From an optimization exercise on the open Yosys and OpenROAD flow, aimed at small area; shortcuts taken in it are not production practice.
RTL that was checked went through simulation tests only; none was proved equivalent to the original.
Some runs may be left out. An edit can pass the tests and still lose a function that they never use.
Only the layout flow was run in run 8; the RTL was not checked for function there.

--- flow/config.mk ---
export PLATFORM = sky130hd
export DESIGN_NAME = sensors_handler
export DESIGN_NICKNAME = sensors_handler
export VERILOG_FILES = /design/flow/design.v
export SDC_FILE = /design/flow/constraint.sdc
export NUM_CORES = 4
export LEC_CHECK = 0
export CAP_MARGIN = 20
export CORE_MARGIN = 2
export CORE_UTILIZATION = 40
export SLEW_MARGIN = 20
--- flow/constraint.sdc ---
create_clock -name core_clock -period 10.0 [get_ports {clk}]
set_input_delay 2.0000 -clock core_clock [delete_from_list [all_inputs] [get_ports {clk}]]
set_output_delay 2.0000 -clock core_clock [all_outputs]
set_load 0.01 [all_outputs]
--- flow/design.v ---
module UARTTransmitter(
	input wire clk,
	input wire reset_n,			 
	input wire start,			 
	input wire [7:0] data,		 
	output reg tx,				 
	output wire ready			 
);
localparam [11:0] BIT_FIRST = 12'h018;
localparam [11:0] LAST_MASK = 12'hb37;	 
localparam [11:0] BIT_LAST  = 12'hb3b;
reg [11:0] cnt;
wire bit_end = ((cnt & LAST_MASK) == (BIT_LAST & LAST_MASK));
localparam [3:0] IDLE = 4'd10;
reg [3:0] phase;
assign ready = phase[3] & phase[1];
always @(posedge clk) begin
	if (ready | bit_end)
		cnt <= BIT_FIRST;
	else
		cnt <= {cnt[10:0], ~(cnt[11] ^ cnt[10])};
end
always @(posedge clk or negedge reset_n) begin
	if (!reset_n) begin
		phase <= IDLE;
		tx <= 1'b1;
	end
	else if (start) begin
		phase <= 4'd0;
		tx <= 1'b0;				 
	end
	else if (bit_end) begin
		if (!ready)
			phase <= phase + 4'd1;
		tx <= phase[3] | data[phase[2:0]];
	end
end
endmodule
module UARTReceiver (
	input wire clk,
	input wire reset_n,			 
	input wire rx,
	output reg [7:0] data_out,	 
	output wire ready			 
);
localparam [11:0] BIT_FIRST  = 12'h018;
localparam [11:0] HALF_FIRST = 12'h589;
localparam [11:0] LAST_MASK  = 12'hb37;
localparam [11:0] BIT_LAST   = 12'hb3b;
localparam [3:0] STOP   = 4'd8;
localparam [3:0] IDLE_F = 4'd9;
localparam [3:0] IDLE_R = 4'd11;
localparam [3:0] HALF   = 4'd15;
reg [3:0] phase;
wire idle = (phase == IDLE_F) | (phase == IDLE_R);
assign ready = (phase == IDLE_R);
reg [11:0] cnt;
wire bit_end = ((cnt & LAST_MASK) == (BIT_LAST & LAST_MASK));
always @(posedge clk) begin
	if (idle)
		cnt <= HALF_FIRST;
	else if (bit_end)
		cnt <= BIT_FIRST;
	else
		cnt <= {cnt[10:0], ~(cnt[11] ^ cnt[10])};
end
always @(posedge clk) begin
	if (bit_end & ~phase[3])
		data_out <= {rx, data_out[7:1]};
end
always @(posedge clk or negedge reset_n) begin
	if (!reset_n)
		phase <= IDLE_R;
	else if (idle)
		phase <= rx ? IDLE_R : HALF;
	else if (bit_end) begin
		if (phase == STOP) begin
			if (rx)
				phase <= IDLE_F;
		end
		else
			phase <= phase + 4'd1;
	end
end
endmodule
module sensors_handler(
	input wire clk,
	input wire reset,
	input wire pin_RX,
	output wire LED_TX,
	output wire pin_TX,
	output wire LED_RX
);
reg [7:0] temp;
wire ready_tx;
wire ready_rx;
wire [7:0] data_received;
localparam WAIT 	= 2'b00; 		 
localparam RX 		= 2'b01;		 
localparam VLD_TX	= 2'b10;		 
localparam TX 		= 2'b11;		 
reg [1:0] states;
assign LED_TX = ready_tx;
assign LED_RX = ready_rx;
UARTTransmitter UTX(clk, reset, states == TX, temp, pin_TX, ready_tx);
UARTReceiver URx(clk, reset, pin_RX, data_received, ready_rx);
always @(posedge clk) begin
	if (states == RX && ready_rx)
		temp <= data_received;
end
always @(posedge clk or negedge reset) begin
	if (!reset)
		states <= WAIT;
	else begin
		case (states)
		WAIT:   if (!ready_rx) states <= RX;
		RX:     if (ready_rx) states <= VLD_TX;
		VLD_TX: if (ready_tx) states <= TX;
		TX:     states <= WAIT;
		endcase
	end
end
endmodule
--- flow/run.sh ---
#!/bin/bash
# synth_recipe.tcl (not shown) runs the flow's synth.tcl, then flattens the netlist and writes it again
# the make line also repeats each setting of config.mk as NAME=value (left out here)
make -C /OpenROAD-flow-scripts/flow DESIGN_CONFIG=/design/flow/config.mk WORK_HOME=/design/flow/orfs CLKGATE_MAP_FILE= SYNTH_SCRIPT=/design/flow/synth_recipe.tcl finish
==> run_1/pdn.png <==
(6 px per um) Pins as bars on the die edge.
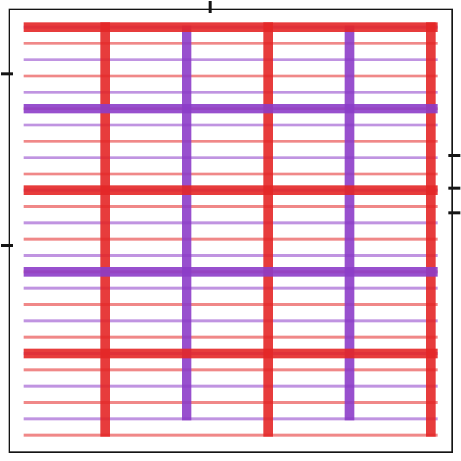
purple -> VDD
red -> VSS
met5 straps = 5
met4 straps = 5
die width: 73.6 um
Core ar.: 4690 um2
Die Span Y: 73.6 um

==> run_1/cell_classes.png <==
(4 px per um) Fill, decap, tap and diode cells in gray.
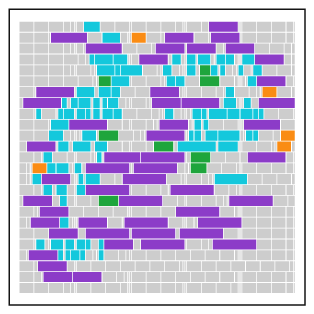
orange -> other buffers and delay cells  # cells 5, share of their area 2.4%
green -> clock drivers and dummy loads  # cells 8, share of their area 4.7%
cyan -> all other logic  # cells 93, share of their area 33%
purple -> flip-flops  # cells 51, share of their area 60%
post-route cell area: 2130 um2
Core Util, Final: 0.455
Site Rows: 25
sequential share of cell area: 0.583

==> flow_summary.toml, run 1 <==
[timing]
timing.hold.ws_ns = 0.425
layout_setup_ws_ns = 6.06
rsz0062_at_grt = "no"
slew_viol_final = 0
fin_tns_setup_ns = 0
final_hold_viol_count = 0
maxSlewHeadroom = 0.496
max_freq_mhz = 254
worst_pin_slew_ns = 0.750
final.period_utilization = 0.394
layout_min_cycle_time_ns = 3.94
setup_violations = 0

[worst_setup_path]
reg2reg_slack_ns = 8.13
start_kind = "flop"
path_class = "flop to output pin"
ff2ff_path_depth = 5
end_kind = "output pin"
regToRegEndpoint = "URx.phase[0]"
reg2reg_from = "URx.phase[1]"
worstPathMaxFanout = 8
required_ns = 8.00
crit_arrival_ns = 1.94

[min_path]
holdPathStages = 1
min_to = "UTX.cnt[4]"
hp-class = "flop to flop"
hold_start = "UTX.cnt[3]"

[finish]
mostFrequentLayoutCells = "dfxtp_1, edfxtp_1, and3_1, nand2_1"
fillers = 445
final_common_cell = "dfxtp_1"
drive_gt1_frac = 0.121
area_delta_synth_final_pct = 10.3
antenna-diode-count = 0
seqCellArea_um2 = 1240
layout.nets = 167
multiInputGateArea_um2 = 658

[route]
route.antenna.remaining_nets = 0
drt-initial-drc-count = 88
drt-total-wl_um = 2950
vias = 1104
viasPerCell = 5.23
drtPass1Iterations = 4
route.detailed.wl_per_inst_um = 14.0
drcViolationCount = 0

[die]
io_pins = 6
initial_utilization = 0.413
design.die.area_um2 = 5410

[yosys]
ys.flop_type = "dfxtp_1"
postSynthAreaPerCell_um2 = 13.1
synth_seq_cells = 51
netlist_instances = 148
synth-edff-count = 16
synth_nets = 159
synth-seq-area-share = 0.643
synth-async-reset-ratio = 0.216
ys_warn_count = 3
synth_cell_types = 41
synth_area_um2 = 1940

[clocking]
clock_path_buffers = 2
htreeDepth = 2
cts-root-buf = "clkbuf_8"
post_cts_buffers = 0
cts_hold_buf = 0
tritoncts = "done"
cts-resized-gates = 0
path_clk_slew_ns = 0.10
cts.sinks = 51
cts_made_buffers = 5

[grt]
grt_max_degree = 19
grt_use_total = 0.124
grt_pass1_vias = 1109
globalRouteOverflowTotal = 0
antenna_found_initial = 0
grt_pass1_wl_um = 5060

[place]
gp_congestion = 0.806
hpwl_um = 2100
post-place-ws_ns = 6.39
io_buffer_count = 5

[job]
timing.max_cap.violations = 0

[outcome]
outcome = "timing/DRC/antenna clean"
==> run_1/clock_map.png <==
(4 px per um)
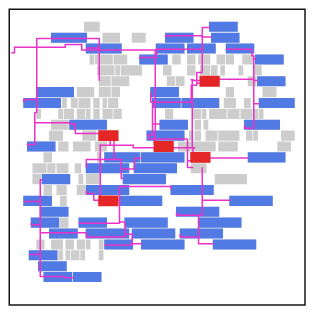
red -> cells driving clock nets  # count 5
magenta -> clock wires  # length 572 um
blue -> flip-flops  # count 51
flops lie = widely spread
clock skew: 0.00649 ns
clock latency (worst-skew pair): 0.30 ns

run 1: routing by layer:
layer  track usage  vias to the layer above  part of all wire
li1              -                      553                 -
met1         0.156                      527              0.48
met2         0.191                       18              0.47
met3        0.0357                        6             0.031
met4        0.0687                        0             0.018
met5             0                        -                 0
run 1: worst max path at each step:
stage	end	depth (start not counted)	startpoint	slack [ns]
detailed placement	LED_RX	3	URx.phase[0]	6.39
floorplan	LED_RX	2	URx.phase[0]	6.98
CTS	LED_RX	3	URx.phase[0]	6.04
global placement	LED_RX	3	URx.phase[0]	6.43
finish	LED_RX	3	URx.phase[0]	6.06
global route	LED_RX	3	URx.phase[0]	5.95
run 1: cell families after synthesis:
group	synth area share
muxes	0.0414
DFF	0.643
buffers and inverters	0.0174
AOI/OAI and AO/OA	0.0614
and+or+nand+nor	0.163
xor gates and xnor gates	0.0226
adders and majority gates	0.0517
run 1: through the flow:
| stage | instances | cell area (um2) |
|---|---|---|
| floorplan | 148 | 1940 |
| global placement | 203 | 2040 |
| finish | 211 | 2130 |
| CTS | 211 | 2130 |
| global route | 211 | 2130 |
| detailed placement | 203 | 2040 |
run 1: flip-flops by register name (all words and copies together), names as in the netlist:
register and cells:
states 2, UTX.tx 1, URx.phase 4, URx.cnt 12
URx.data_out 8, UTX.phase 4, temp 8, UTX.cnt 12
run 1: Yosys cell counts (2+ instances only):
cell       n  area share
inv_1      4      0.0078
a21oi_1    2      0.0052
mux2i_1    2       0.010
xor2_1     2      0.0091
nor2_1     8       0.016
clkbuf_1   4      0.0078
and3_1    16       0.052
ha_1       8       0.052
and2_1     2      0.0065
xnor2_1    3       0.014
dfxtp_1   24        0.25
nor3_1     4       0.010
or2_1      2      0.0065
or3_1      2      0.0065
o21ai_0    2      0.0052
dfrtp_1    5       0.065
dfstp_2    6       0.081
edfxtp_1  16        0.25
nand2_1   10       0.019
nand4b_1   2      0.0091
o21ai_1    2      0.0052
nand4_1    3      0.0097
run 1: area by class of cell:
type | instances | area share
inverters | 5 | 0.00879
clock inverters | 3 | 0.0129
multi-input cells | 88 | 0.308
repair buffers | 5 | 0.0234
well taps | 54 | 0.0317
flip-flops and latches | 51 | 0.583
clock buffers | 5 | 0.0322
run 1: worst max-delay path, cell delays in order (launching register included):
cell             delay [ns]
dfstp_2                0.59
ha_1                   0.30
and2_1                 0.21
clkdlybuf4s50_1        0.54
## Run 2: what changed since run 1
--- a/flow/config.mk
+++ b/flow/config.mk
@@ -9,3 +9,6 @@
 export CORE_MARGIN = 2
 export CORE_UTILIZATION = 40
+export CTS_BUF_LIST = sky130_fd_sc_hd__clkbuf_8
+export CTS_CLUSTER_DIAMETER = 300
+export CTS_CLUSTER_SIZE = 60
 export SLEW_MARGIN = 20
==> run_2/final_clocks.png <==
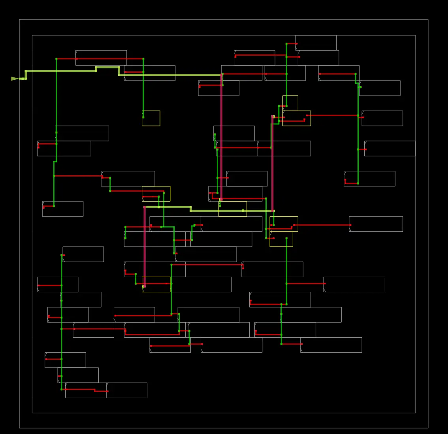
TritonCTS sink count: 51
Layout clock buffers: 5
CTS Buf Count: 5
FFs & Latches: 51

==> run_2/metal_stack.png <==
(10 px per um)
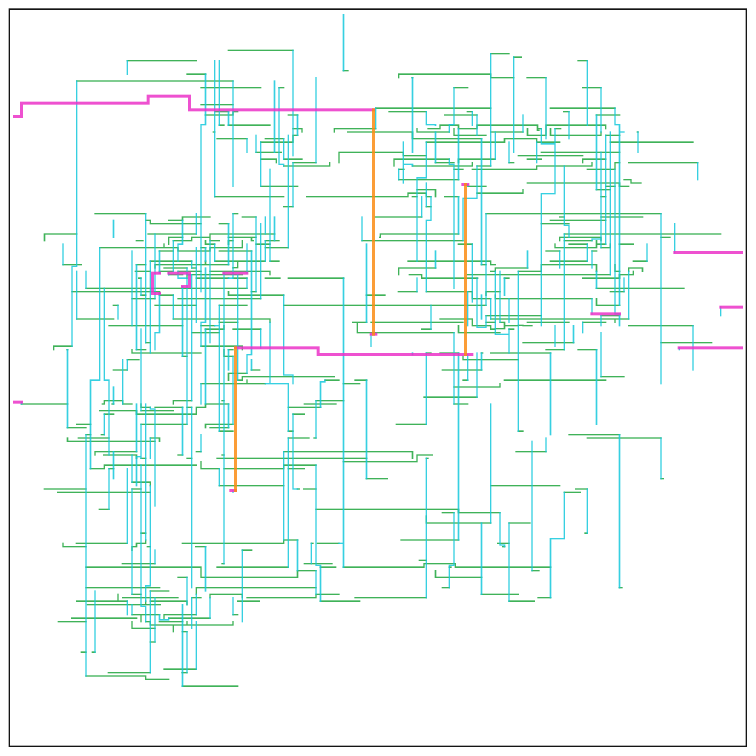
green -> met1  # wire length 1,410 um
orange -> met4  # wire length 53.7 um
cyan -> met2  # wire length 1,390 um
magenta -> met3  # wire length 92.1 um
GRT Util Overall: 0.124
DR WL/cell: 14.0 um
Vias: 1,104

==> run 2 against run 1 <==
Still clean on timing, DRC and antenna. Sequential share of layout area unchanged. Setup slack unchanged. Cell count unchanged. Wire length unchanged. Non-clock buffer count unchanged. Fmax unchanged. Via count unchanged. Critical endpoint unchanged. Largest cell class unchanged.
==> flow_summary.toml, run 2 <==
[outcome]
outcome = "timing/DRC/antenna clean"

[die]
initial_utilization = 0.413
io_pins = 6
die_x_um = 73.6
design.die.area_um2 = 5410
rows = 25
die_h_um = 73.6
coreArea_um2 = 4690

[finish]
fin_area_um2 = 2130
antenna-diode-count = 0
final_common_cell = "dfxtp_1"
final_util = 0.455
layout.nets = 167
area_delta_synth_final_pct = 10.3
drive_gt1_frac = 0.121
mostFrequentLayoutCells = "dfxtp_1, edfxtp_1, and3_1, nand2_1"
largestRegisters = "URx.cnt (12), UTX.cnt (12)"

[grt]
busiest_layer = "met2"
grt_pass1_vias = 1109
met1_usage = 0.156
globalRouteOverflowTotal = 0
grt_max_degree = 19
met3_usage = 0.0357
antenna_found_initial = 0
grtUsageMet2 = 0.191
grt_pass1_wl_um = 5060

[yosys]
netlist_instances = 148
yosysMostFrequentCell = "dfxtp_1"
postSynthAreaPerCell_um2 = 13.1
synth_seq_cells = 51
ys_warn_count = 3
synth-async-reset-ratio = 0.216
ys.flop_type = "dfxtp_1"
synth_area_um2 = 1940
synthTopCellsByCount = "dfxtp_1, and3_1, edfxtp_1, nand2_1"
synth_cell_types = 41
synth_area_leader_cell = "dfxtp_1"
synth-seq-area-share = 0.643
synth-edff-count = 16
synth_top_area_share = 0.248
synth.area.top_cells = "dfxtp_1, edfxtp_1, dfstp_2"
synth_nets = 159

[timing]
max_freq_mhz = 254
worst_pin_slew_ns = 0.750
fin_tns_setup_ns = 0
maxSlewHeadroom = 0.496
layout_min_cycle_time_ns = 3.94
fin_worst_skew_ns = 0.00649
final_hold_viol_count = 0
slew_viol_final = 0
final.period_utilization = 0.394
rsz0062_at_grt = "no"
setup_violations = 0

[worst_setup_path]
crit_arrival_ns = 1.94
worstPathMaxFanout = 8
end_kind = "output pin"
critPathTopFamily = "flip-flops"
path_class = "flop to output pin"
ff2ff_path_depth = 5
path_cells = "ha_1 -> and2_1 -> clkdlybuf4s50_1"
start_kind = "flop"
crit_slowest_cell = "dfstp_2"
cp.depth = 3
max_stage_delay_ns = 0.59
cp_num_buf_inv = 1
required_ns = 8.00

[place]
gp_congestion = 0.806
post_dp_cell_area_um2 = 2040
io_buffer_count = 5
hpwl_um = 2100

[clocking]
cts-root-buf = "clkbuf_8"
insertion_delay_ns = 0.30
path_clk_slew_ns = 0.10
htreeDepth = 2
tritoncts = "done"
clock_path_buffers = 2
cts-resized-gates = 0
post_cts_buffers = 0
cts_hold_buf = 0

[route]
drtPass1Iterations = 4
viasPerCell = 5.23
drcViolationCount = 0
route.antenna.remaining_nets = 0
drt-initial-drc-count = 88
drt-total-wl_um = 2950

[min_path]
holdPathStages = 1
hp-class = "flop to flop"

[job]
timing.max_cap.violations = 0
==> run_2/final_routing.png <==
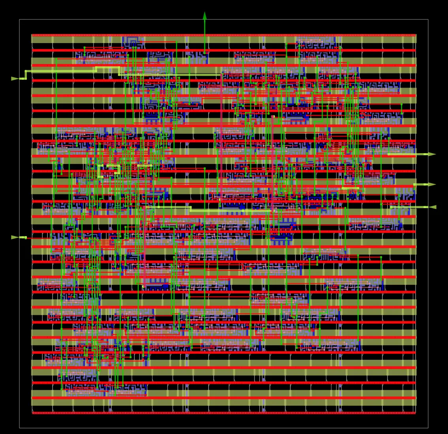
met3 WL post-DR: 92 um
Metal-1 WL: 1410 um
met2 routed WL: 1390 um

==> run 2: metrics by stage <==
stage	cells	worst slack, ns	hold WS [ns]
2_1_floorplan	148	6.98	0.391
3_3_place_gp	203	6.43	0.405
3_5_place_dp	203	6.39	0.406
4_1_cts	211	6.04	0.436
5_1_grt	211	5.95	0.448
6_report	211	6.06	0.425
==> run 2: path summary, 6_finish.rpt <==
path | startpoint | end | slack, ns
min in group asynchronous | reset | UTX.phase[0] | 2.04
worst max register to register | URx.phase[1] | URx.phase[0] | 8.13
max in group asynchronous | reset | UTX.phase[3] | 7.59
worst max-delay path | URx.phase[0] | LED_RX | 6.06
worst min-delay path | UTX.cnt[3] | UTX.cnt[4] | 0.43
worst min register to register | UTX.cnt[3] | UTX.cnt[4] | 0.43
==> run 2: cell type report <==
cell class | instances | area (um2)
sequential | 51 | 1240
clock inverter | 3 | 27.5
fill | 445 | 2560
tap | 54 | 67.6
inverter | 5 | 18.8
multi-input combinational | 88 | 658
timing repair buffer | 5 | 50.0
clock buffer | 5 | 68.8
==> run 2: layer usage <==
layer  wire [um]  share of wire
met5           0              0
met3          92          0.031
met1        1410           0.48
met2        1390           0.47
met4          53          0.018
==> run 2: logic make-up after synthesis <==
kind of cell	Yosys count	synth area share
multiplexers	5	0.0414
AND/OR/NAND/NOR	55	0.163
flip-flops	51	0.643
AO/OA/AOI/OAI	15	0.0614
XOR/XNOR	5	0.0226
adder cells (fa/ha/maj)	8	0.0517
buffers and inverters	9	0.0174
## Run 3: what changed since run 2
--- a/flow/design.v
+++ b/flow/design.v
@@ -7,10 +7,9 @@
 	output wire ready			 
 );
-localparam [11:0] BIT_FIRST = 12'h018;
-localparam [11:0] LAST_MASK = 12'hb37;	 
-localparam [11:0] BIT_LAST  = 12'hb3b;
+localparam [11:0] BIT_FIRST = 12'h54d;
+localparam [11:0] LAST_MASK = 12'hb37;
+localparam [11:0] BIT_LAST  = 12'he6e;
 reg [11:0] cnt;
 wire bit_end = ((cnt & LAST_MASK) == (BIT_LAST & LAST_MASK));
-localparam [3:0] IDLE = 4'd10;
 reg [3:0] phase;
 assign ready = phase[3] & phase[1];
@@ -19,20 +18,25 @@
 		cnt <= BIT_FIRST;
 	else
-		cnt <= {cnt[10:0], ~(cnt[11] ^ cnt[10])};
+		cnt <= {~cnt[10:0], ~(cnt[11] ^ cnt[10])};
 end
+wire [3:0] phase_next = start ? 4'd0 : (bit_end & ~ready) ? phase + 4'd1 : phase;
 always @(posedge clk or negedge reset_n) begin
 	if (!reset_n) begin
-		phase <= IDLE;
+		phase[3] <= 1'b1;
+		phase[1] <= 1'b1;
 		tx <= 1'b1;
 	end
-	else if (start) begin
-		phase <= 4'd0;
-		tx <= 1'b0;				 
+	else begin
+		phase[3] <= phase_next[3];
+		phase[1] <= phase_next[1];
+		if (start)
+			tx <= 1'b0;				 
+		else if (bit_end)
+			tx <= phase[3] | data[phase[2:0]];
 	end
-	else if (bit_end) begin
-		if (!ready)
-			phase <= phase + 4'd1;
-		tx <= phase[3] | data[phase[2:0]];
-	end
+end
+always @(posedge clk) begin
+	phase[2] <= phase_next[2];
+	phase[0] <= phase_next[0];
 end
 endmodule
@@ -44,15 +48,12 @@
 	output wire ready			 
 );
-localparam [11:0] BIT_FIRST  = 12'h018;
-localparam [11:0] HALF_FIRST = 12'h589;
+localparam [11:0] BIT_FIRST  = 12'h54d;
+localparam [11:0] HALF_FIRST = 12'h0dc;
 localparam [11:0] LAST_MASK  = 12'hb37;
-localparam [11:0] BIT_LAST   = 12'hb3b;
-localparam [3:0] STOP   = 4'd8;
-localparam [3:0] IDLE_F = 4'd9;
-localparam [3:0] IDLE_R = 4'd11;
-localparam [3:0] HALF   = 4'd15;
+localparam [11:0] BIT_LAST   = 12'he6e;
 reg [3:0] phase;
-wire idle = (phase == IDLE_F) | (phase == IDLE_R);
-assign ready = (phase == IDLE_R);
+wire idle = phase[3] & ~phase[2] & (phase[1] | phase[0]);
+wire stop = phase[3] & ~phase[2] & ~phase[1] & ~phase[0];
+assign ready = phase[3] & ~phase[2] & phase[1];
 reg [11:0] cnt;
 wire bit_end = ((cnt & LAST_MASK) == (BIT_LAST & LAST_MASK));
@@ -63,5 +64,5 @@
 		cnt <= BIT_FIRST;
 	else
-		cnt <= {cnt[10:0], ~(cnt[11] ^ cnt[10])};
+		cnt <= {~cnt[10:0], ~(cnt[11] ^ cnt[10])};
 end
 always @(posedge clk) begin
@@ -69,18 +70,14 @@
 		data_out <= {rx, data_out[7:1]};
 end
+wire [3:0] phase_next = idle ? (rx ? {3'b101, phase[0]} : 4'b1111) :
+                        (bit_end & (rx | ~stop)) ? phase + 4'd1 : phase;
 always @(posedge clk or negedge reset_n) begin
 	if (!reset_n)
-		phase <= IDLE_R;
-	else if (idle)
-		phase <= rx ? IDLE_R : HALF;
-	else if (bit_end) begin
-		if (phase == STOP) begin
-			if (rx)
-				phase <= IDLE_F;
-		end
-		else
-			phase <= phase + 4'd1;
-	end
+		phase[3:1] <= 3'b101;
+	else
+		phase[3:1] <= phase_next[3:1];
 end
+always @(posedge clk)
+	phase[0] <= phase_next[0];
 endmodule
 module sensors_handler(
==> flow/flow/run.sh (new file) <==
#!/bin/bash
# The standard layout (standard.sh) with two changes passed to ORFS through its
# own variables:
# - clock tree: no dummy load cells, one buffer type
# - port buffers: the smallest buffer (the resizer may still upsize them)
set -euo pipefail
export CTS_ARGS="-sink_clustering_enable -repair_clock_nets -dont_use_dummy_load -buf_list sky130_fd_sc_hd__clkbuf_8"
export BUFFER_PORTS_ARGS="-buffer_cell sky130_fd_sc_hd__buf_1"
bash standard.sh finish > standard.log 2>&1
==> flow/standard.sh (new file) <==
#!/bin/bash
# synth_recipe.tcl (not shown) runs the flow's synth.tcl, then flattens the netlist and writes it again
# the make line also repeats each setting of config.mk as NAME=value (left out here)
make -C /OpenROAD-flow-scripts/flow DESIGN_CONFIG=/design/flow/config.mk WORK_HOME=/design/flow/orfs CLKGATE_MAP_FILE= SYNTH_SCRIPT=/design/flow/synth_recipe.tcl "${@:-finish}"
--- a/flow/config.mk
+++ b/flow/config.mk
@@ -9,6 +9,3 @@
 export CORE_MARGIN = 2
 export CORE_UTILIZATION = 40
-export CTS_BUF_LIST = sky130_fd_sc_hd__clkbuf_8
-export CTS_CLUSTER_DIAMETER = 300
-export CTS_CLUSTER_SIZE = 60
 export SLEW_MARGIN = 20
removed: flow/run.sh
==> run_3/clock_map.png <==
(4 px per um)
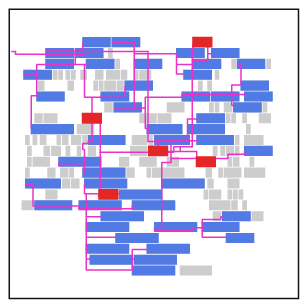
magenta -> clock wires  # length 551 um
blue -> flip-flops  # count 51
red -> cells driving clock nets  # count 5
routed clock nets = 6
clock latency (worst-skew pair): 0.29 ns
clock skew: 0.0117 ns

==> run_3/pdn.png <==
(6 px per um) Pins as bars on the die edge.
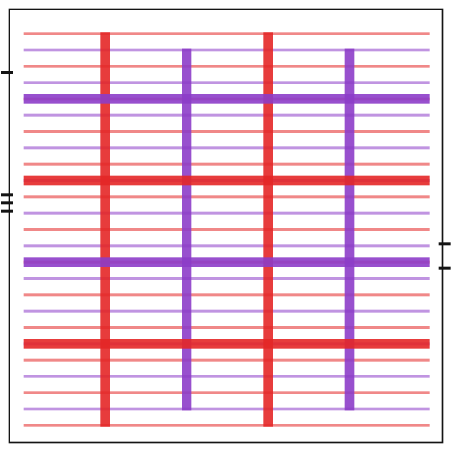
purple -> VDD
red -> VSS
rows = 24
met4 straps = 4
Die Span Y: 71.9 um
Core ar.: 4410 um2
die width: 71.9 um

==> run 3 against run 2 <==
Cell area down 6.6%. Synthesized cell count down 2.7%. Core utilization down 0.31 points.
==> flow_summary.toml, run 3 <==
[place]
hpwl_um = 2140
post_dp_cell_area_um2 = 1930
io_buffer_count = 5
gp_congestion = 0.823

[clocking]
cts_hold_buf = 0
clock_path_buffers = 2
cts.sinks = 51
cts-root-buf = "clkbuf_8"
path_clk_slew_ns = 0.08
htreeDepth = 2
tritoncts = "done"
post_cts_buffers = 0
cts_made_buffers = 5
cts-resized-gates = 0

[grt]
globalRouteOverflowTotal = 0
grt_max_degree = 15
antenna_found_initial = 0
met1_usage = 0.161
grt_pass1_wl_um = 5130
busiest_layer = "met2"
met3_usage = 0.0403
grtUsageMet2 = 0.213
grt_pass1_vias = 1101

[route]
drt-initial-drc-count = 23
drtPass1Iterations = 4
viasPerCell = 5.17
drcViolationCount = 0
route.antenna.remaining_nets = 0

[worst_setup_path]
end_kind = "output pin"
required_ns = 8.00
path_cells = "nand2b_1 -> nor2_1 -> buf_1"
crit_arrival_ns = 1.35
critPathTopFamily = "flip-flops"
startpoint = "URx.phase[3]"
reg2reg_from = "URx.cnt[5]"
cp_num_buf_inv = 1
max_stage_delay_ns = 0.57
crit_slowest_cell = "dfstp_2"
path_class = "flop to output pin"
start_kind = "flop"
worstPathMaxFanout = 5

[min_path]
hp-class = "flop to flop"
hold_start = "UTX.cnt[7]"

[yosys]
synth-edff-count = 17
ys_warn_count = 3
synth-async-reset-ratio = 0.157
synth-seq-area-share = 0.670
synth_area_um2 = 1850
synth_cell_types = 35
synth_nets = 154
synth_area_leader_cell = "dfxtp_1"
synth.area.top_cells = "dfxtp_1, edfxtp_1, dfstp_2"
ys.flop_type = "dfxtp_1"
synthTopCellsByCount = "dfxtp_1, nor2_1, edfxtp_1, nand2_1, ha_1"
netlist_instances = 144
synth_seq_cells = 51
synth_top_area_share = 0.282
yosysMostFrequentCell = "dfxtp_1"
postSynthAreaPerCell_um2 = 12.8

[timing]
fin_tns_setup_ns = 0
setup_violations = 0
maxSlewHeadroom = 0.606
final.period_utilization = 0.335
max_freq_mhz = 299
layout_min_cycle_time_ns = 3.35
final_hold_viol_count = 0
slew_viol_final = 0
rsz0062_at_grt = "no"
worst_pin_slew_ns = 0.588

[finish]
seqCellArea_um2 = 1240
multiInputGateArea_um2 = 586
antenna-diode-count = 0
fillers = 404
mostFrequentLayoutCells = "dfxtp_1, nor2_1, edfxtp_1, nand2_1, ha_1"
fin_area_um2 = 1990
largestRegisters = "URx.cnt (12), UTX.cnt (12)"
final_common_cell = "dfxtp_1"
drive_gt1_frac = 0.105
layout.nets = 165
area_delta_synth_final_pct = 7.99

[die]
io_pins = 6
initial_utilization = 0.418
design.die.area_um2 = 5180

[job]
timing.max_cap.violations = 0

[outcome]
outcome = "timing/DRC/antenna clean"
==> run_3/cell_classes.png <==
(4 px per um) Fill, decap, tap and diode cells in gray.
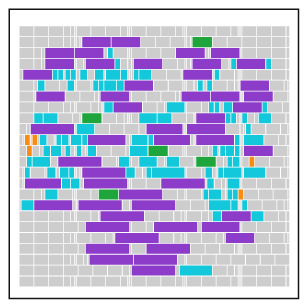
sequential share of cell area: 0.620
Core Util, Final: 0.452
Site Rows: 24

==> run_3/metal_stack.png <==
(12 px per um)
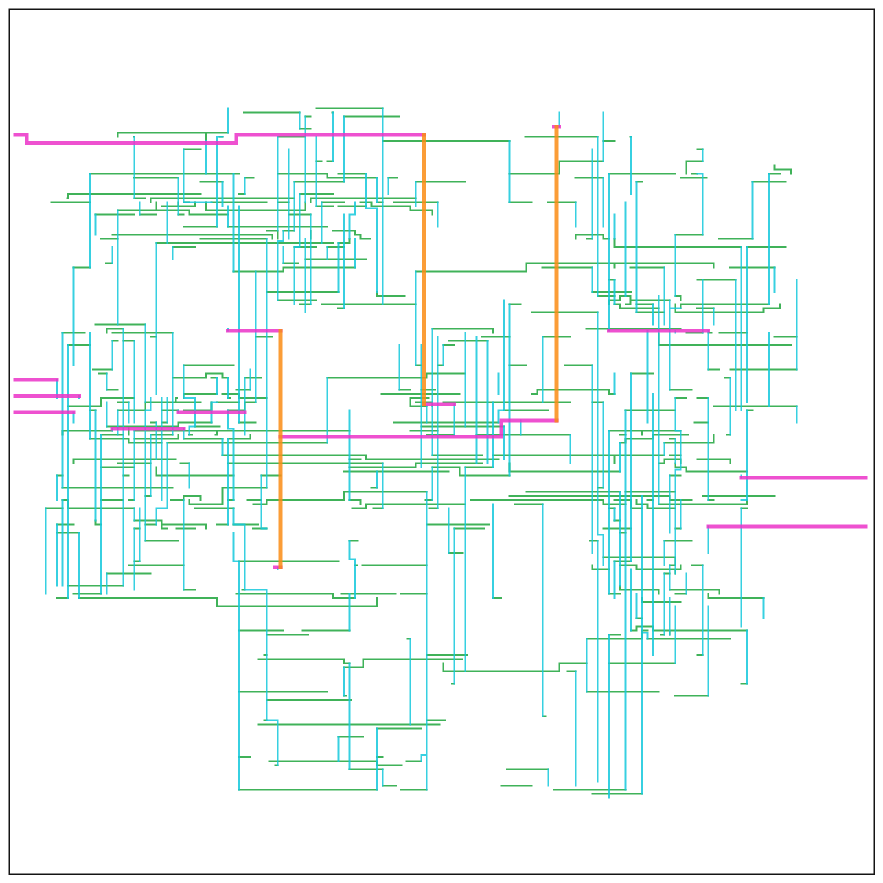
magenta -> met3  # wire length 124 um
cyan -> met2  # wire length 1,370 um
green -> met1  # wire length 1,310 um
orange -> met4  # wire length 66.6 um
GRT Util Overall: 0.132
drt total wl: 2870 um
DR WL/cell: 14.0 um
Vias: 1,059

## run 3: cell count changes after synthesis, moves of 3 or more
cell,previous run,this run
nor2_1,8,22
and3_1,16,1
nor2b_1,0,3
clkbuf_1,4,0
nand2_1,10,13
## run 3: stage by stage
| step | instances | setup slack, ns | hold slack [ns] |
|---|---|---|---|
| after floorplan | 144 | 7.04 | 0.343 |
| after global placement | 200 | 6.90 | 0.350 |
| after detailed placement | 200 | 6.86 | 0.353 |
| after CTS | 205 | 6.65 | 0.377 |
| after global routing | 205 | 6.57 | 0.385 |
| final | 205 | 6.65 | 0.375 |
## run 3: final timing paths
check	slack [ns]	end	cells past startpoint
worst min-delay path	0.38	UTX.cnt[8]	1
max in group asynchronous	8.01	UTX.phase[1]	1
min in group asynchronous	1.63	states[0]	1
worst max-delay path	6.65	LED_RX	3
worst min register to register	0.38	UTX.cnt[8]	1
worst max register to register	8.11	URx.data_out[7]	3
## run 3: per-layer routing
layer | wire length, um | vias to the layer above
met5 | 0 | -
met4 | 66 | 0
met3 | 123 | 7
met2 | 1370 | 18
met1 | 1310 | 509
li1 | - | 525
## run 3: worst register-to-register path, cell delays in order, from the launching register on
cell	delay, ns
dfxtp_1	0.34
nor4bb_1	0.37
nand4_1	0.29
nor2_1	0.54
## run 3: cells by family after synthesis
kind of cell,after synthesis,synth area share
flip-flops,51,0.670
AO/OA/AOI/OAI,15,0.0576
adder cells (fa/ha/maj),7,0.0474
multiplexers,4,0.0359
AND/OR/NAND/NOR,56,0.152
XOR/XNOR,5,0.0237
buffers and inverters,6,0.0129
## run 3: final cells by class
cell class,instances,share of cell area
Sequential cell,51,0.620
Multi-Input combinational cell,87,0.294
Clock buffer,5,0.0345
Tap cell,52,0.0326
Timing Repair Buffer,5,0.00941
Inverter,5,0.00941
## Run 4: what changed since run 3
==> flow/flow/run.sh (replaced) <==
#!/bin/bash
set -euo pipefail
export CTS_ARGS="-sink_clustering_enable -repair_clock_nets -dont_use_dummy_load -buf_list sky130_fd_sc_hd__clkbuf_16 -root_buf sky130_fd_sc_hd__clkbuf_16 -sink_clustering_size 64 -sink_clustering_max_diameter 500"
export BUFFER_PORTS_ARGS="-buffer_cell sky130_fd_sc_hd__buf_1"
bash standard.sh finish > standard.log 2>&1
==> run_4/clock_map.png <==
(4 px per um)
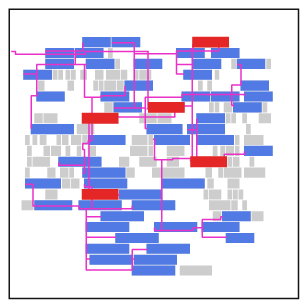
red -> cells driving clock nets  # count 5
magenta -> clock wires  # length 529 um
blue -> flip-flops  # count 51
routed clock nets = 6
flops lie = widely spread
clock skew: 0.00887 ns

==> run_4/cell_classes.png <==
(4 px per um) Fill, decap, tap and diode cells in gray.
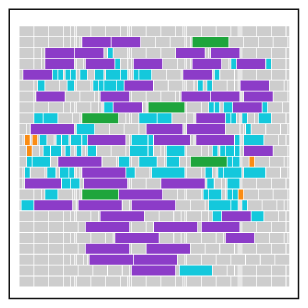
sequential share of cell area: 0.603
post-route cell area: 2050 um2

==> run_4/metal_stack.png <==
(12 px per um)
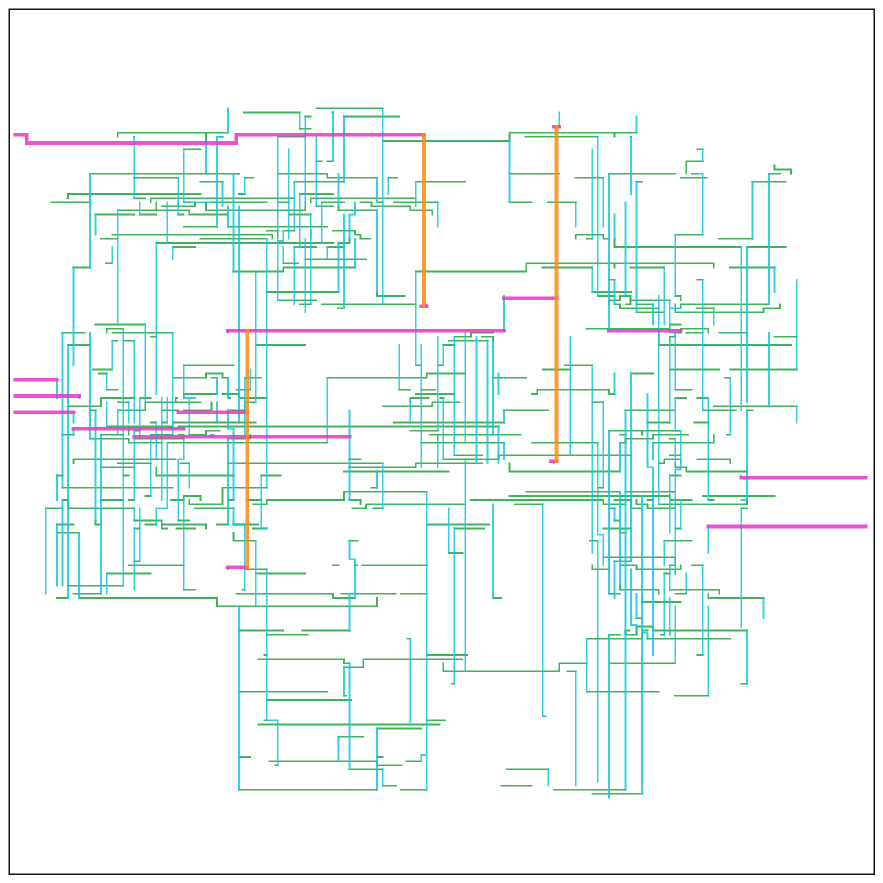
cyan -> met2  # wire length 1,320 um
green -> met1  # wire length 1,280 um
orange -> met4  # wire length 61.9 um
magenta -> met3  # wire length 141 um
Vias: 1,061
drt total wl: 2810 um
DR WL/cell: 13.7 um

==> run 4 against run 3 <==
Critical endpoint unchanged. Core utilization rose by 1.3 points. Clock skew shrank 0.0028 ns. Critical path depth stayed put. Largest cell class unchanged. Die area did not move. Still clean on timing, DRC and antenna. Cell count unchanged. Wire length decreased by 2.1%. Setup slack improved by 0.028 ns.
==> flow_summary.toml, run 4 <==
[outcome]
outcome = "timing/DRC/antenna clean"

[clocking]
cts-root-buf = "clkbuf_16"
clock_path_buffers = 2
htreeDepth = 2
cts.sinks = 51
cts-resized-gates = 0
insertion_delay_ns = 0.28
post_cts_buffers = 0
cts_hold_buf = 0
tritoncts = "done"
cts_made_buffers = 5
path_clk_slew_ns = 0.06

[timing]
max_freq_mhz = 301
setup_violations = 0
final_hold_viol_count = 0
rsz0062_at_grt = "no"
slew_viol_final = 0
maxSlewHeadroom = 0.603
layout_min_cycle_time_ns = 3.32
final.period_utilization = 0.332
worst_pin_slew_ns = 0.594
fin_tns_setup_ns = 0

[die]
die_h_um = 71.9
coreArea_um2 = 4410
die_x_um = 71.9
rows = 24
design.die.area_um2 = 5180
initial_utilization = 0.418
io_pins = 6

[place]
io_buffer_count = 5
placed_cells = 200
post_dp_cell_area_um2 = 1930
gp_congestion = 0.823
hpwl_um = 2140

[finish]
multiInputGateArea_um2 = 586
seqCellArea_um2 = 1240
drive_gt1_frac = 0.105
antenna-diode-count = 0
final_common_cell = "dfxtp_1"
area_delta_synth_final_pct = 11.0
largestRegisters = "URx.cnt (12), UTX.cnt (12)"
layout.nets = 165
fillers = 399
mostFrequentLayoutCells = "dfxtp_1, nor2_1, edfxtp_1, nand2_1, ha_1"
fin_cells = 205

[yosys]
synth-edff-count = 17
ys_warn_count = 3
synth-seq-area-share = 0.670
synth_seq_cells = 51
postSynthAreaPerCell_um2 = 12.8
ys.flop_type = "dfxtp_1"
synth_nets = 154
synth.area.top_cells = "dfxtp_1, edfxtp_1, dfstp_2"
synth-async-reset-ratio = 0.157
synth_area_um2 = 1850
synthTopCellsByCount = "dfxtp_1, nor2_1, edfxtp_1, nand2_1, ha_1"
synth_top_area_share = 0.282
yosysMostFrequentCell = "dfxtp_1"
synth_cell_types = 35
netlist_instances = 144
synth_area_leader_cell = "dfxtp_1"

[route]
route.antenna.remaining_nets = 0
viasPerCell = 5.18
drtPass1Iterations = 4
drt-initial-drc-count = 29
drcViolationCount = 0

[min_path]
hp-class = "flop to flop"
min_to = "UTX.cnt[8]"
holdPathStages = 1
hold_start = "UTX.cnt[7]"

[worst_setup_path]
worstPathMaxFanout = 5
end_kind = "output pin"
start_kind = "flop"
required_ns = 8.00
max_stage_delay_ns = 0.56
regToRegEndpoint = "URx.data_out[4]"
crit_arrival_ns = 1.32
critPathTopFamily = "flip-flops"
path_class = "flop to output pin"
reg2reg_from = "URx.cnt[5]"
reg2reg_slack_ns = 8.11
crit_slowest_cell = "dfstp_2"
cp_num_buf_inv = 1
ff2ff_path_depth = 3
path_cells = "nand2b_1 -> nor2_1 -> buf_1"

[job]
timing.max_cap.violations = 0

[grt]
grt_max_degree = 15
grt_pass1_vias = 1097
grt_pass1_wl_um = 5060
globalRouteOverflowTotal = 0
grt_use_total = 0.130
antenna_found_initial = 0
[run 4: layout make-up]
type	instances	share of cell area
sequential	51	0.603
multi-input combinational	87	0.286
clock buffer	5	0.0610
tap	52	0.0317
timing repair buffer	5	0.00915
inverter	5	0.00915
[run 4: how the worst max path moves through the flow]
stage / from / endpoint / depth (start not counted)
after floorplan: pin_RX / URx.phase[0] / 3
after global placement: pin_RX / URx.phase[0] / 4
after detailed placement: pin_RX / URx.phase[0] / 4
after CTS: URx.phase[1] / LED_RX / 3
after global routing: URx.phase[3] / LED_RX / 3
final: URx.phase[3] / LED_RX / 3
[run 4: metal layers]
layer  up-vias  track usage  wire length (um)
met3         7       0.0403               140
met1       506        0.160              1280
met2        21        0.210              1320
li1        527            -                 -
met4         0       0.0629                61
met5         -            0                 0
[run 4: per-stage QoR]
step / setup WS (ns) / util / hold WS (ns)
2_1_floorplan: 7.04 / - / 0.343
3_3_place_gp: 6.90 / 0.436 / 0.350
3_5_place_dp: 6.86 / 0.436 / 0.353
4_1_cts: 6.67 / 0.465 / 0.375
5_1_grt: 6.60 / 0.465 / 0.384
6_report: 6.68 / 0.465 / 0.370
[run 4: kinds of logic after synthesis]
family	count (synthesis)	synth area share
AOI/OAI and AO/OA	15	0.0576
adders and majority gates	7	0.0474
xor gates and xnor gates	5	0.0237
buffers and inverters	6	0.0129
and+or+nand+nor	56	0.152
DFF	51	0.670
muxes	4	0.0359
[run 4: worst register-to-register path, cell delays in order, from the launching register on]
cell      delay, ns
dfxtp_1        0.33
nor4bb_1       0.37
nand4_1        0.29
nor2_1         0.54
## Run 5: what changed since run 4
==> flow/run.sh (new file) <==
#!/bin/bash
# synth_recipe.tcl (not shown) runs the flow's synth.tcl, then flattens the netlist and writes it again
# the make line also repeats each setting of config.mk as NAME=value (left out here)
make -C /OpenROAD-flow-scripts/flow DESIGN_CONFIG=/design/flow/config.mk WORK_HOME=/design/flow/orfs CLKGATE_MAP_FILE= SYNTH_SCRIPT=/design/flow/synth_recipe.tcl finish
removed: flow/flow/run.sh
removed: flow/standard.sh
==> run_5/clock_map.png <==
(4 px per um)
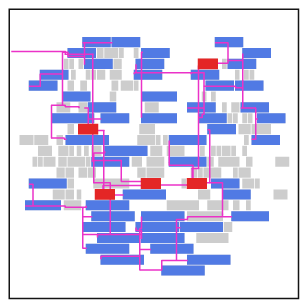
magenta -> clock wires  # length 528 um
red -> cells driving clock nets  # count 5
blue -> flip-flops  # count 51
flops lie = widely spread
routed clock nets = 6
clock skew: 0.00942 ns
clock latency (worst-skew pair): 0.30 ns

==> run_5/cell_classes.png <==
(4 px per um) Fill, decap, tap and diode cells in gray.
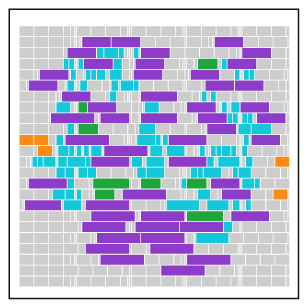
green -> clock drivers and dummy loads  # cells 8, share of their area 6.2%
cyan -> all other logic  # cells 92, share of their area 30%
purple -> flip-flops  # cells 51, share of their area 61%
orange -> other buffers and delay cells  # cells 5, share of their area 2.5%
post-route cell area: 2080 um2
Core Util, Final: 0.472
sequential share of cell area: 0.594

==> run_5/metal_stack.png <==
(12 px per um)
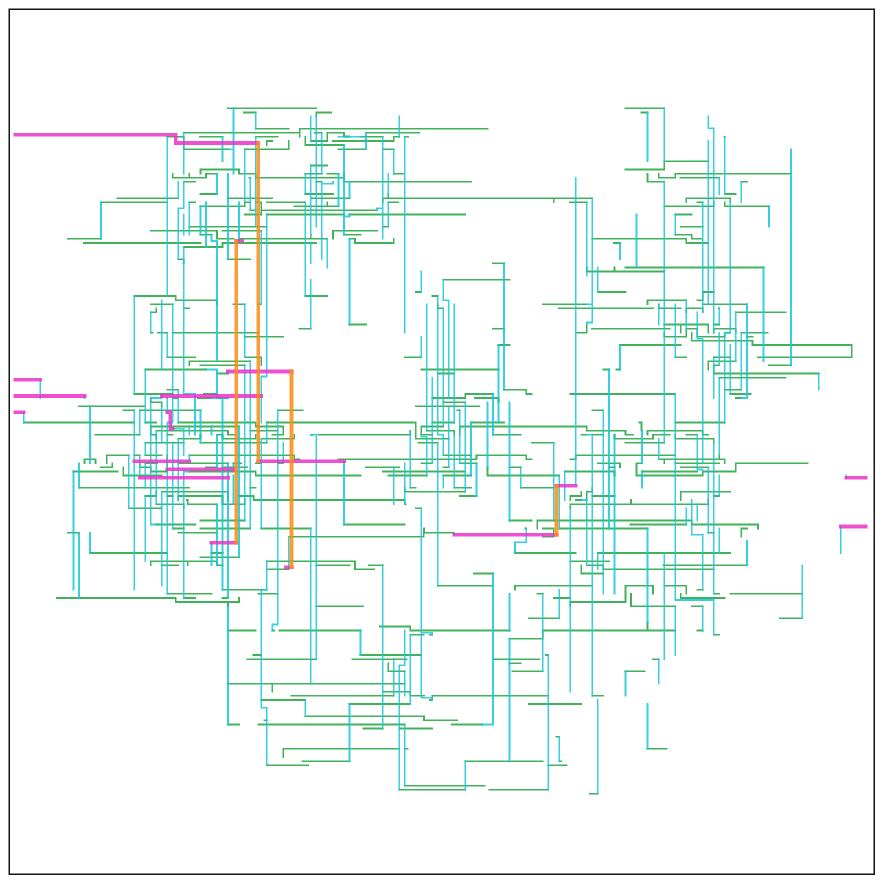
Vias: 1,069
GRT Util Overall: 0.127
drt total wl: 2840 um
DR WL/cell: 13.6 um

==> run 5 against run 4 <==
Still clean on timing, DRC and antenna. Clock-buffer cell count grew 2. Core utilization increased by 0.71 points. Critical path depth stayed put. Critical path type unchanged. Critical endpoint unchanged.
==> flow_summary.toml, run 5 <==
[finish]
area_delta_synth_final_pct = 12.7
layout.nets = 165
seqCellArea_um2 = 1240
multiInputGateArea_um2 = 586
largestRegisters = "URx.cnt (12), UTX.cnt (12)"
final_common_cell = "dfxtp_1"
fin_cells = 208
fillers = 401
antenna-diode-count = 0
drive_gt1_frac = 0.122
mostFrequentLayoutCells = "dfxtp_1, nor2_1, edfxtp_1, nand2_1, ha_1"

[clocking]
post_cts_buffers = 0
clock_path_buffers = 2
path_clk_slew_ns = 0.09
cts_made_buffers = 5
htreeDepth = 2
cts-root-buf = "clkbuf_8"
cts_hold_buf = 0
cts.sinks = 51
cts-resized-gates = 0
tritoncts = "done"

[grt]
grt_pass1_vias = 1102
globalRouteOverflowTotal = 0
grt_max_degree = 17
antenna_found_initial = 0

[die]
design.die.area_um2 = 5180
die_h_um = 71.9
die_x_um = 71.9
io_pins = 6
rows = 24
initial_utilization = 0.418
coreArea_um2 = 4410

[route]
drcViolationCount = 0
routedLengthMet1_um = 1370
wl_met2_um = 1310
drtPass1Iterations = 5

[place]
gp_congestion = 0.839
io_buffer_count = 5
hpwl_um = 2050

[timing]
fin_tns_setup_ns = 0
worst_pin_slew_ns = 0.667
slew_viol_final = 0
layout_min_cycle_time_ns = 3.76
maxSlewHeadroom = 0.554
final_hold_viol_count = 0
max_freq_mhz = 266
rsz0062_at_grt = "no"

[yosys]
synth_cell_types = 35
yosysMostFrequentCell = "dfxtp_1"
postSynthAreaPerCell_um2 = 12.8
synth-edff-count = 17
synth-seq-area-share = 0.670
synth.area.top_cells = "dfxtp_1, edfxtp_1, dfstp_2"
synthTopCellsByCount = "dfxtp_1, nor2_1, edfxtp_1, nand2_1, ha_1"
synth_area_um2 = 1850
ys_warn_count = 3
ys.flop_type = "dfxtp_1"
synth_top_area_share = 0.282
synth_nets = 154
synth_area_leader_cell = "dfxtp_1"
synth-async-reset-ratio = 0.157
netlist_instances = 144

[worst_setup_path]
crit_arrival_ns = 1.76
path_class = "flop to output pin"
end_kind = "output pin"
worstPathMaxFanout = 5
required_ns = 8.00
start_kind = "flop"

[outcome]
outcome = "timing/DRC/antenna clean"

[min_path]
hp-class = "flop to flop"
==> run 5: critical path, cell delays in order, from the launching register on <==
cell             delay, ns
dfstp_2               0.57
nand2b_1              0.10
nor2_1                0.21
clkdlybuf4s50_1       0.58
==> run 5: worst paths after layout <==
kind                       slack (ns)               to          from  cells past startpoint
max                              6.24           LED_RX  URx.phase[3]                      3
min                              0.37       UTX.cnt[8]    UTX.cnt[7]                      1
max reg2reg                      8.04  URx.data_out[7]    URx.cnt[5]                      3
min reg2reg                      0.37       UTX.cnt[8]    UTX.cnt[7]                      1
max in group asynchronous        7.68     URx.phase[1]         reset                      1
min in group asynchronous        2.00        states[1]         reset                      1
==> run 5: stage by stage <==
stage	worst slack (ns)	util	instance area (um2)	hold slack (ns)
after floorplan	7.04	-	1850	0.343
after global placement	6.53	0.443	1960	0.353
after detailed placement	6.47	0.443	1960	0.356
after CTS	6.27	0.472	2080	0.377
after global routing	6.19	0.472	2080	0.396
final	6.24	0.472	2080	0.372
==> run 5: layout make-up <==
cell class / instances / area share
multi-input cells: 87 / 0.281
inverters: 5 / 0.00901
clock inverters: 1 / 0.00300
repair buffers: 5 / 0.0240
flip-flops and latches: 51 / 0.594
clock buffers: 7 / 0.0571
well taps: 52 / 0.0312
==> run 5: cell families (layout without fill, tap and decap cells) <==
logic type / after synthesis / after routing / synth area share
simple gates: 56 / 56 / 0.152
flops: 51 / 51 / 0.670
compound gates: 15 / 15 / 0.0576
fa+ha+maj: 7 / 7 / 0.0474
buf+inv: 6 / 18 / 0.0129
xor+xnor: 5 / 5 / 0.0237
mux: 4 / 4 / 0.0359
==> run 5: routing by layer <==
metal,track usage,vias up
met3,0.0458,8
met1,0.163,509
met2,0.188,23
met4,0.0671,0
li1,-,529
met5,0,-
## Run 6: what changed since run 5
==> flow/design.v (replaced) <==
module UARTTransmitter(
	input wire clk,
	input wire reset_n,			 
	input wire go,				 
	input wire [7:0] data,		 
	output reg tx,				 
	output wire ready,			 
	output wire pre				 
);
localparam [11:0] BIT_FIRST = 12'h54d;
localparam [11:0] LAST_MASK = 12'hb37;
localparam [11:0] BIT_LAST  = 12'he6e;
reg [11:0] cnt;
wire bit_end = ((cnt & LAST_MASK) == (BIT_LAST & LAST_MASK));
reg [3:0] p;
assign ready = (p[0] & ~p[1] & ~p[2] & p[3]) | (~p[0] & ~p[2] & ~p[3]);
assign pre = (~p[0] & p[1] & ~p[2]);
wire idle = (p[0] & ~p[1] & ~p[2] & p[3]);
wire fb = (p[2] & p[3]) | (p[0] & ~p[2] & ~p[3]) | (~p[0] & p[3]);
wire one = (p[0] & ~p[1] & ~p[2] & p[3]) | (~p[0] & p[1] & ~p[3]) | (~p[0] & ~p[1] & p[2] & p[3]);	 
reg m;
always @(*) begin
	case ({p[3], p[2], p[1]})
		3'd0: m = data[2];
		3'd4: m = data[1];
		3'd2: m = data[0];
		3'd6: m = data[6];
		3'd1: m = data[3];
		3'd5: m = data[7];
		3'd3: m = data[4];
		3'd7: m = data[5];
	endcase
end
always @(posedge clk) begin
	if (ready | bit_end)
		cnt <= BIT_FIRST;
	else
		cnt <= {~cnt[10:0], ~(cnt[11] ^ cnt[10])};
end
always @(posedge clk or negedge reset_n) begin
	if (!reset_n) begin
		p <= 4'b1001;
		tx <= 1'b1;
	end
	else begin
		if ((ready | bit_end) & (~idle | go))
			p <= {p[2:0], fb};
		if (pre)
			tx <= 1'b0;				 
		else if (bit_end)
			tx <= one | m;
	end
end
endmodule
module UARTReceiver (
	input wire clk,
	input wire reset_n,			 
	input wire rx,
	output reg [7:0] data_out,	 
	output wire ready			 
);
localparam [11:0] BIT_FIRST  = 12'h54d;
localparam [11:0] HALF_FIRST = 12'h0dc;
localparam [11:0] LAST_MASK  = 12'hb37;
localparam [11:0] BIT_LAST   = 12'he6e;
reg [3:0] p;
wire idle = (~p[0] & ~p[1] & ~p[2]);
wire stop = (~p[0] & ~p[1] & p[2]);
assign ready = (~p[0] & ~p[1] & ~p[3]);
wire fb = (~p[0] & ~p[2] & ~rx) | (~p[0] & p[1] & ~p[3]) | (p[1] & ~p[2] & p[3]) | (p[0] & ~p[1] & ~p[3]);
reg [11:0] cnt;
wire bit_end = ((cnt & LAST_MASK) == (BIT_LAST & LAST_MASK));
always @(posedge clk) begin
	if (idle)
		cnt <= HALF_FIRST;
	else if (bit_end)
		cnt <= BIT_FIRST;
	else
		cnt <= {~cnt[10:0], ~(cnt[11] ^ cnt[10])};
end
always @(posedge clk) begin
	if (bit_end & ~stop)
		data_out <= {rx, data_out[7:1]};
end
always @(posedge clk or negedge reset_n) begin
	if (!reset_n)
		p <= 4'b0000;
	else if (idle | (bit_end & (rx | ~stop)))
		p <= {p[2:0], fb};
end
endmodule
module sensors_handler(
	input wire clk,
	input wire reset,
	input wire pin_RX,
	output wire LED_TX,
	output wire pin_TX,
	output wire LED_RX
);
reg [7:0] temp;
wire ready_tx;
wire pre_tx;
wire ready_rx;
wire [7:0] data_received;
localparam WAIT 	= 2'b00;
localparam RX 		= 2'b01;
localparam VLD_TX	= 2'b10;
reg [1:0] states;
assign LED_TX = ready_tx;
assign LED_RX = ready_rx;
UARTTransmitter UTX(clk, reset, states[1], temp, pin_TX, ready_tx, pre_tx);
UARTReceiver URx(clk, reset, pin_RX, data_received, ready_rx);
always @(posedge clk) begin
	if (states[0] & ready_rx)
		temp <= data_received;
end
always @(posedge clk or negedge reset) begin
	if (!reset)
		states <= WAIT;
	else begin
		states[0] <= ~(states[1] | ready_rx);
		states[1] <= (states[0] & ready_rx) | (states[1] & ~pre_tx);
	end
end
endmodule
==> flow/flow/run.sh (new file) <==
#!/bin/bash
# The standard layout (standard.sh) with two changes passed to ORFS through its
# own variables:
# - clock tree: no dummy load cells, one buffer type
# - port buffers: the smallest buffer (the resizer may still upsize them)
set -euo pipefail
export CTS_ARGS="-sink_clustering_enable -repair_clock_nets -dont_use_dummy_load -buf_list sky130_fd_sc_hd__clkbuf_8"
export BUFFER_PORTS_ARGS="-buffer_cell sky130_fd_sc_hd__buf_1"
bash standard.sh finish > standard.log 2>&1
==> flow/standard.sh (new file) <==
#!/bin/bash
# synth_recipe.tcl (not shown) runs the flow's synth.tcl, then flattens the netlist and writes it again
# the make line also repeats each setting of config.mk as NAME=value (left out here)
make -C /OpenROAD-flow-scripts/flow DESIGN_CONFIG=/design/flow/config.mk WORK_HOME=/design/flow/orfs CLKGATE_MAP_FILE= SYNTH_SCRIPT=/design/flow/synth_recipe.tcl "${@:-finish}"
removed: flow/run.sh
==> run_6/metal_stack.png <==
(12 px per um)
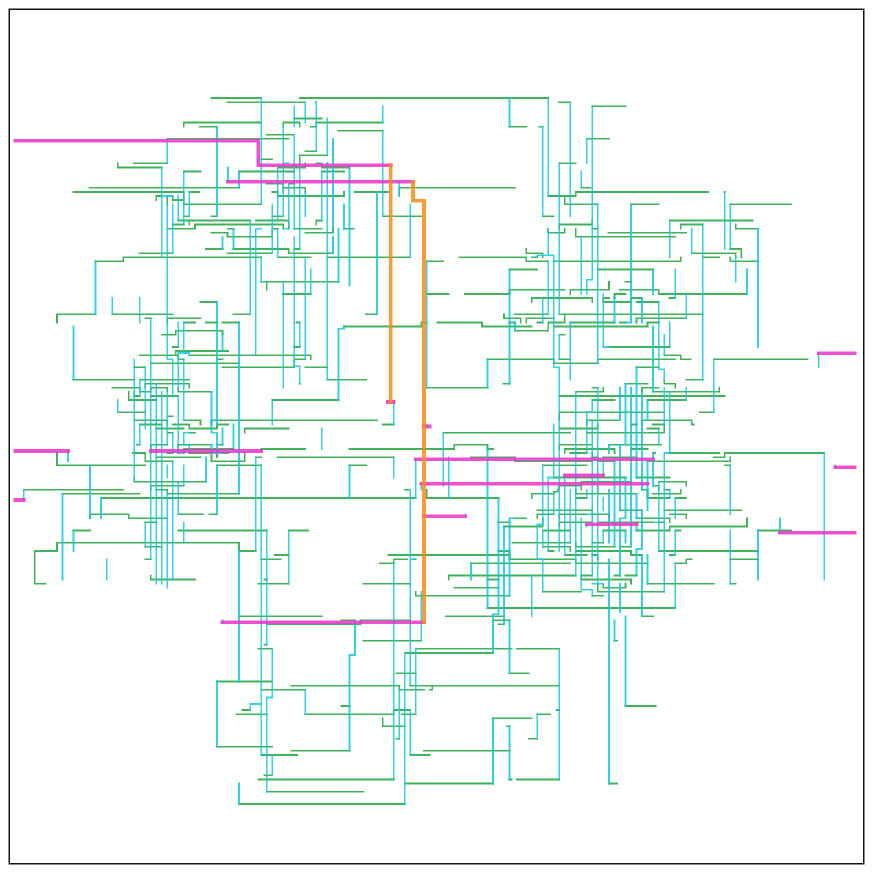
magenta -> met3  # wire length 141 um
cyan -> met2  # wire length 1,210 um
green -> met1  # wire length 1,350 um
orange -> met4  # wire length 57.4 um
Vias: 1,090
drt total wl: 2760 um
GRT Util Overall: 0.126
DR WL/cell: 13.3 um

==> run_6/pdn.png <==
(6 px per um) Pins as bars on the die edge.
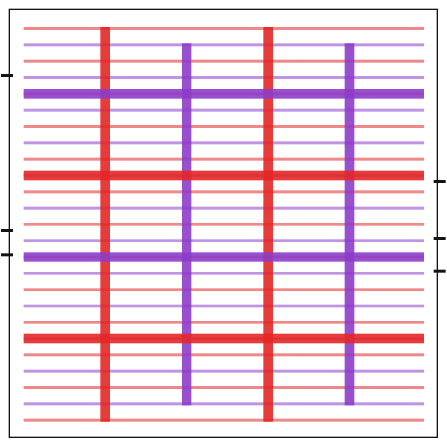
purple -> VDD
red -> VSS
met5 straps = 4
met4 straps = 4
signal pins = 6
rows = 24
Die Span Y: 71.1 um
die width: 71.1 um
Core ar.: 4350 um2

==> run_6/cell_classes.png <==
(6 px per um) Fill, decap, tap and diode cells in gray.
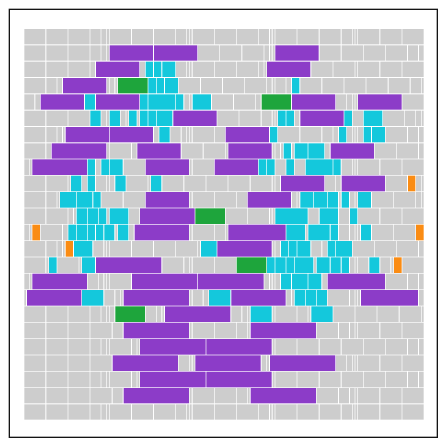
orange -> other buffers and delay cells  # cells 5, share of their area 1.0%
cyan -> all other logic  # cells 94, share of their area 29%
green -> cells driving clock nets  # cells 5, share of their area 3.7%
purple -> flip-flops  # cells 51, share of their area 67%
Core Util, Final: 0.442
sequential share of cell area: 0.645
post-route cell area: 1920 um2

==> run_6/clock_map.png <==
(6 px per um)
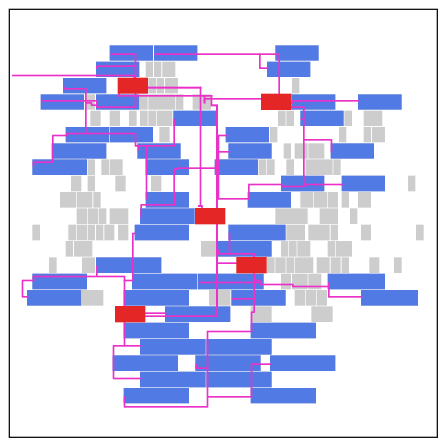
blue -> flip-flops  # count 51
magenta -> clock wires  # length 547 um
red -> cells driving clock nets  # count 5
routed clock nets = 6
clock skew: 0.0170 ns

==> run 6 against run 5 <==
Still clean on timing, DRC and antenna. First-iteration DRC count grew to 3.1 times the previous value. Register-to-register slack got worse by 0.17 ns. Cell area down 7.6%. Clock skew rose by 0.0075 ns. Largest cell class unchanged. Highest routed layer unchanged.
==> flow_summary.toml, run 6 <==
[yosys]
netlist_instances = 152
ys_warn_count = 3
synth_area_um2 = 1800
synth_top_area_share = 0.267
synth_nets = 155
yosysMostFrequentCell = "dfxtp_1"
postSynthAreaPerCell_um2 = 11.8
ys.flop_type = "dfxtp_1"
synthTopCellsByCount = "dfxtp_1, nand2_1, edfxtp_1, nor2_1, a21oi_1"
synth.area.top_cells = "dfxtp_1, edfxtp_1, dfrtp_1"
synth_seq_cells = 51
synth_area_leader_cell = "dfxtp_1"
synth-edff-count = 16
synth-seq-area-share = 0.689
synth_cell_types = 33
synth-async-reset-ratio = 0.216

[timing]
slew_viol_final = 0
layout_min_cycle_time_ns = 3.54
final_hold_viol_count = 0
worst_pin_slew_ns = 0.746
setup_violations = 0
final.period_utilization = 0.354
max_freq_mhz = 282
maxSlewHeadroom = 0.503
fin_tns_setup_ns = 0
rsz0062_at_grt = "no"

[clocking]
clock_path_buffers = 2
path_clk_slew_ns = 0.09
cts_hold_buf = 0
post_cts_buffers = 0
cts-root-buf = "clkbuf_8"
insertion_delay_ns = 0.30
cts.sinks = 51
tritoncts = "done"
cts_made_buffers = 5
htreeDepth = 2
cts-resized-gates = 0

[worst_setup_path]
start_kind = "flop"
worstPathMaxFanout = 8
crit_arrival_ns = 1.54
reg2reg_slack_ns = 7.87
reg2reg_from = "URx.cnt[0]"
required_ns = 8.00
path_class = "flop to output pin"
regToRegEndpoint = "URx.data_out[2]"
end_kind = "output pin"
ff2ff_path_depth = 3

[finish]
antenna-diode-count = 0
drive_gt1_frac = 0.0774
final_common_cell = "dfxtp_1"
seqCellArea_um2 = 1240
multiInputGateArea_um2 = 515
area_delta_synth_final_pct = 6.81
largestRegisters = "URx.cnt (12), UTX.cnt (12)"
mostFrequentLayoutCells = "dfxtp_1, nand2_1, edfxtp_1, nor2_1, a21oi_1"
layout.nets = 160
fillers = 387

[outcome]
outcome = "timing/DRC/antenna clean"

[min_path]
hold_start = "UTX.cnt[7]"
holdPathStages = 1
min_to = "UTX.cnt[8]"
hp-class = "flop to flop"

[route]
viasPerCell = 5.27
drcViolationCount = 0
drt-initial-drc-count = 153
drtPass1Iterations = 4
route.antenna.remaining_nets = 0

[die]
rows = 24
initial_utilization = 0.414
io_pins = 6
design.die.area_um2 = 5050

[place]
hpwl_um = 1950
gp_congestion = 0.897
io_buffer_count = 5

[grt]
grt_max_degree = 15
antenna_found_initial = 0
globalRouteOverflowTotal = 0
grt_pass1_wl_um = 4750
grt_pass1_vias = 1059

[job]
timing.max_cap.violations = 0
==> run 6: metrics by stage <==
step	area [um2]	std cells	hold WS, ns	setup WS, ns
6_report	1920	207	0.379	6.46
5_1_grt	1920	207	0.409	6.34
4_1_cts	1920	207	0.386	6.45
3_5_place_dp	1850	202	0.363	6.79
3_3_place_gp	1850	202	0.346	6.83
2_1_floorplan	1800	152	0.343	6.91
==> run 6: how the worst max path moves through the flow <==
| stage | from | to | cells after the start |
|---|---|---|---|
| finish | UTX.p[3] | LED_TX | 4 |
| global route | UTX.p[3] | LED_TX | 4 |
| CTS | UTX.p[0] | LED_TX | 4 |
| detailed placement | UTX.p[0] | LED_TX | 4 |
| global placement | UTX.p[0] | LED_TX | 4 |
| floorplan | UTX.p[0] | LED_TX | 4 |
==> run 6: critical path, stage by stage (launching register included) <==
cell,delay (ns)
dfstp_2,0.60
nor2b_1,0.25
a21oi_1,0.14
inv_1,0.10
buf_1,0.15
==> run 6: metal layers <==
metal  track usage  part of all wire  up-vias
met5             0                 0        -
met4        0.0608             0.021        0
met2         0.175              0.44       21
met1         0.166              0.49      527
met3        0.0570             0.051        6
li1              -                 -      536
==> run 6: cells by family (layout without fill, tap and decap cells) <==
family | count (synthesis) | in the layout | share of synthesized area
XOR/XNOR | 2 | 2 | 0.00973
AND/OR/NAND/NOR | 57 | 57 | 0.154
flip-flops | 51 | 51 | 0.689
multiplexers | 5 | 5 | 0.0278
buffers and inverters | 11 | 14 | 0.0250
AO/OA/AOI/OAI | 26 | 26 | 0.0945
==> run 6: final cells by class <==
cell class,instances,share of cell area
Clock buffer,5,0.0358
Inverter,4,0.00781
Multi-Input combinational cell,90,0.268
Sequential cell,51,0.645
Tap cell,52,0.0338
Timing Repair Buffer,5,0.00976
## Run 7: what changed since run 6
--- a/flow/design.v
+++ b/flow/design.v
@@ -14,20 +14,19 @@
 wire bit_end = ((cnt & LAST_MASK) == (BIT_LAST & LAST_MASK));
 reg [3:0] p;
-assign ready = (p[0] & ~p[1] & ~p[2] & p[3]) | (~p[0] & ~p[2] & ~p[3]);
-assign pre = (~p[0] & p[1] & ~p[2]);
-wire idle = (p[0] & ~p[1] & ~p[2] & p[3]);
-wire fb = (p[2] & p[3]) | (p[0] & ~p[2] & ~p[3]) | (~p[0] & p[3]);
-wire one = (p[0] & ~p[1] & ~p[2] & p[3]) | (~p[0] & p[1] & ~p[3]) | (~p[0] & ~p[1] & p[2] & p[3]);	 
+assign ready = (~p[2] & p[3]) | (~p[1] & p[3]);
+assign pre = (~p[2] & p[3]);
+wire idle = (~p[1] & p[3]);
+wire one = (p[3]);	 
 reg m;
 always @(*) begin
-	case ({p[3], p[2], p[1]})
-		3'd0: m = data[2];
-		3'd4: m = data[1];
-		3'd2: m = data[0];
-		3'd6: m = data[6];
-		3'd1: m = data[3];
-		3'd5: m = data[7];
-		3'd3: m = data[4];
-		3'd7: m = data[5];
+	case ({p[2], p[1], p[0]})
+		3'd0: m = data[4];
+		3'd4: m = data[3];
+		3'd2: m = data[2];
+		3'd6: m = data[0];
+		3'd1: m = data[5];
+		3'd5: m = data[1];
+		3'd3: m = data[6];
+		3'd7: m = data[7];
 	endcase
 end
@@ -40,10 +39,10 @@
 always @(posedge clk or negedge reset_n) begin
 	if (!reset_n) begin
-		p <= 4'b1001;
+		p <= 4'b1101;
 		tx <= 1'b1;
 	end
 	else begin
 		if ((ready | bit_end) & (~idle | go))
-			p <= {p[2:0], fb};
+			p <= {(p[2] & p[3]) | (p[0] & p[1] & p[2]), (p[1]), (p[0]), (p[0] & p[1] & ~p[3]) | (~p[0] & p[1] & p[2]) | (~p[1] & ~p[2]) | (~p[1] & p[3])};
 		if (pre)
 			tx <= 1'b0;				 
@@ -65,8 +64,7 @@
 localparam [11:0] BIT_LAST   = 12'he6e;
 reg [3:0] p;
-wire idle = (~p[0] & ~p[1] & ~p[2]);
-wire stop = (~p[0] & ~p[1] & p[2]);
-assign ready = (~p[0] & ~p[1] & ~p[3]);
-wire fb = (~p[0] & ~p[2] & ~rx) | (~p[0] & p[1] & ~p[3]) | (p[1] & ~p[2] & p[3]) | (p[0] & ~p[1] & ~p[3]);
+wire idle = (p[0] & p[1] & p[3]);
+wire stop = (~p[1] & p[3]);
+assign ready = (p[0] & p[1] & p[2] & p[3]);
 reg [11:0] cnt;
 wire bit_end = ((cnt & LAST_MASK) == (BIT_LAST & LAST_MASK));
@@ -85,7 +83,7 @@
 always @(posedge clk or negedge reset_n) begin
 	if (!reset_n)
-		p <= 4'b0000;
+		p <= 4'b1111;
 	else if (idle | (bit_end & (rx | ~stop)))
-		p <= {p[2:0], fb};
+		p <= {(p[0] & p[3]) | (~p[0] & p[1] & ~p[2]), (p[1]), (p[0]), (~p[0] & p[1] & ~p[3]) | (p[0] & p[3] & rx) | (~p[2] & ~p[3])};
 end
 endmodule
==> run_7/clock_map.png <==
(6 px per um)
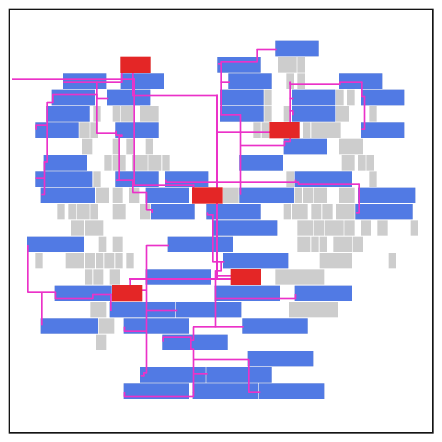
blue -> flip-flops  # count 51
magenta -> clock wires  # length 507 um
red -> cells driving clock nets  # count 5
flops lie = widely spread
routed clock nets = 6
clock skew: 0.0287 ns

==> run_7/metal_stack.png <==
(12 px per um)
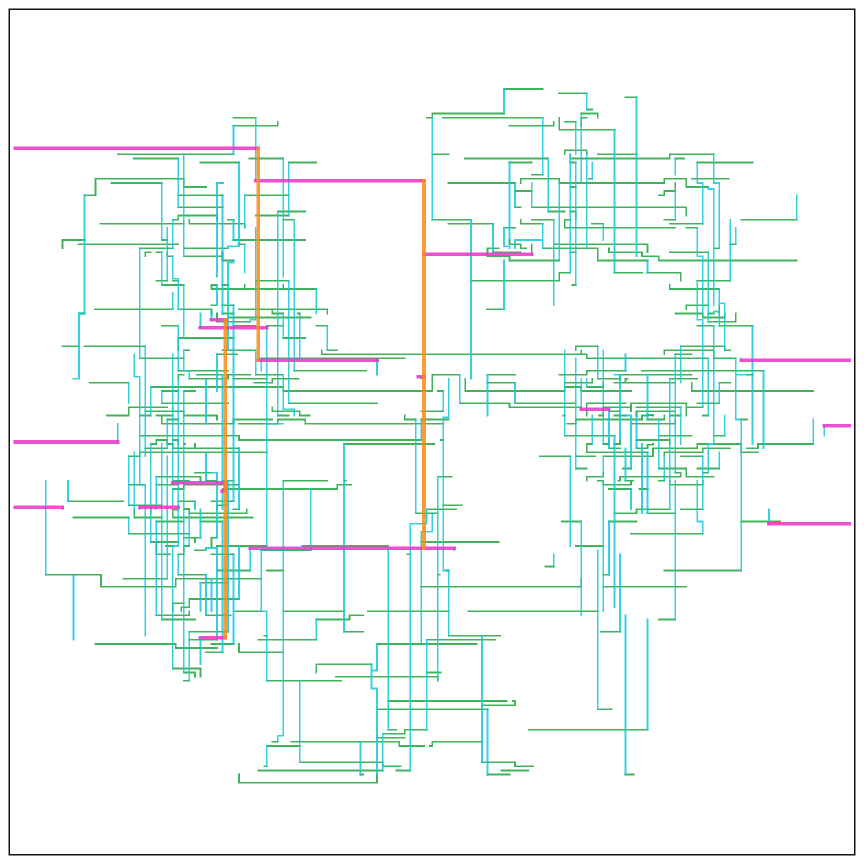
Vias: 1,022
GRT Util Overall: 0.125
DR WL/cell: 13.7 um
drt total wl: 2710 um

==> run_7/cell_classes.png <==
(6 px per um) Fill, decap, tap and diode cells in gray.
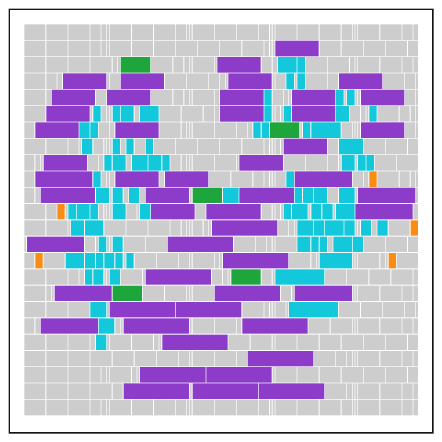
post-route cell area: 1890 um2
Core ar.: 4290 um2
sequential share of cell area: 0.658
Core Util, Final: 0.441

==> run_7/pdn.png <==
(6 px per um) Pins as bars on the die edge.
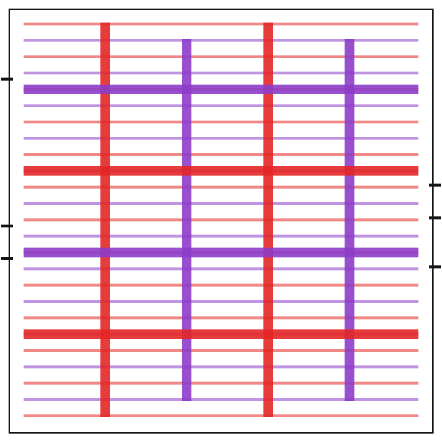
die width: 70.3 um
Die Span Y: 70.3 um

==> run 7 against run 6 <==
Sequential share of layout area grew 1.4 points. Wire length shrank 2.0%. Via count shrank 6.2%. First-iteration DRC count shrank 75%. Core utilization shrank 0.082 points. Still clean. Critical path type unchanged. Register-to-register slack lost 0.04 ns. Non-clock buffer count is the same. Area after synthesis shrank 2.2%. Flip-flop and latch count is the same. Cell count shrank 4.8%. Die area shrank 2.1%.
==> flow_summary.toml, run 7 <==
[yosys]
synth_cell_types = 37
ys_warn_count = 3
synth_nets = 143
synthTopCellsByCount = "dfxtp_1, nor2_1, edfxtp_1, nand2_1"
netlist_instances = 140
synth-edff-count = 16
synth_seq_cells = 51
synth_top_area_share = 0.273
yosysMostFrequentCell = "dfxtp_1"
synth-seq-area-share = 0.708
synth.area.top_cells = "dfxtp_1, edfxtp_1, dfstp_2"
synth-async-reset-ratio = 0.216
synth_area_leader_cell = "dfxtp_1"
postSynthAreaPerCell_um2 = 12.6
ys.flop_type = "dfxtp_1"
synth_area_um2 = 1760

[clocking]
cts-resized-gates = 0
insertion_delay_ns = 0.30
tritoncts = "done"
htreeDepth = 2
path_clk_slew_ns = 0.10
cts_hold_buf = 0
cts_made_buffers = 5
post_cts_buffers = 0
cts-root-buf = "clkbuf_8"
clock_path_buffers = 2
cts.sinks = 51

[route]
drt-initial-drc-count = 38
viasPerCell = 5.19
drcViolationCount = 0
route.antenna.remaining_nets = 0
drtPass1Iterations = 4

[timing]
setup_violations = 0
rsz0062_at_grt = "no"
layout_min_cycle_time_ns = 3.48
fin_tns_setup_ns = 0
worst_pin_slew_ns = 0.737
max_freq_mhz = 288
slew_viol_final = 0
final_hold_viol_count = 0
maxSlewHeadroom = 0.509
final.period_utilization = 0.348

[grt]
globalRouteOverflowTotal = 0
antenna_found_initial = 0
grt_pass1_wl_um = 4750
grt_max_degree = 18
grt_pass1_vias = 1006

[place]
io_buffer_count = 5
gp_congestion = 0.753
hpwl_um = 1960

[worst_setup_path]
path_class = "flop to output pin"
end_kind = "output pin"
worstPathMaxFanout = 8
max_stage_delay_ns = 0.59
crit_arrival_ns = 1.48
required_ns = 8.00
path_cells = "and3_1 -> and2_1 -> buf_1"
start_kind = "flop"
crit_slowest_cell = "dfstp_2"

[job]
timing.max_cap.violations = 0

[finish]
seqCellArea_um2 = 1250
mostFrequentLayoutCells = "dfxtp_1, nor2_1, edfxtp_1, nand2_1"
final_common_cell = "dfxtp_1"
multiInputGateArea_um2 = 475
layout.nets = 150
largestRegisters = "URx.cnt (12), UTX.cnt (12)"
fillers = 399
antenna-diode-count = 0
drive_gt1_frac = 0.124
area_delta_synth_final_pct = 7.53

[die]
design.die.area_um2 = 4950
io_pins = 6
rows = 24
initial_utilization = 0.410

[min_path]
hp-class = "flop to flop"

[outcome]
outcome = "timing/DRC/antenna clean"
==> run 7: cell count changes after synthesis, sizes merged, moves of 3 or more <==
cell	change
dfstp	+5
dfrtp	-5
nand2	-6
mux2i	-5
buf	-3
o211ai	-3
==> run 7: stage by stage <==
stage / std cells / hold WS (ns) / instance area [um2] / setup WS, ns / util
2_1_floorplan: 140 / 0.343 / 1760 / 6.90 / -
4_1_cts: 197 / 0.379 / 1890 / 6.51 / 0.441
5_1_grt: 197 / 0.395 / 1890 / 6.41 / 0.441
6_report: 197 / 0.374 / 1890 / 6.52 / 0.441
3_5_place_dp: 192 / 0.362 / 1820 / 6.83 / 0.425
3_3_place_gp: 192 / 0.351 / 1820 / 6.84 / 0.425
==> run 7: final timing paths <==
| check | depth (start not counted) | slack, ns | start | to |
|---|---|---|---|---|
| worst max-delay path | 3 | 6.52 | URx.p[0] | LED_RX |
| max in group asynchronous | 1 | 7.91 | reset | URx.p[3] |
| worst min register to register | 1 | 0.37 | UTX.cnt[7] | UTX.cnt[8] |
| worst min-delay path | 1 | 0.37 | UTX.cnt[7] | UTX.cnt[8] |
| worst max register to register | 3 | 7.83 | URx.cnt[0] | URx.data_out[2] |
| min in group asynchronous | 1 | 1.67 | reset | UTX.p[1] |
==> run 7: layout make-up <==
cell class                      count  share of cell area
Tap cell                           52              0.0344
Timing Repair Buffer                5             0.00991
Sequential cell                    51               0.658
Inverter                            5             0.00991
Clock buffer                        5              0.0364
Multi-Input combinational cell     79               0.251
==> run 7: logic make-up (layout without fill, tap and decap cells) <==
logic type / after synthesis / count (layout) / share of synthesized area
AND/OR/NAND/NOR: 47 / 47 / 0.128
AO/OA/AOI/OAI: 28 / 28 / 0.107
buffers and inverters: 10 / 15 / 0.0220
XOR/XNOR: 2 / 2 / 0.00995
flip-flops: 51 / 51 / 0.708
multiplexers: 2 / 2 / 0.0256
==> run 7: critical path, delay by kind of cell, from the launching register on <==
family,cells,cell delay [ns]
DFF,1,0.59
and+or+nand+nor,2,0.45
buffers and inverters,1,0.15
==> run 7: per-layer routing <==
metal	global-route usage	wire length (um)	vias up
met2	0.182	1200	21
met1	0.163	1310	484
met5	0	0	-
met3	0.0505	120	8
li1	-	-	509
met4	0.0598	74	0
## Run 8: files that changed since run 7, shown whole
removed: flow/flow/run.sh
removed: flow/standard.sh
==> flow/design.v <==
module UARTTransmitter(
	input wire clk,				 
	input wire reset,
	input wire start,			 
	input wire [7:0] data,		 
	output reg tx,				 
	output reg valid_tx			 
);
reg [12:0] cnt;
wire bit_start = (cnt == 2604);  
reg [3:0] bit_num;
wire wait_state = (bit_num == 4'hf);
always @(posedge clk or posedge reset) begin
	if (reset)
		cnt <= 13'b0;
	else if (start && wait_state)
		cnt <= 13'b0;
	else if (bit_start)
		cnt <= 13'b0;
	else
		cnt <= cnt + 13'b1;
end
always @(posedge clk or posedge reset) begin
	if (reset) begin
		bit_num <= 4'hf;
		tx <= 1'b1;
		valid_tx <= 1'b1;
	end
	else if (start && wait_state) begin
		bit_num <= 4'h0;
		tx <= 1'b0;				 
		valid_tx <= 1'b0;
	end
	else if (bit_start) begin
		case (bit_num)
		4'h0: begin				 
			bit_num <= 4'h1;
			tx <= data[0];		 
		end
		4'h1: begin
			bit_num <= 4'h2;
			tx <= data[1];
		end
		4'h2: begin
			bit_num <= 4'h3;
			tx <= data[2];
		end
		4'h3: begin
			bit_num <= 4'h4;
			tx <= data[3];
		end
		4'h4: begin
			bit_num <= 4'h5;
			tx <= data[4];
		end
		4'h5: begin
			bit_num <= 4'h6;
			tx <= data[5];
		end
		4'h6: begin
			bit_num <= 4'h7;
			tx <= data[6];
		end
		4'h7: begin
			bit_num <= 4'h8;
			tx <= data[7];
		end
		4'h8: begin				 
			bit_num <= 4'h9;
			tx <= 1'b1;
		end
		default: begin
			bit_num <= 4'hf;
			valid_tx <= 1'b1;
		end
		endcase
	end
end
endmodule
module UARTReceiver (
    input wire clk,
    input wire reset,
    input wire rx,
    output reg [7:0] data_out,
    output reg data_ready
);
localparam IDLE = 2'b00;
localparam START_BIT = 2'b01;
localparam DATA_BITS = 2'b10;
localparam STOP_BIT = 2'b11;
reg [3:0] bit_counter;
reg [7:0] shift_reg;
reg [1:0] state;
wire start = (rx == 1'b0);
reg [15:0] uart_clk_cnt;
wire uart_clk = (uart_clk_cnt == 2604);	 
reg only_first;
wire offset_clk = (uart_clk_cnt == 1302);  
always @(posedge clk or posedge reset) begin
	if (reset) begin
		uart_clk_cnt <= 16'b0;
		only_first <= 1'b0;
	end
	else if (start & (state == IDLE)) begin
		uart_clk_cnt <= 16'b0;
		only_first <= 1'b1;
	end
	else if (offset_clk & only_first) begin
		uart_clk_cnt <= 16'b0;
		only_first <= 1'b0;
	end
	else if (uart_clk)
		uart_clk_cnt <= 16'b0;
	else
		uart_clk_cnt <= uart_clk_cnt + 16'b1;
end
always @(posedge clk or posedge reset) begin
    if (reset) begin
        state <= IDLE;
        bit_counter <= 0;
        shift_reg <= 0;
        data_ready <= 1;
    end 
    else begin
        case (state)
            IDLE: begin
                data_ready <= 1'b1;
                if (start) begin
					data_ready <= 1'b0;
                    state <= START_BIT;
                end
            end
            START_BIT: begin
                if (offset_clk) begin
                    state <= DATA_BITS;
                    bit_counter <= 0;
                end
            end
            DATA_BITS: begin
                if (uart_clk) begin
                    shift_reg[bit_counter] <= rx;
                    if (bit_counter == 7) begin
                        state <= STOP_BIT;
                    end 
                    else begin
                        bit_counter <= bit_counter + 4'b1;
                    end
                end
            end
            STOP_BIT: begin
                if (uart_clk) begin
					if (rx) begin
						data_out <= shift_reg;
						state <= IDLE;
					end
				end
            end
        endcase
    end
end
endmodule
module sensors_handler(
	input wire clk,
	input wire reset,
	input wire pin_RX,
	output wire LED_TX,
	output wire pin_TX,
	output wire LED_RX
);
wire not_reset = !reset;
reg start;
reg [7:0] temp;
wire start_wire = start;
wire [7:0] data_transmitt = temp;
wire ready_tx;
assign LED_TX = ready_tx;
UARTTransmitter UTX(clk, not_reset, start_wire, data_transmitt, pin_TX, ready_tx);
wire [7:0] data_received;
wire ready_rx;
assign LED_RX = ready_rx;
UARTReceiver URx(clk, not_reset, pin_RX, data_received, ready_rx);
localparam WAIT 	= 2'b00; 		 
localparam RX 		= 2'b01;		 
localparam VLD_TX	= 2'b10;		 
localparam TX 		= 2'b11;		 
reg [1:0] states;
always @(posedge clk or posedge not_reset) begin
	if (not_reset) begin
		start <= 1'b0;
		temp <= 8'b0;
		states <= WAIT;
	end
	else begin
		case (states)
		WAIT: begin
			if (!ready_rx) begin
				states <= RX;
			end
		end
		RX: begin
			if (ready_rx) begin
				temp <= data_received;
				states <= VLD_TX;
			end
		end
		VLD_TX: begin
			if (ready_tx) begin
				start <= 1'b1;
				states <= TX;
			end
		end
		TX: begin
			start <= 1'b0;
			if (ready_tx) begin
				states <= WAIT;
			end
		end
		endcase
	end
end
endmodule
==> flow/run.sh <==
#!/bin/bash
# synth_recipe.tcl (not shown) runs the flow's synth.tcl, then flattens the netlist and writes it again
# the make line also repeats each setting of config.mk as NAME=value (left out here)
make -C /OpenROAD-flow-scripts/flow DESIGN_CONFIG=/design/flow/config.mk WORK_HOME=/design/flow/orfs CLKGATE_MAP_FILE= SYNTH_SCRIPT=/design/flow/synth_recipe.tcl finish
==> run_8/cell_classes.png <==
(4 px per um) Fill, decap, tap and diode cells in gray.
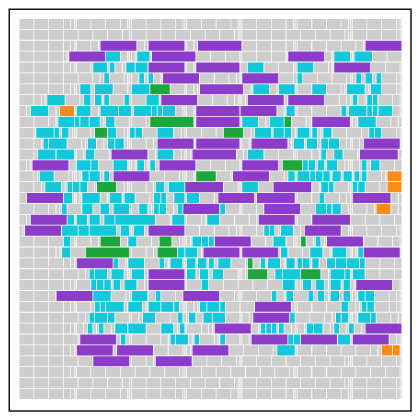
sequential share of cell area: 0.444
Core Util, Final: 0.446
Site Rows: 35
post-route cell area: 4060 um2
Core ar.: 9110 um2

==> run_8/pdn.png <==
(4 px per um) Pins as bars on the die edge.
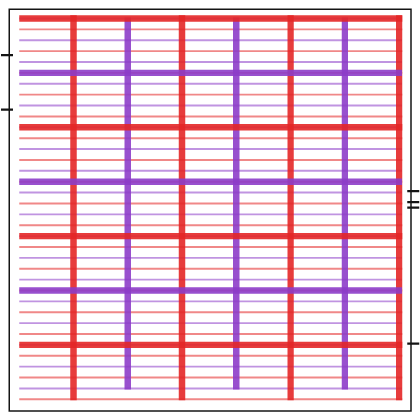
die width: 100 um
Die Span Y: 100 um

==> run 8 against run 7 <==
Still clean. Cell count increased by 140%. Area after synthesis increased by 110%. Synthesized cell count increased to 2.5 times the previous value. Flip-flop and latch count increased by 19. Global-route usage increased by 1.8 points. Core utilization increased by 0.48 points. Via count increased by 150%. Clock skew decreased by 0.017 ns. Register-to-register slack got worse by 0.45 ns. Fmax increased by 0.13%. Critical endpoint unchanged.
==> flow_summary.toml, run 8 <==
[clocking]
cts-root-buf = "clkbuf_8"
path_clk_slew_ns = 0.07
cts-resized-gates = 0
cts.sinks = 70
cts_made_buffers = 9
tritoncts = "done"
htreeDepth = 3
post_cts_buffers = 0
clock_path_buffers = 2
cts_hold_buf = 0

[timing]
slew_viol_final = 0
worst_pin_slew_ns = 0.795
layout_setup_ws_ns = 6.53
setup_violations = 0
final.period_utilization = 0.347
layout_min_cycle_time_ns = 3.47
maxSlewHeadroom = 0.470
max_freq_mhz = 288
final_hold_viol_count = 0
rsz0062_at_grt = "no"
fin_tns_setup_ns = 0

[route]
drcViolationCount = 0
drt-initial-drc-count = 46
drtPass1Iterations = 4
viasPerCell = 5.31
route.antenna.remaining_nets = 0

[grt]
grt_pass1_wl_um = 11600
globalRouteOverflowTotal = 0
grt_max_degree = 64
grt_pass1_vias = 2508
antenna_found_initial = 0

[worst_setup_path]
worstPathMaxFanout = 4
crit_arrival_ns = 1.47
end_kind = "output pin"
regToRegEndpoint = "URx.data_out[1]"
ff2ff_path_depth = 3
cp_num_buf_inv = 1
crit_end = "LED_RX"
max_stage_delay_ns = 0.59
path_class = "flop to output pin"
required_ns = 8.00
startpoint = "URx.data_ready"
reg2reg_slack_ns = 7.38
cp.depth = 1
critPathTopFamily = "flip-flops"
start_kind = "flop"
crit_slowest_cell = "dfstp_2"
reg2reg_from = "URx.uart_clk_cnt[12]"
path_cells = "clkdlybuf4s50_1"

[finish]
mostFrequentLayoutCells = "dfrtp_1, nor2_1, nand2_1, nand3_1, ha_1"
largestRegisters = "URx.uart_clk_cnt (16), UTX.cnt (13)"
layout.nets = 383
antenna-diode-count = 0
drive_gt1_frac = 0.118
area_delta_synth_final_pct = 10.0
final_common_cell = "dfrtp_1"
regMostFlops = "URx.uart_clk_cnt"
largest_reg_flops = 16

[yosys]
synth.area.top_cells = "dfrtp_1, ha_1, edfxtp_1"
synth_area_um2 = 3690
netlist_instances = 352
synth-edff-count = 8
synthTopCellsByCount = "dfrtp_1, nor2_1, nand2_1, ha_1, nand3_1"
synth-async-reset-ratio = 0.886
synth_cell_types = 55
synth_area_leader_cell = "dfrtp_1"
synth-seq-area-share = 0.488
synth_nets = 375
synth_seq_cells = 70
yosysMostFrequentCell = "dfrtp_1"
postSynthAreaPerCell_um2 = 10.5
synth_top_area_share = 0.373
ys_warn_count = 3
ys.flop_type = "dfrtp_1"

[min_path]
hp-class = "flop to flop"

[die]
design.die.area_um2 = 10000
io_pins = 6
initial_utilization = 0.405

[job]
timing.max_cap.violations = 0

[outcome]
outcome = "timing/DRC/antenna clean"

[place]
io_buffer_count = 5
post-place-ws_ns = 6.18
gp_congestion = 0.801
hpwl_um = 4560
post_dp_cell_area_um2 = 3840
==> run_8/metal_stack.png <==
(8 px per um)
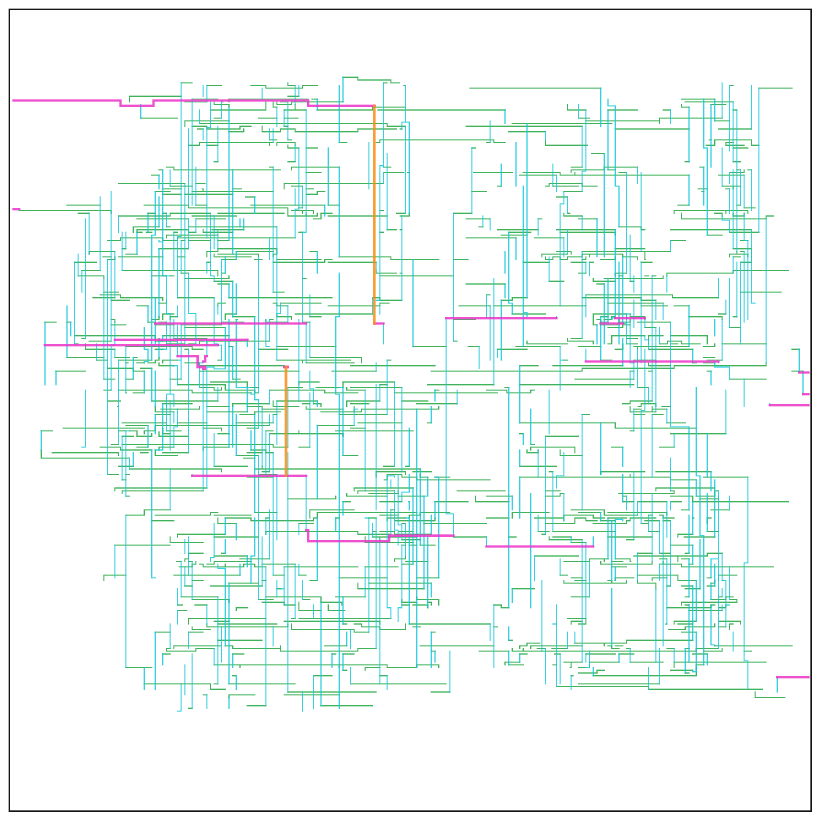
drt total wl: 6550 um
DR WL/cell: 13.8 um
GRT Util Overall: 0.144
Vias: 2,528

==> run_8/clock_map.png <==
(4 px per um)
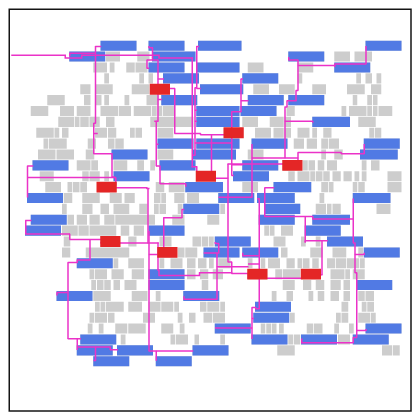
blue -> flip-flops  # count 70
magenta -> clock wires  # length 930 um
red -> cells driving clock nets  # count 9
routed clock nets = 10
clock latency (worst-skew pair): 0.34 ns
clock skew: 0.0116 ns

-- run 8: cell count changes in the layout (fill, tap and decap cells not counted), moves of 6 or more --
cell	delta
dfrtp_1	+52
nor2_1	+25
dfxtp_1	-24
ha_1	+20
nand3_1	+19
inv_1	+14
mux2_2	+14
xor2_1	+11
xnor2_1	+10
nor3_1	+9
edfxtp_1	-8
nand2_1	+8
and3_1	+6
-- run 8: final cells by class --
cell class	instances	area, um2
fill	896	5050
multi-input combinational	254	1780
clock inverter	6	86.3
sequential	70	1800
tap	111	139
inverter	19	71.3
timing repair buffer	6	52.6
clock buffer	10	128
-- run 8: worst min path at each step --
stage                startpoint         endpoint  slack [ns]  cells after the start
2_1_floorplan  URx.shift_reg[0]  URx.data_out[0]        0.42                      0
3_3_place_gp   URx.shift_reg[0]  URx.data_out[0]        0.43                      0
3_5_place_dp   URx.shift_reg[0]  URx.data_out[0]        0.44                      0
4_1_cts        URx.shift_reg[0]  URx.data_out[0]        0.45                      0
5_1_grt        URx.shift_reg[4]  URx.data_out[4]        0.47                      0
6_report       URx.shift_reg[0]  URx.data_out[0]        0.45                      0
-- run 8: stage by stage --
step	std cells	hold slack (ns)	util
finish	476	0.448	0.446
global route	476	0.468	0.446
detailed placement	460	0.437	0.422
floorplan	352	0.419	-
global placement	460	0.434	0.422
CTS	476	0.445	0.446
-- run 8: cell families after synthesis --
kind of cell / count (synthesis) / synth area share
xor gates and xnor gates: 23 / 0.0546
buffers and inverters: 28 / 0.0292
DFF: 70 / 0.488
adders and majority gates: 20 / 0.0678
AOI/OAI and AO/OA: 46 / 0.0990
muxes: 17 / 0.0509
and+or+nand+nor: 148 / 0.211
-- run 8: layer usage --
metal,track usage,routed length [um],vias up
li1,-,-,1265
met1,0.191,3250,1228
met2,0.233,3050,31
met3,0.0397,208,4
met4,0.0379,40,0
met5,0,0,-

-- re-timing with driven ports --
How much do the figures lean on ideal ports? The routed layouts below were timed once more, with nothing changed but the port constraints.
Step 1 sets driving cells, clkbuf_16 on the clock port and buf_2 on the other inputs (assumed; they add their load-dependent delay and slew).
Step 2 adds t to the input delays and takes it off the output delays; t is the mean of the earliest and latest rising clock arrival at the registers after step 1. Input paths then give back, and output paths get back, about the clock's delay inside the block.
Three values: ideal ports, drivers, drivers and shift; two values: the first two.
run	shift t [ns]	slack for setup (ns)	worst setup path after step 2	worst register clock-pin slew, ns	cell pins on the clock port's net
run 1	0.325	6.060 / 6.034 / 6.359	register to output	0.10 / 0.10	1
run 2	0.325	6.060 / 6.034 / 6.359	register to output	0.10 / 0.10	1
run 3	0.316	6.655 / 6.627 / 6.862	input to register	0.08 / 0.08	1
run 4	0.305	6.683 / 6.654 / 6.857	input to register	0.06 / 0.06	1
run 5	0.322	6.237 / 6.210 / 6.450	input to register	0.09 / 0.09	1
run 6	0.314	6.456 / 6.430 / 6.743	register to output	0.09 / 0.09	1
run 7	0.315	6.525 / 6.499 / 6.813	register to output	0.10 / 0.10	1
run 8	0.365	6.529 / 6.499 / 6.174	input to register	0.08 / 0.08	1
After both steps setup and hold are still met in every run listed. The setup slack of run 8, which loses most, moves by -0.030 ns with the drivers and by -0.355 ns with both steps.
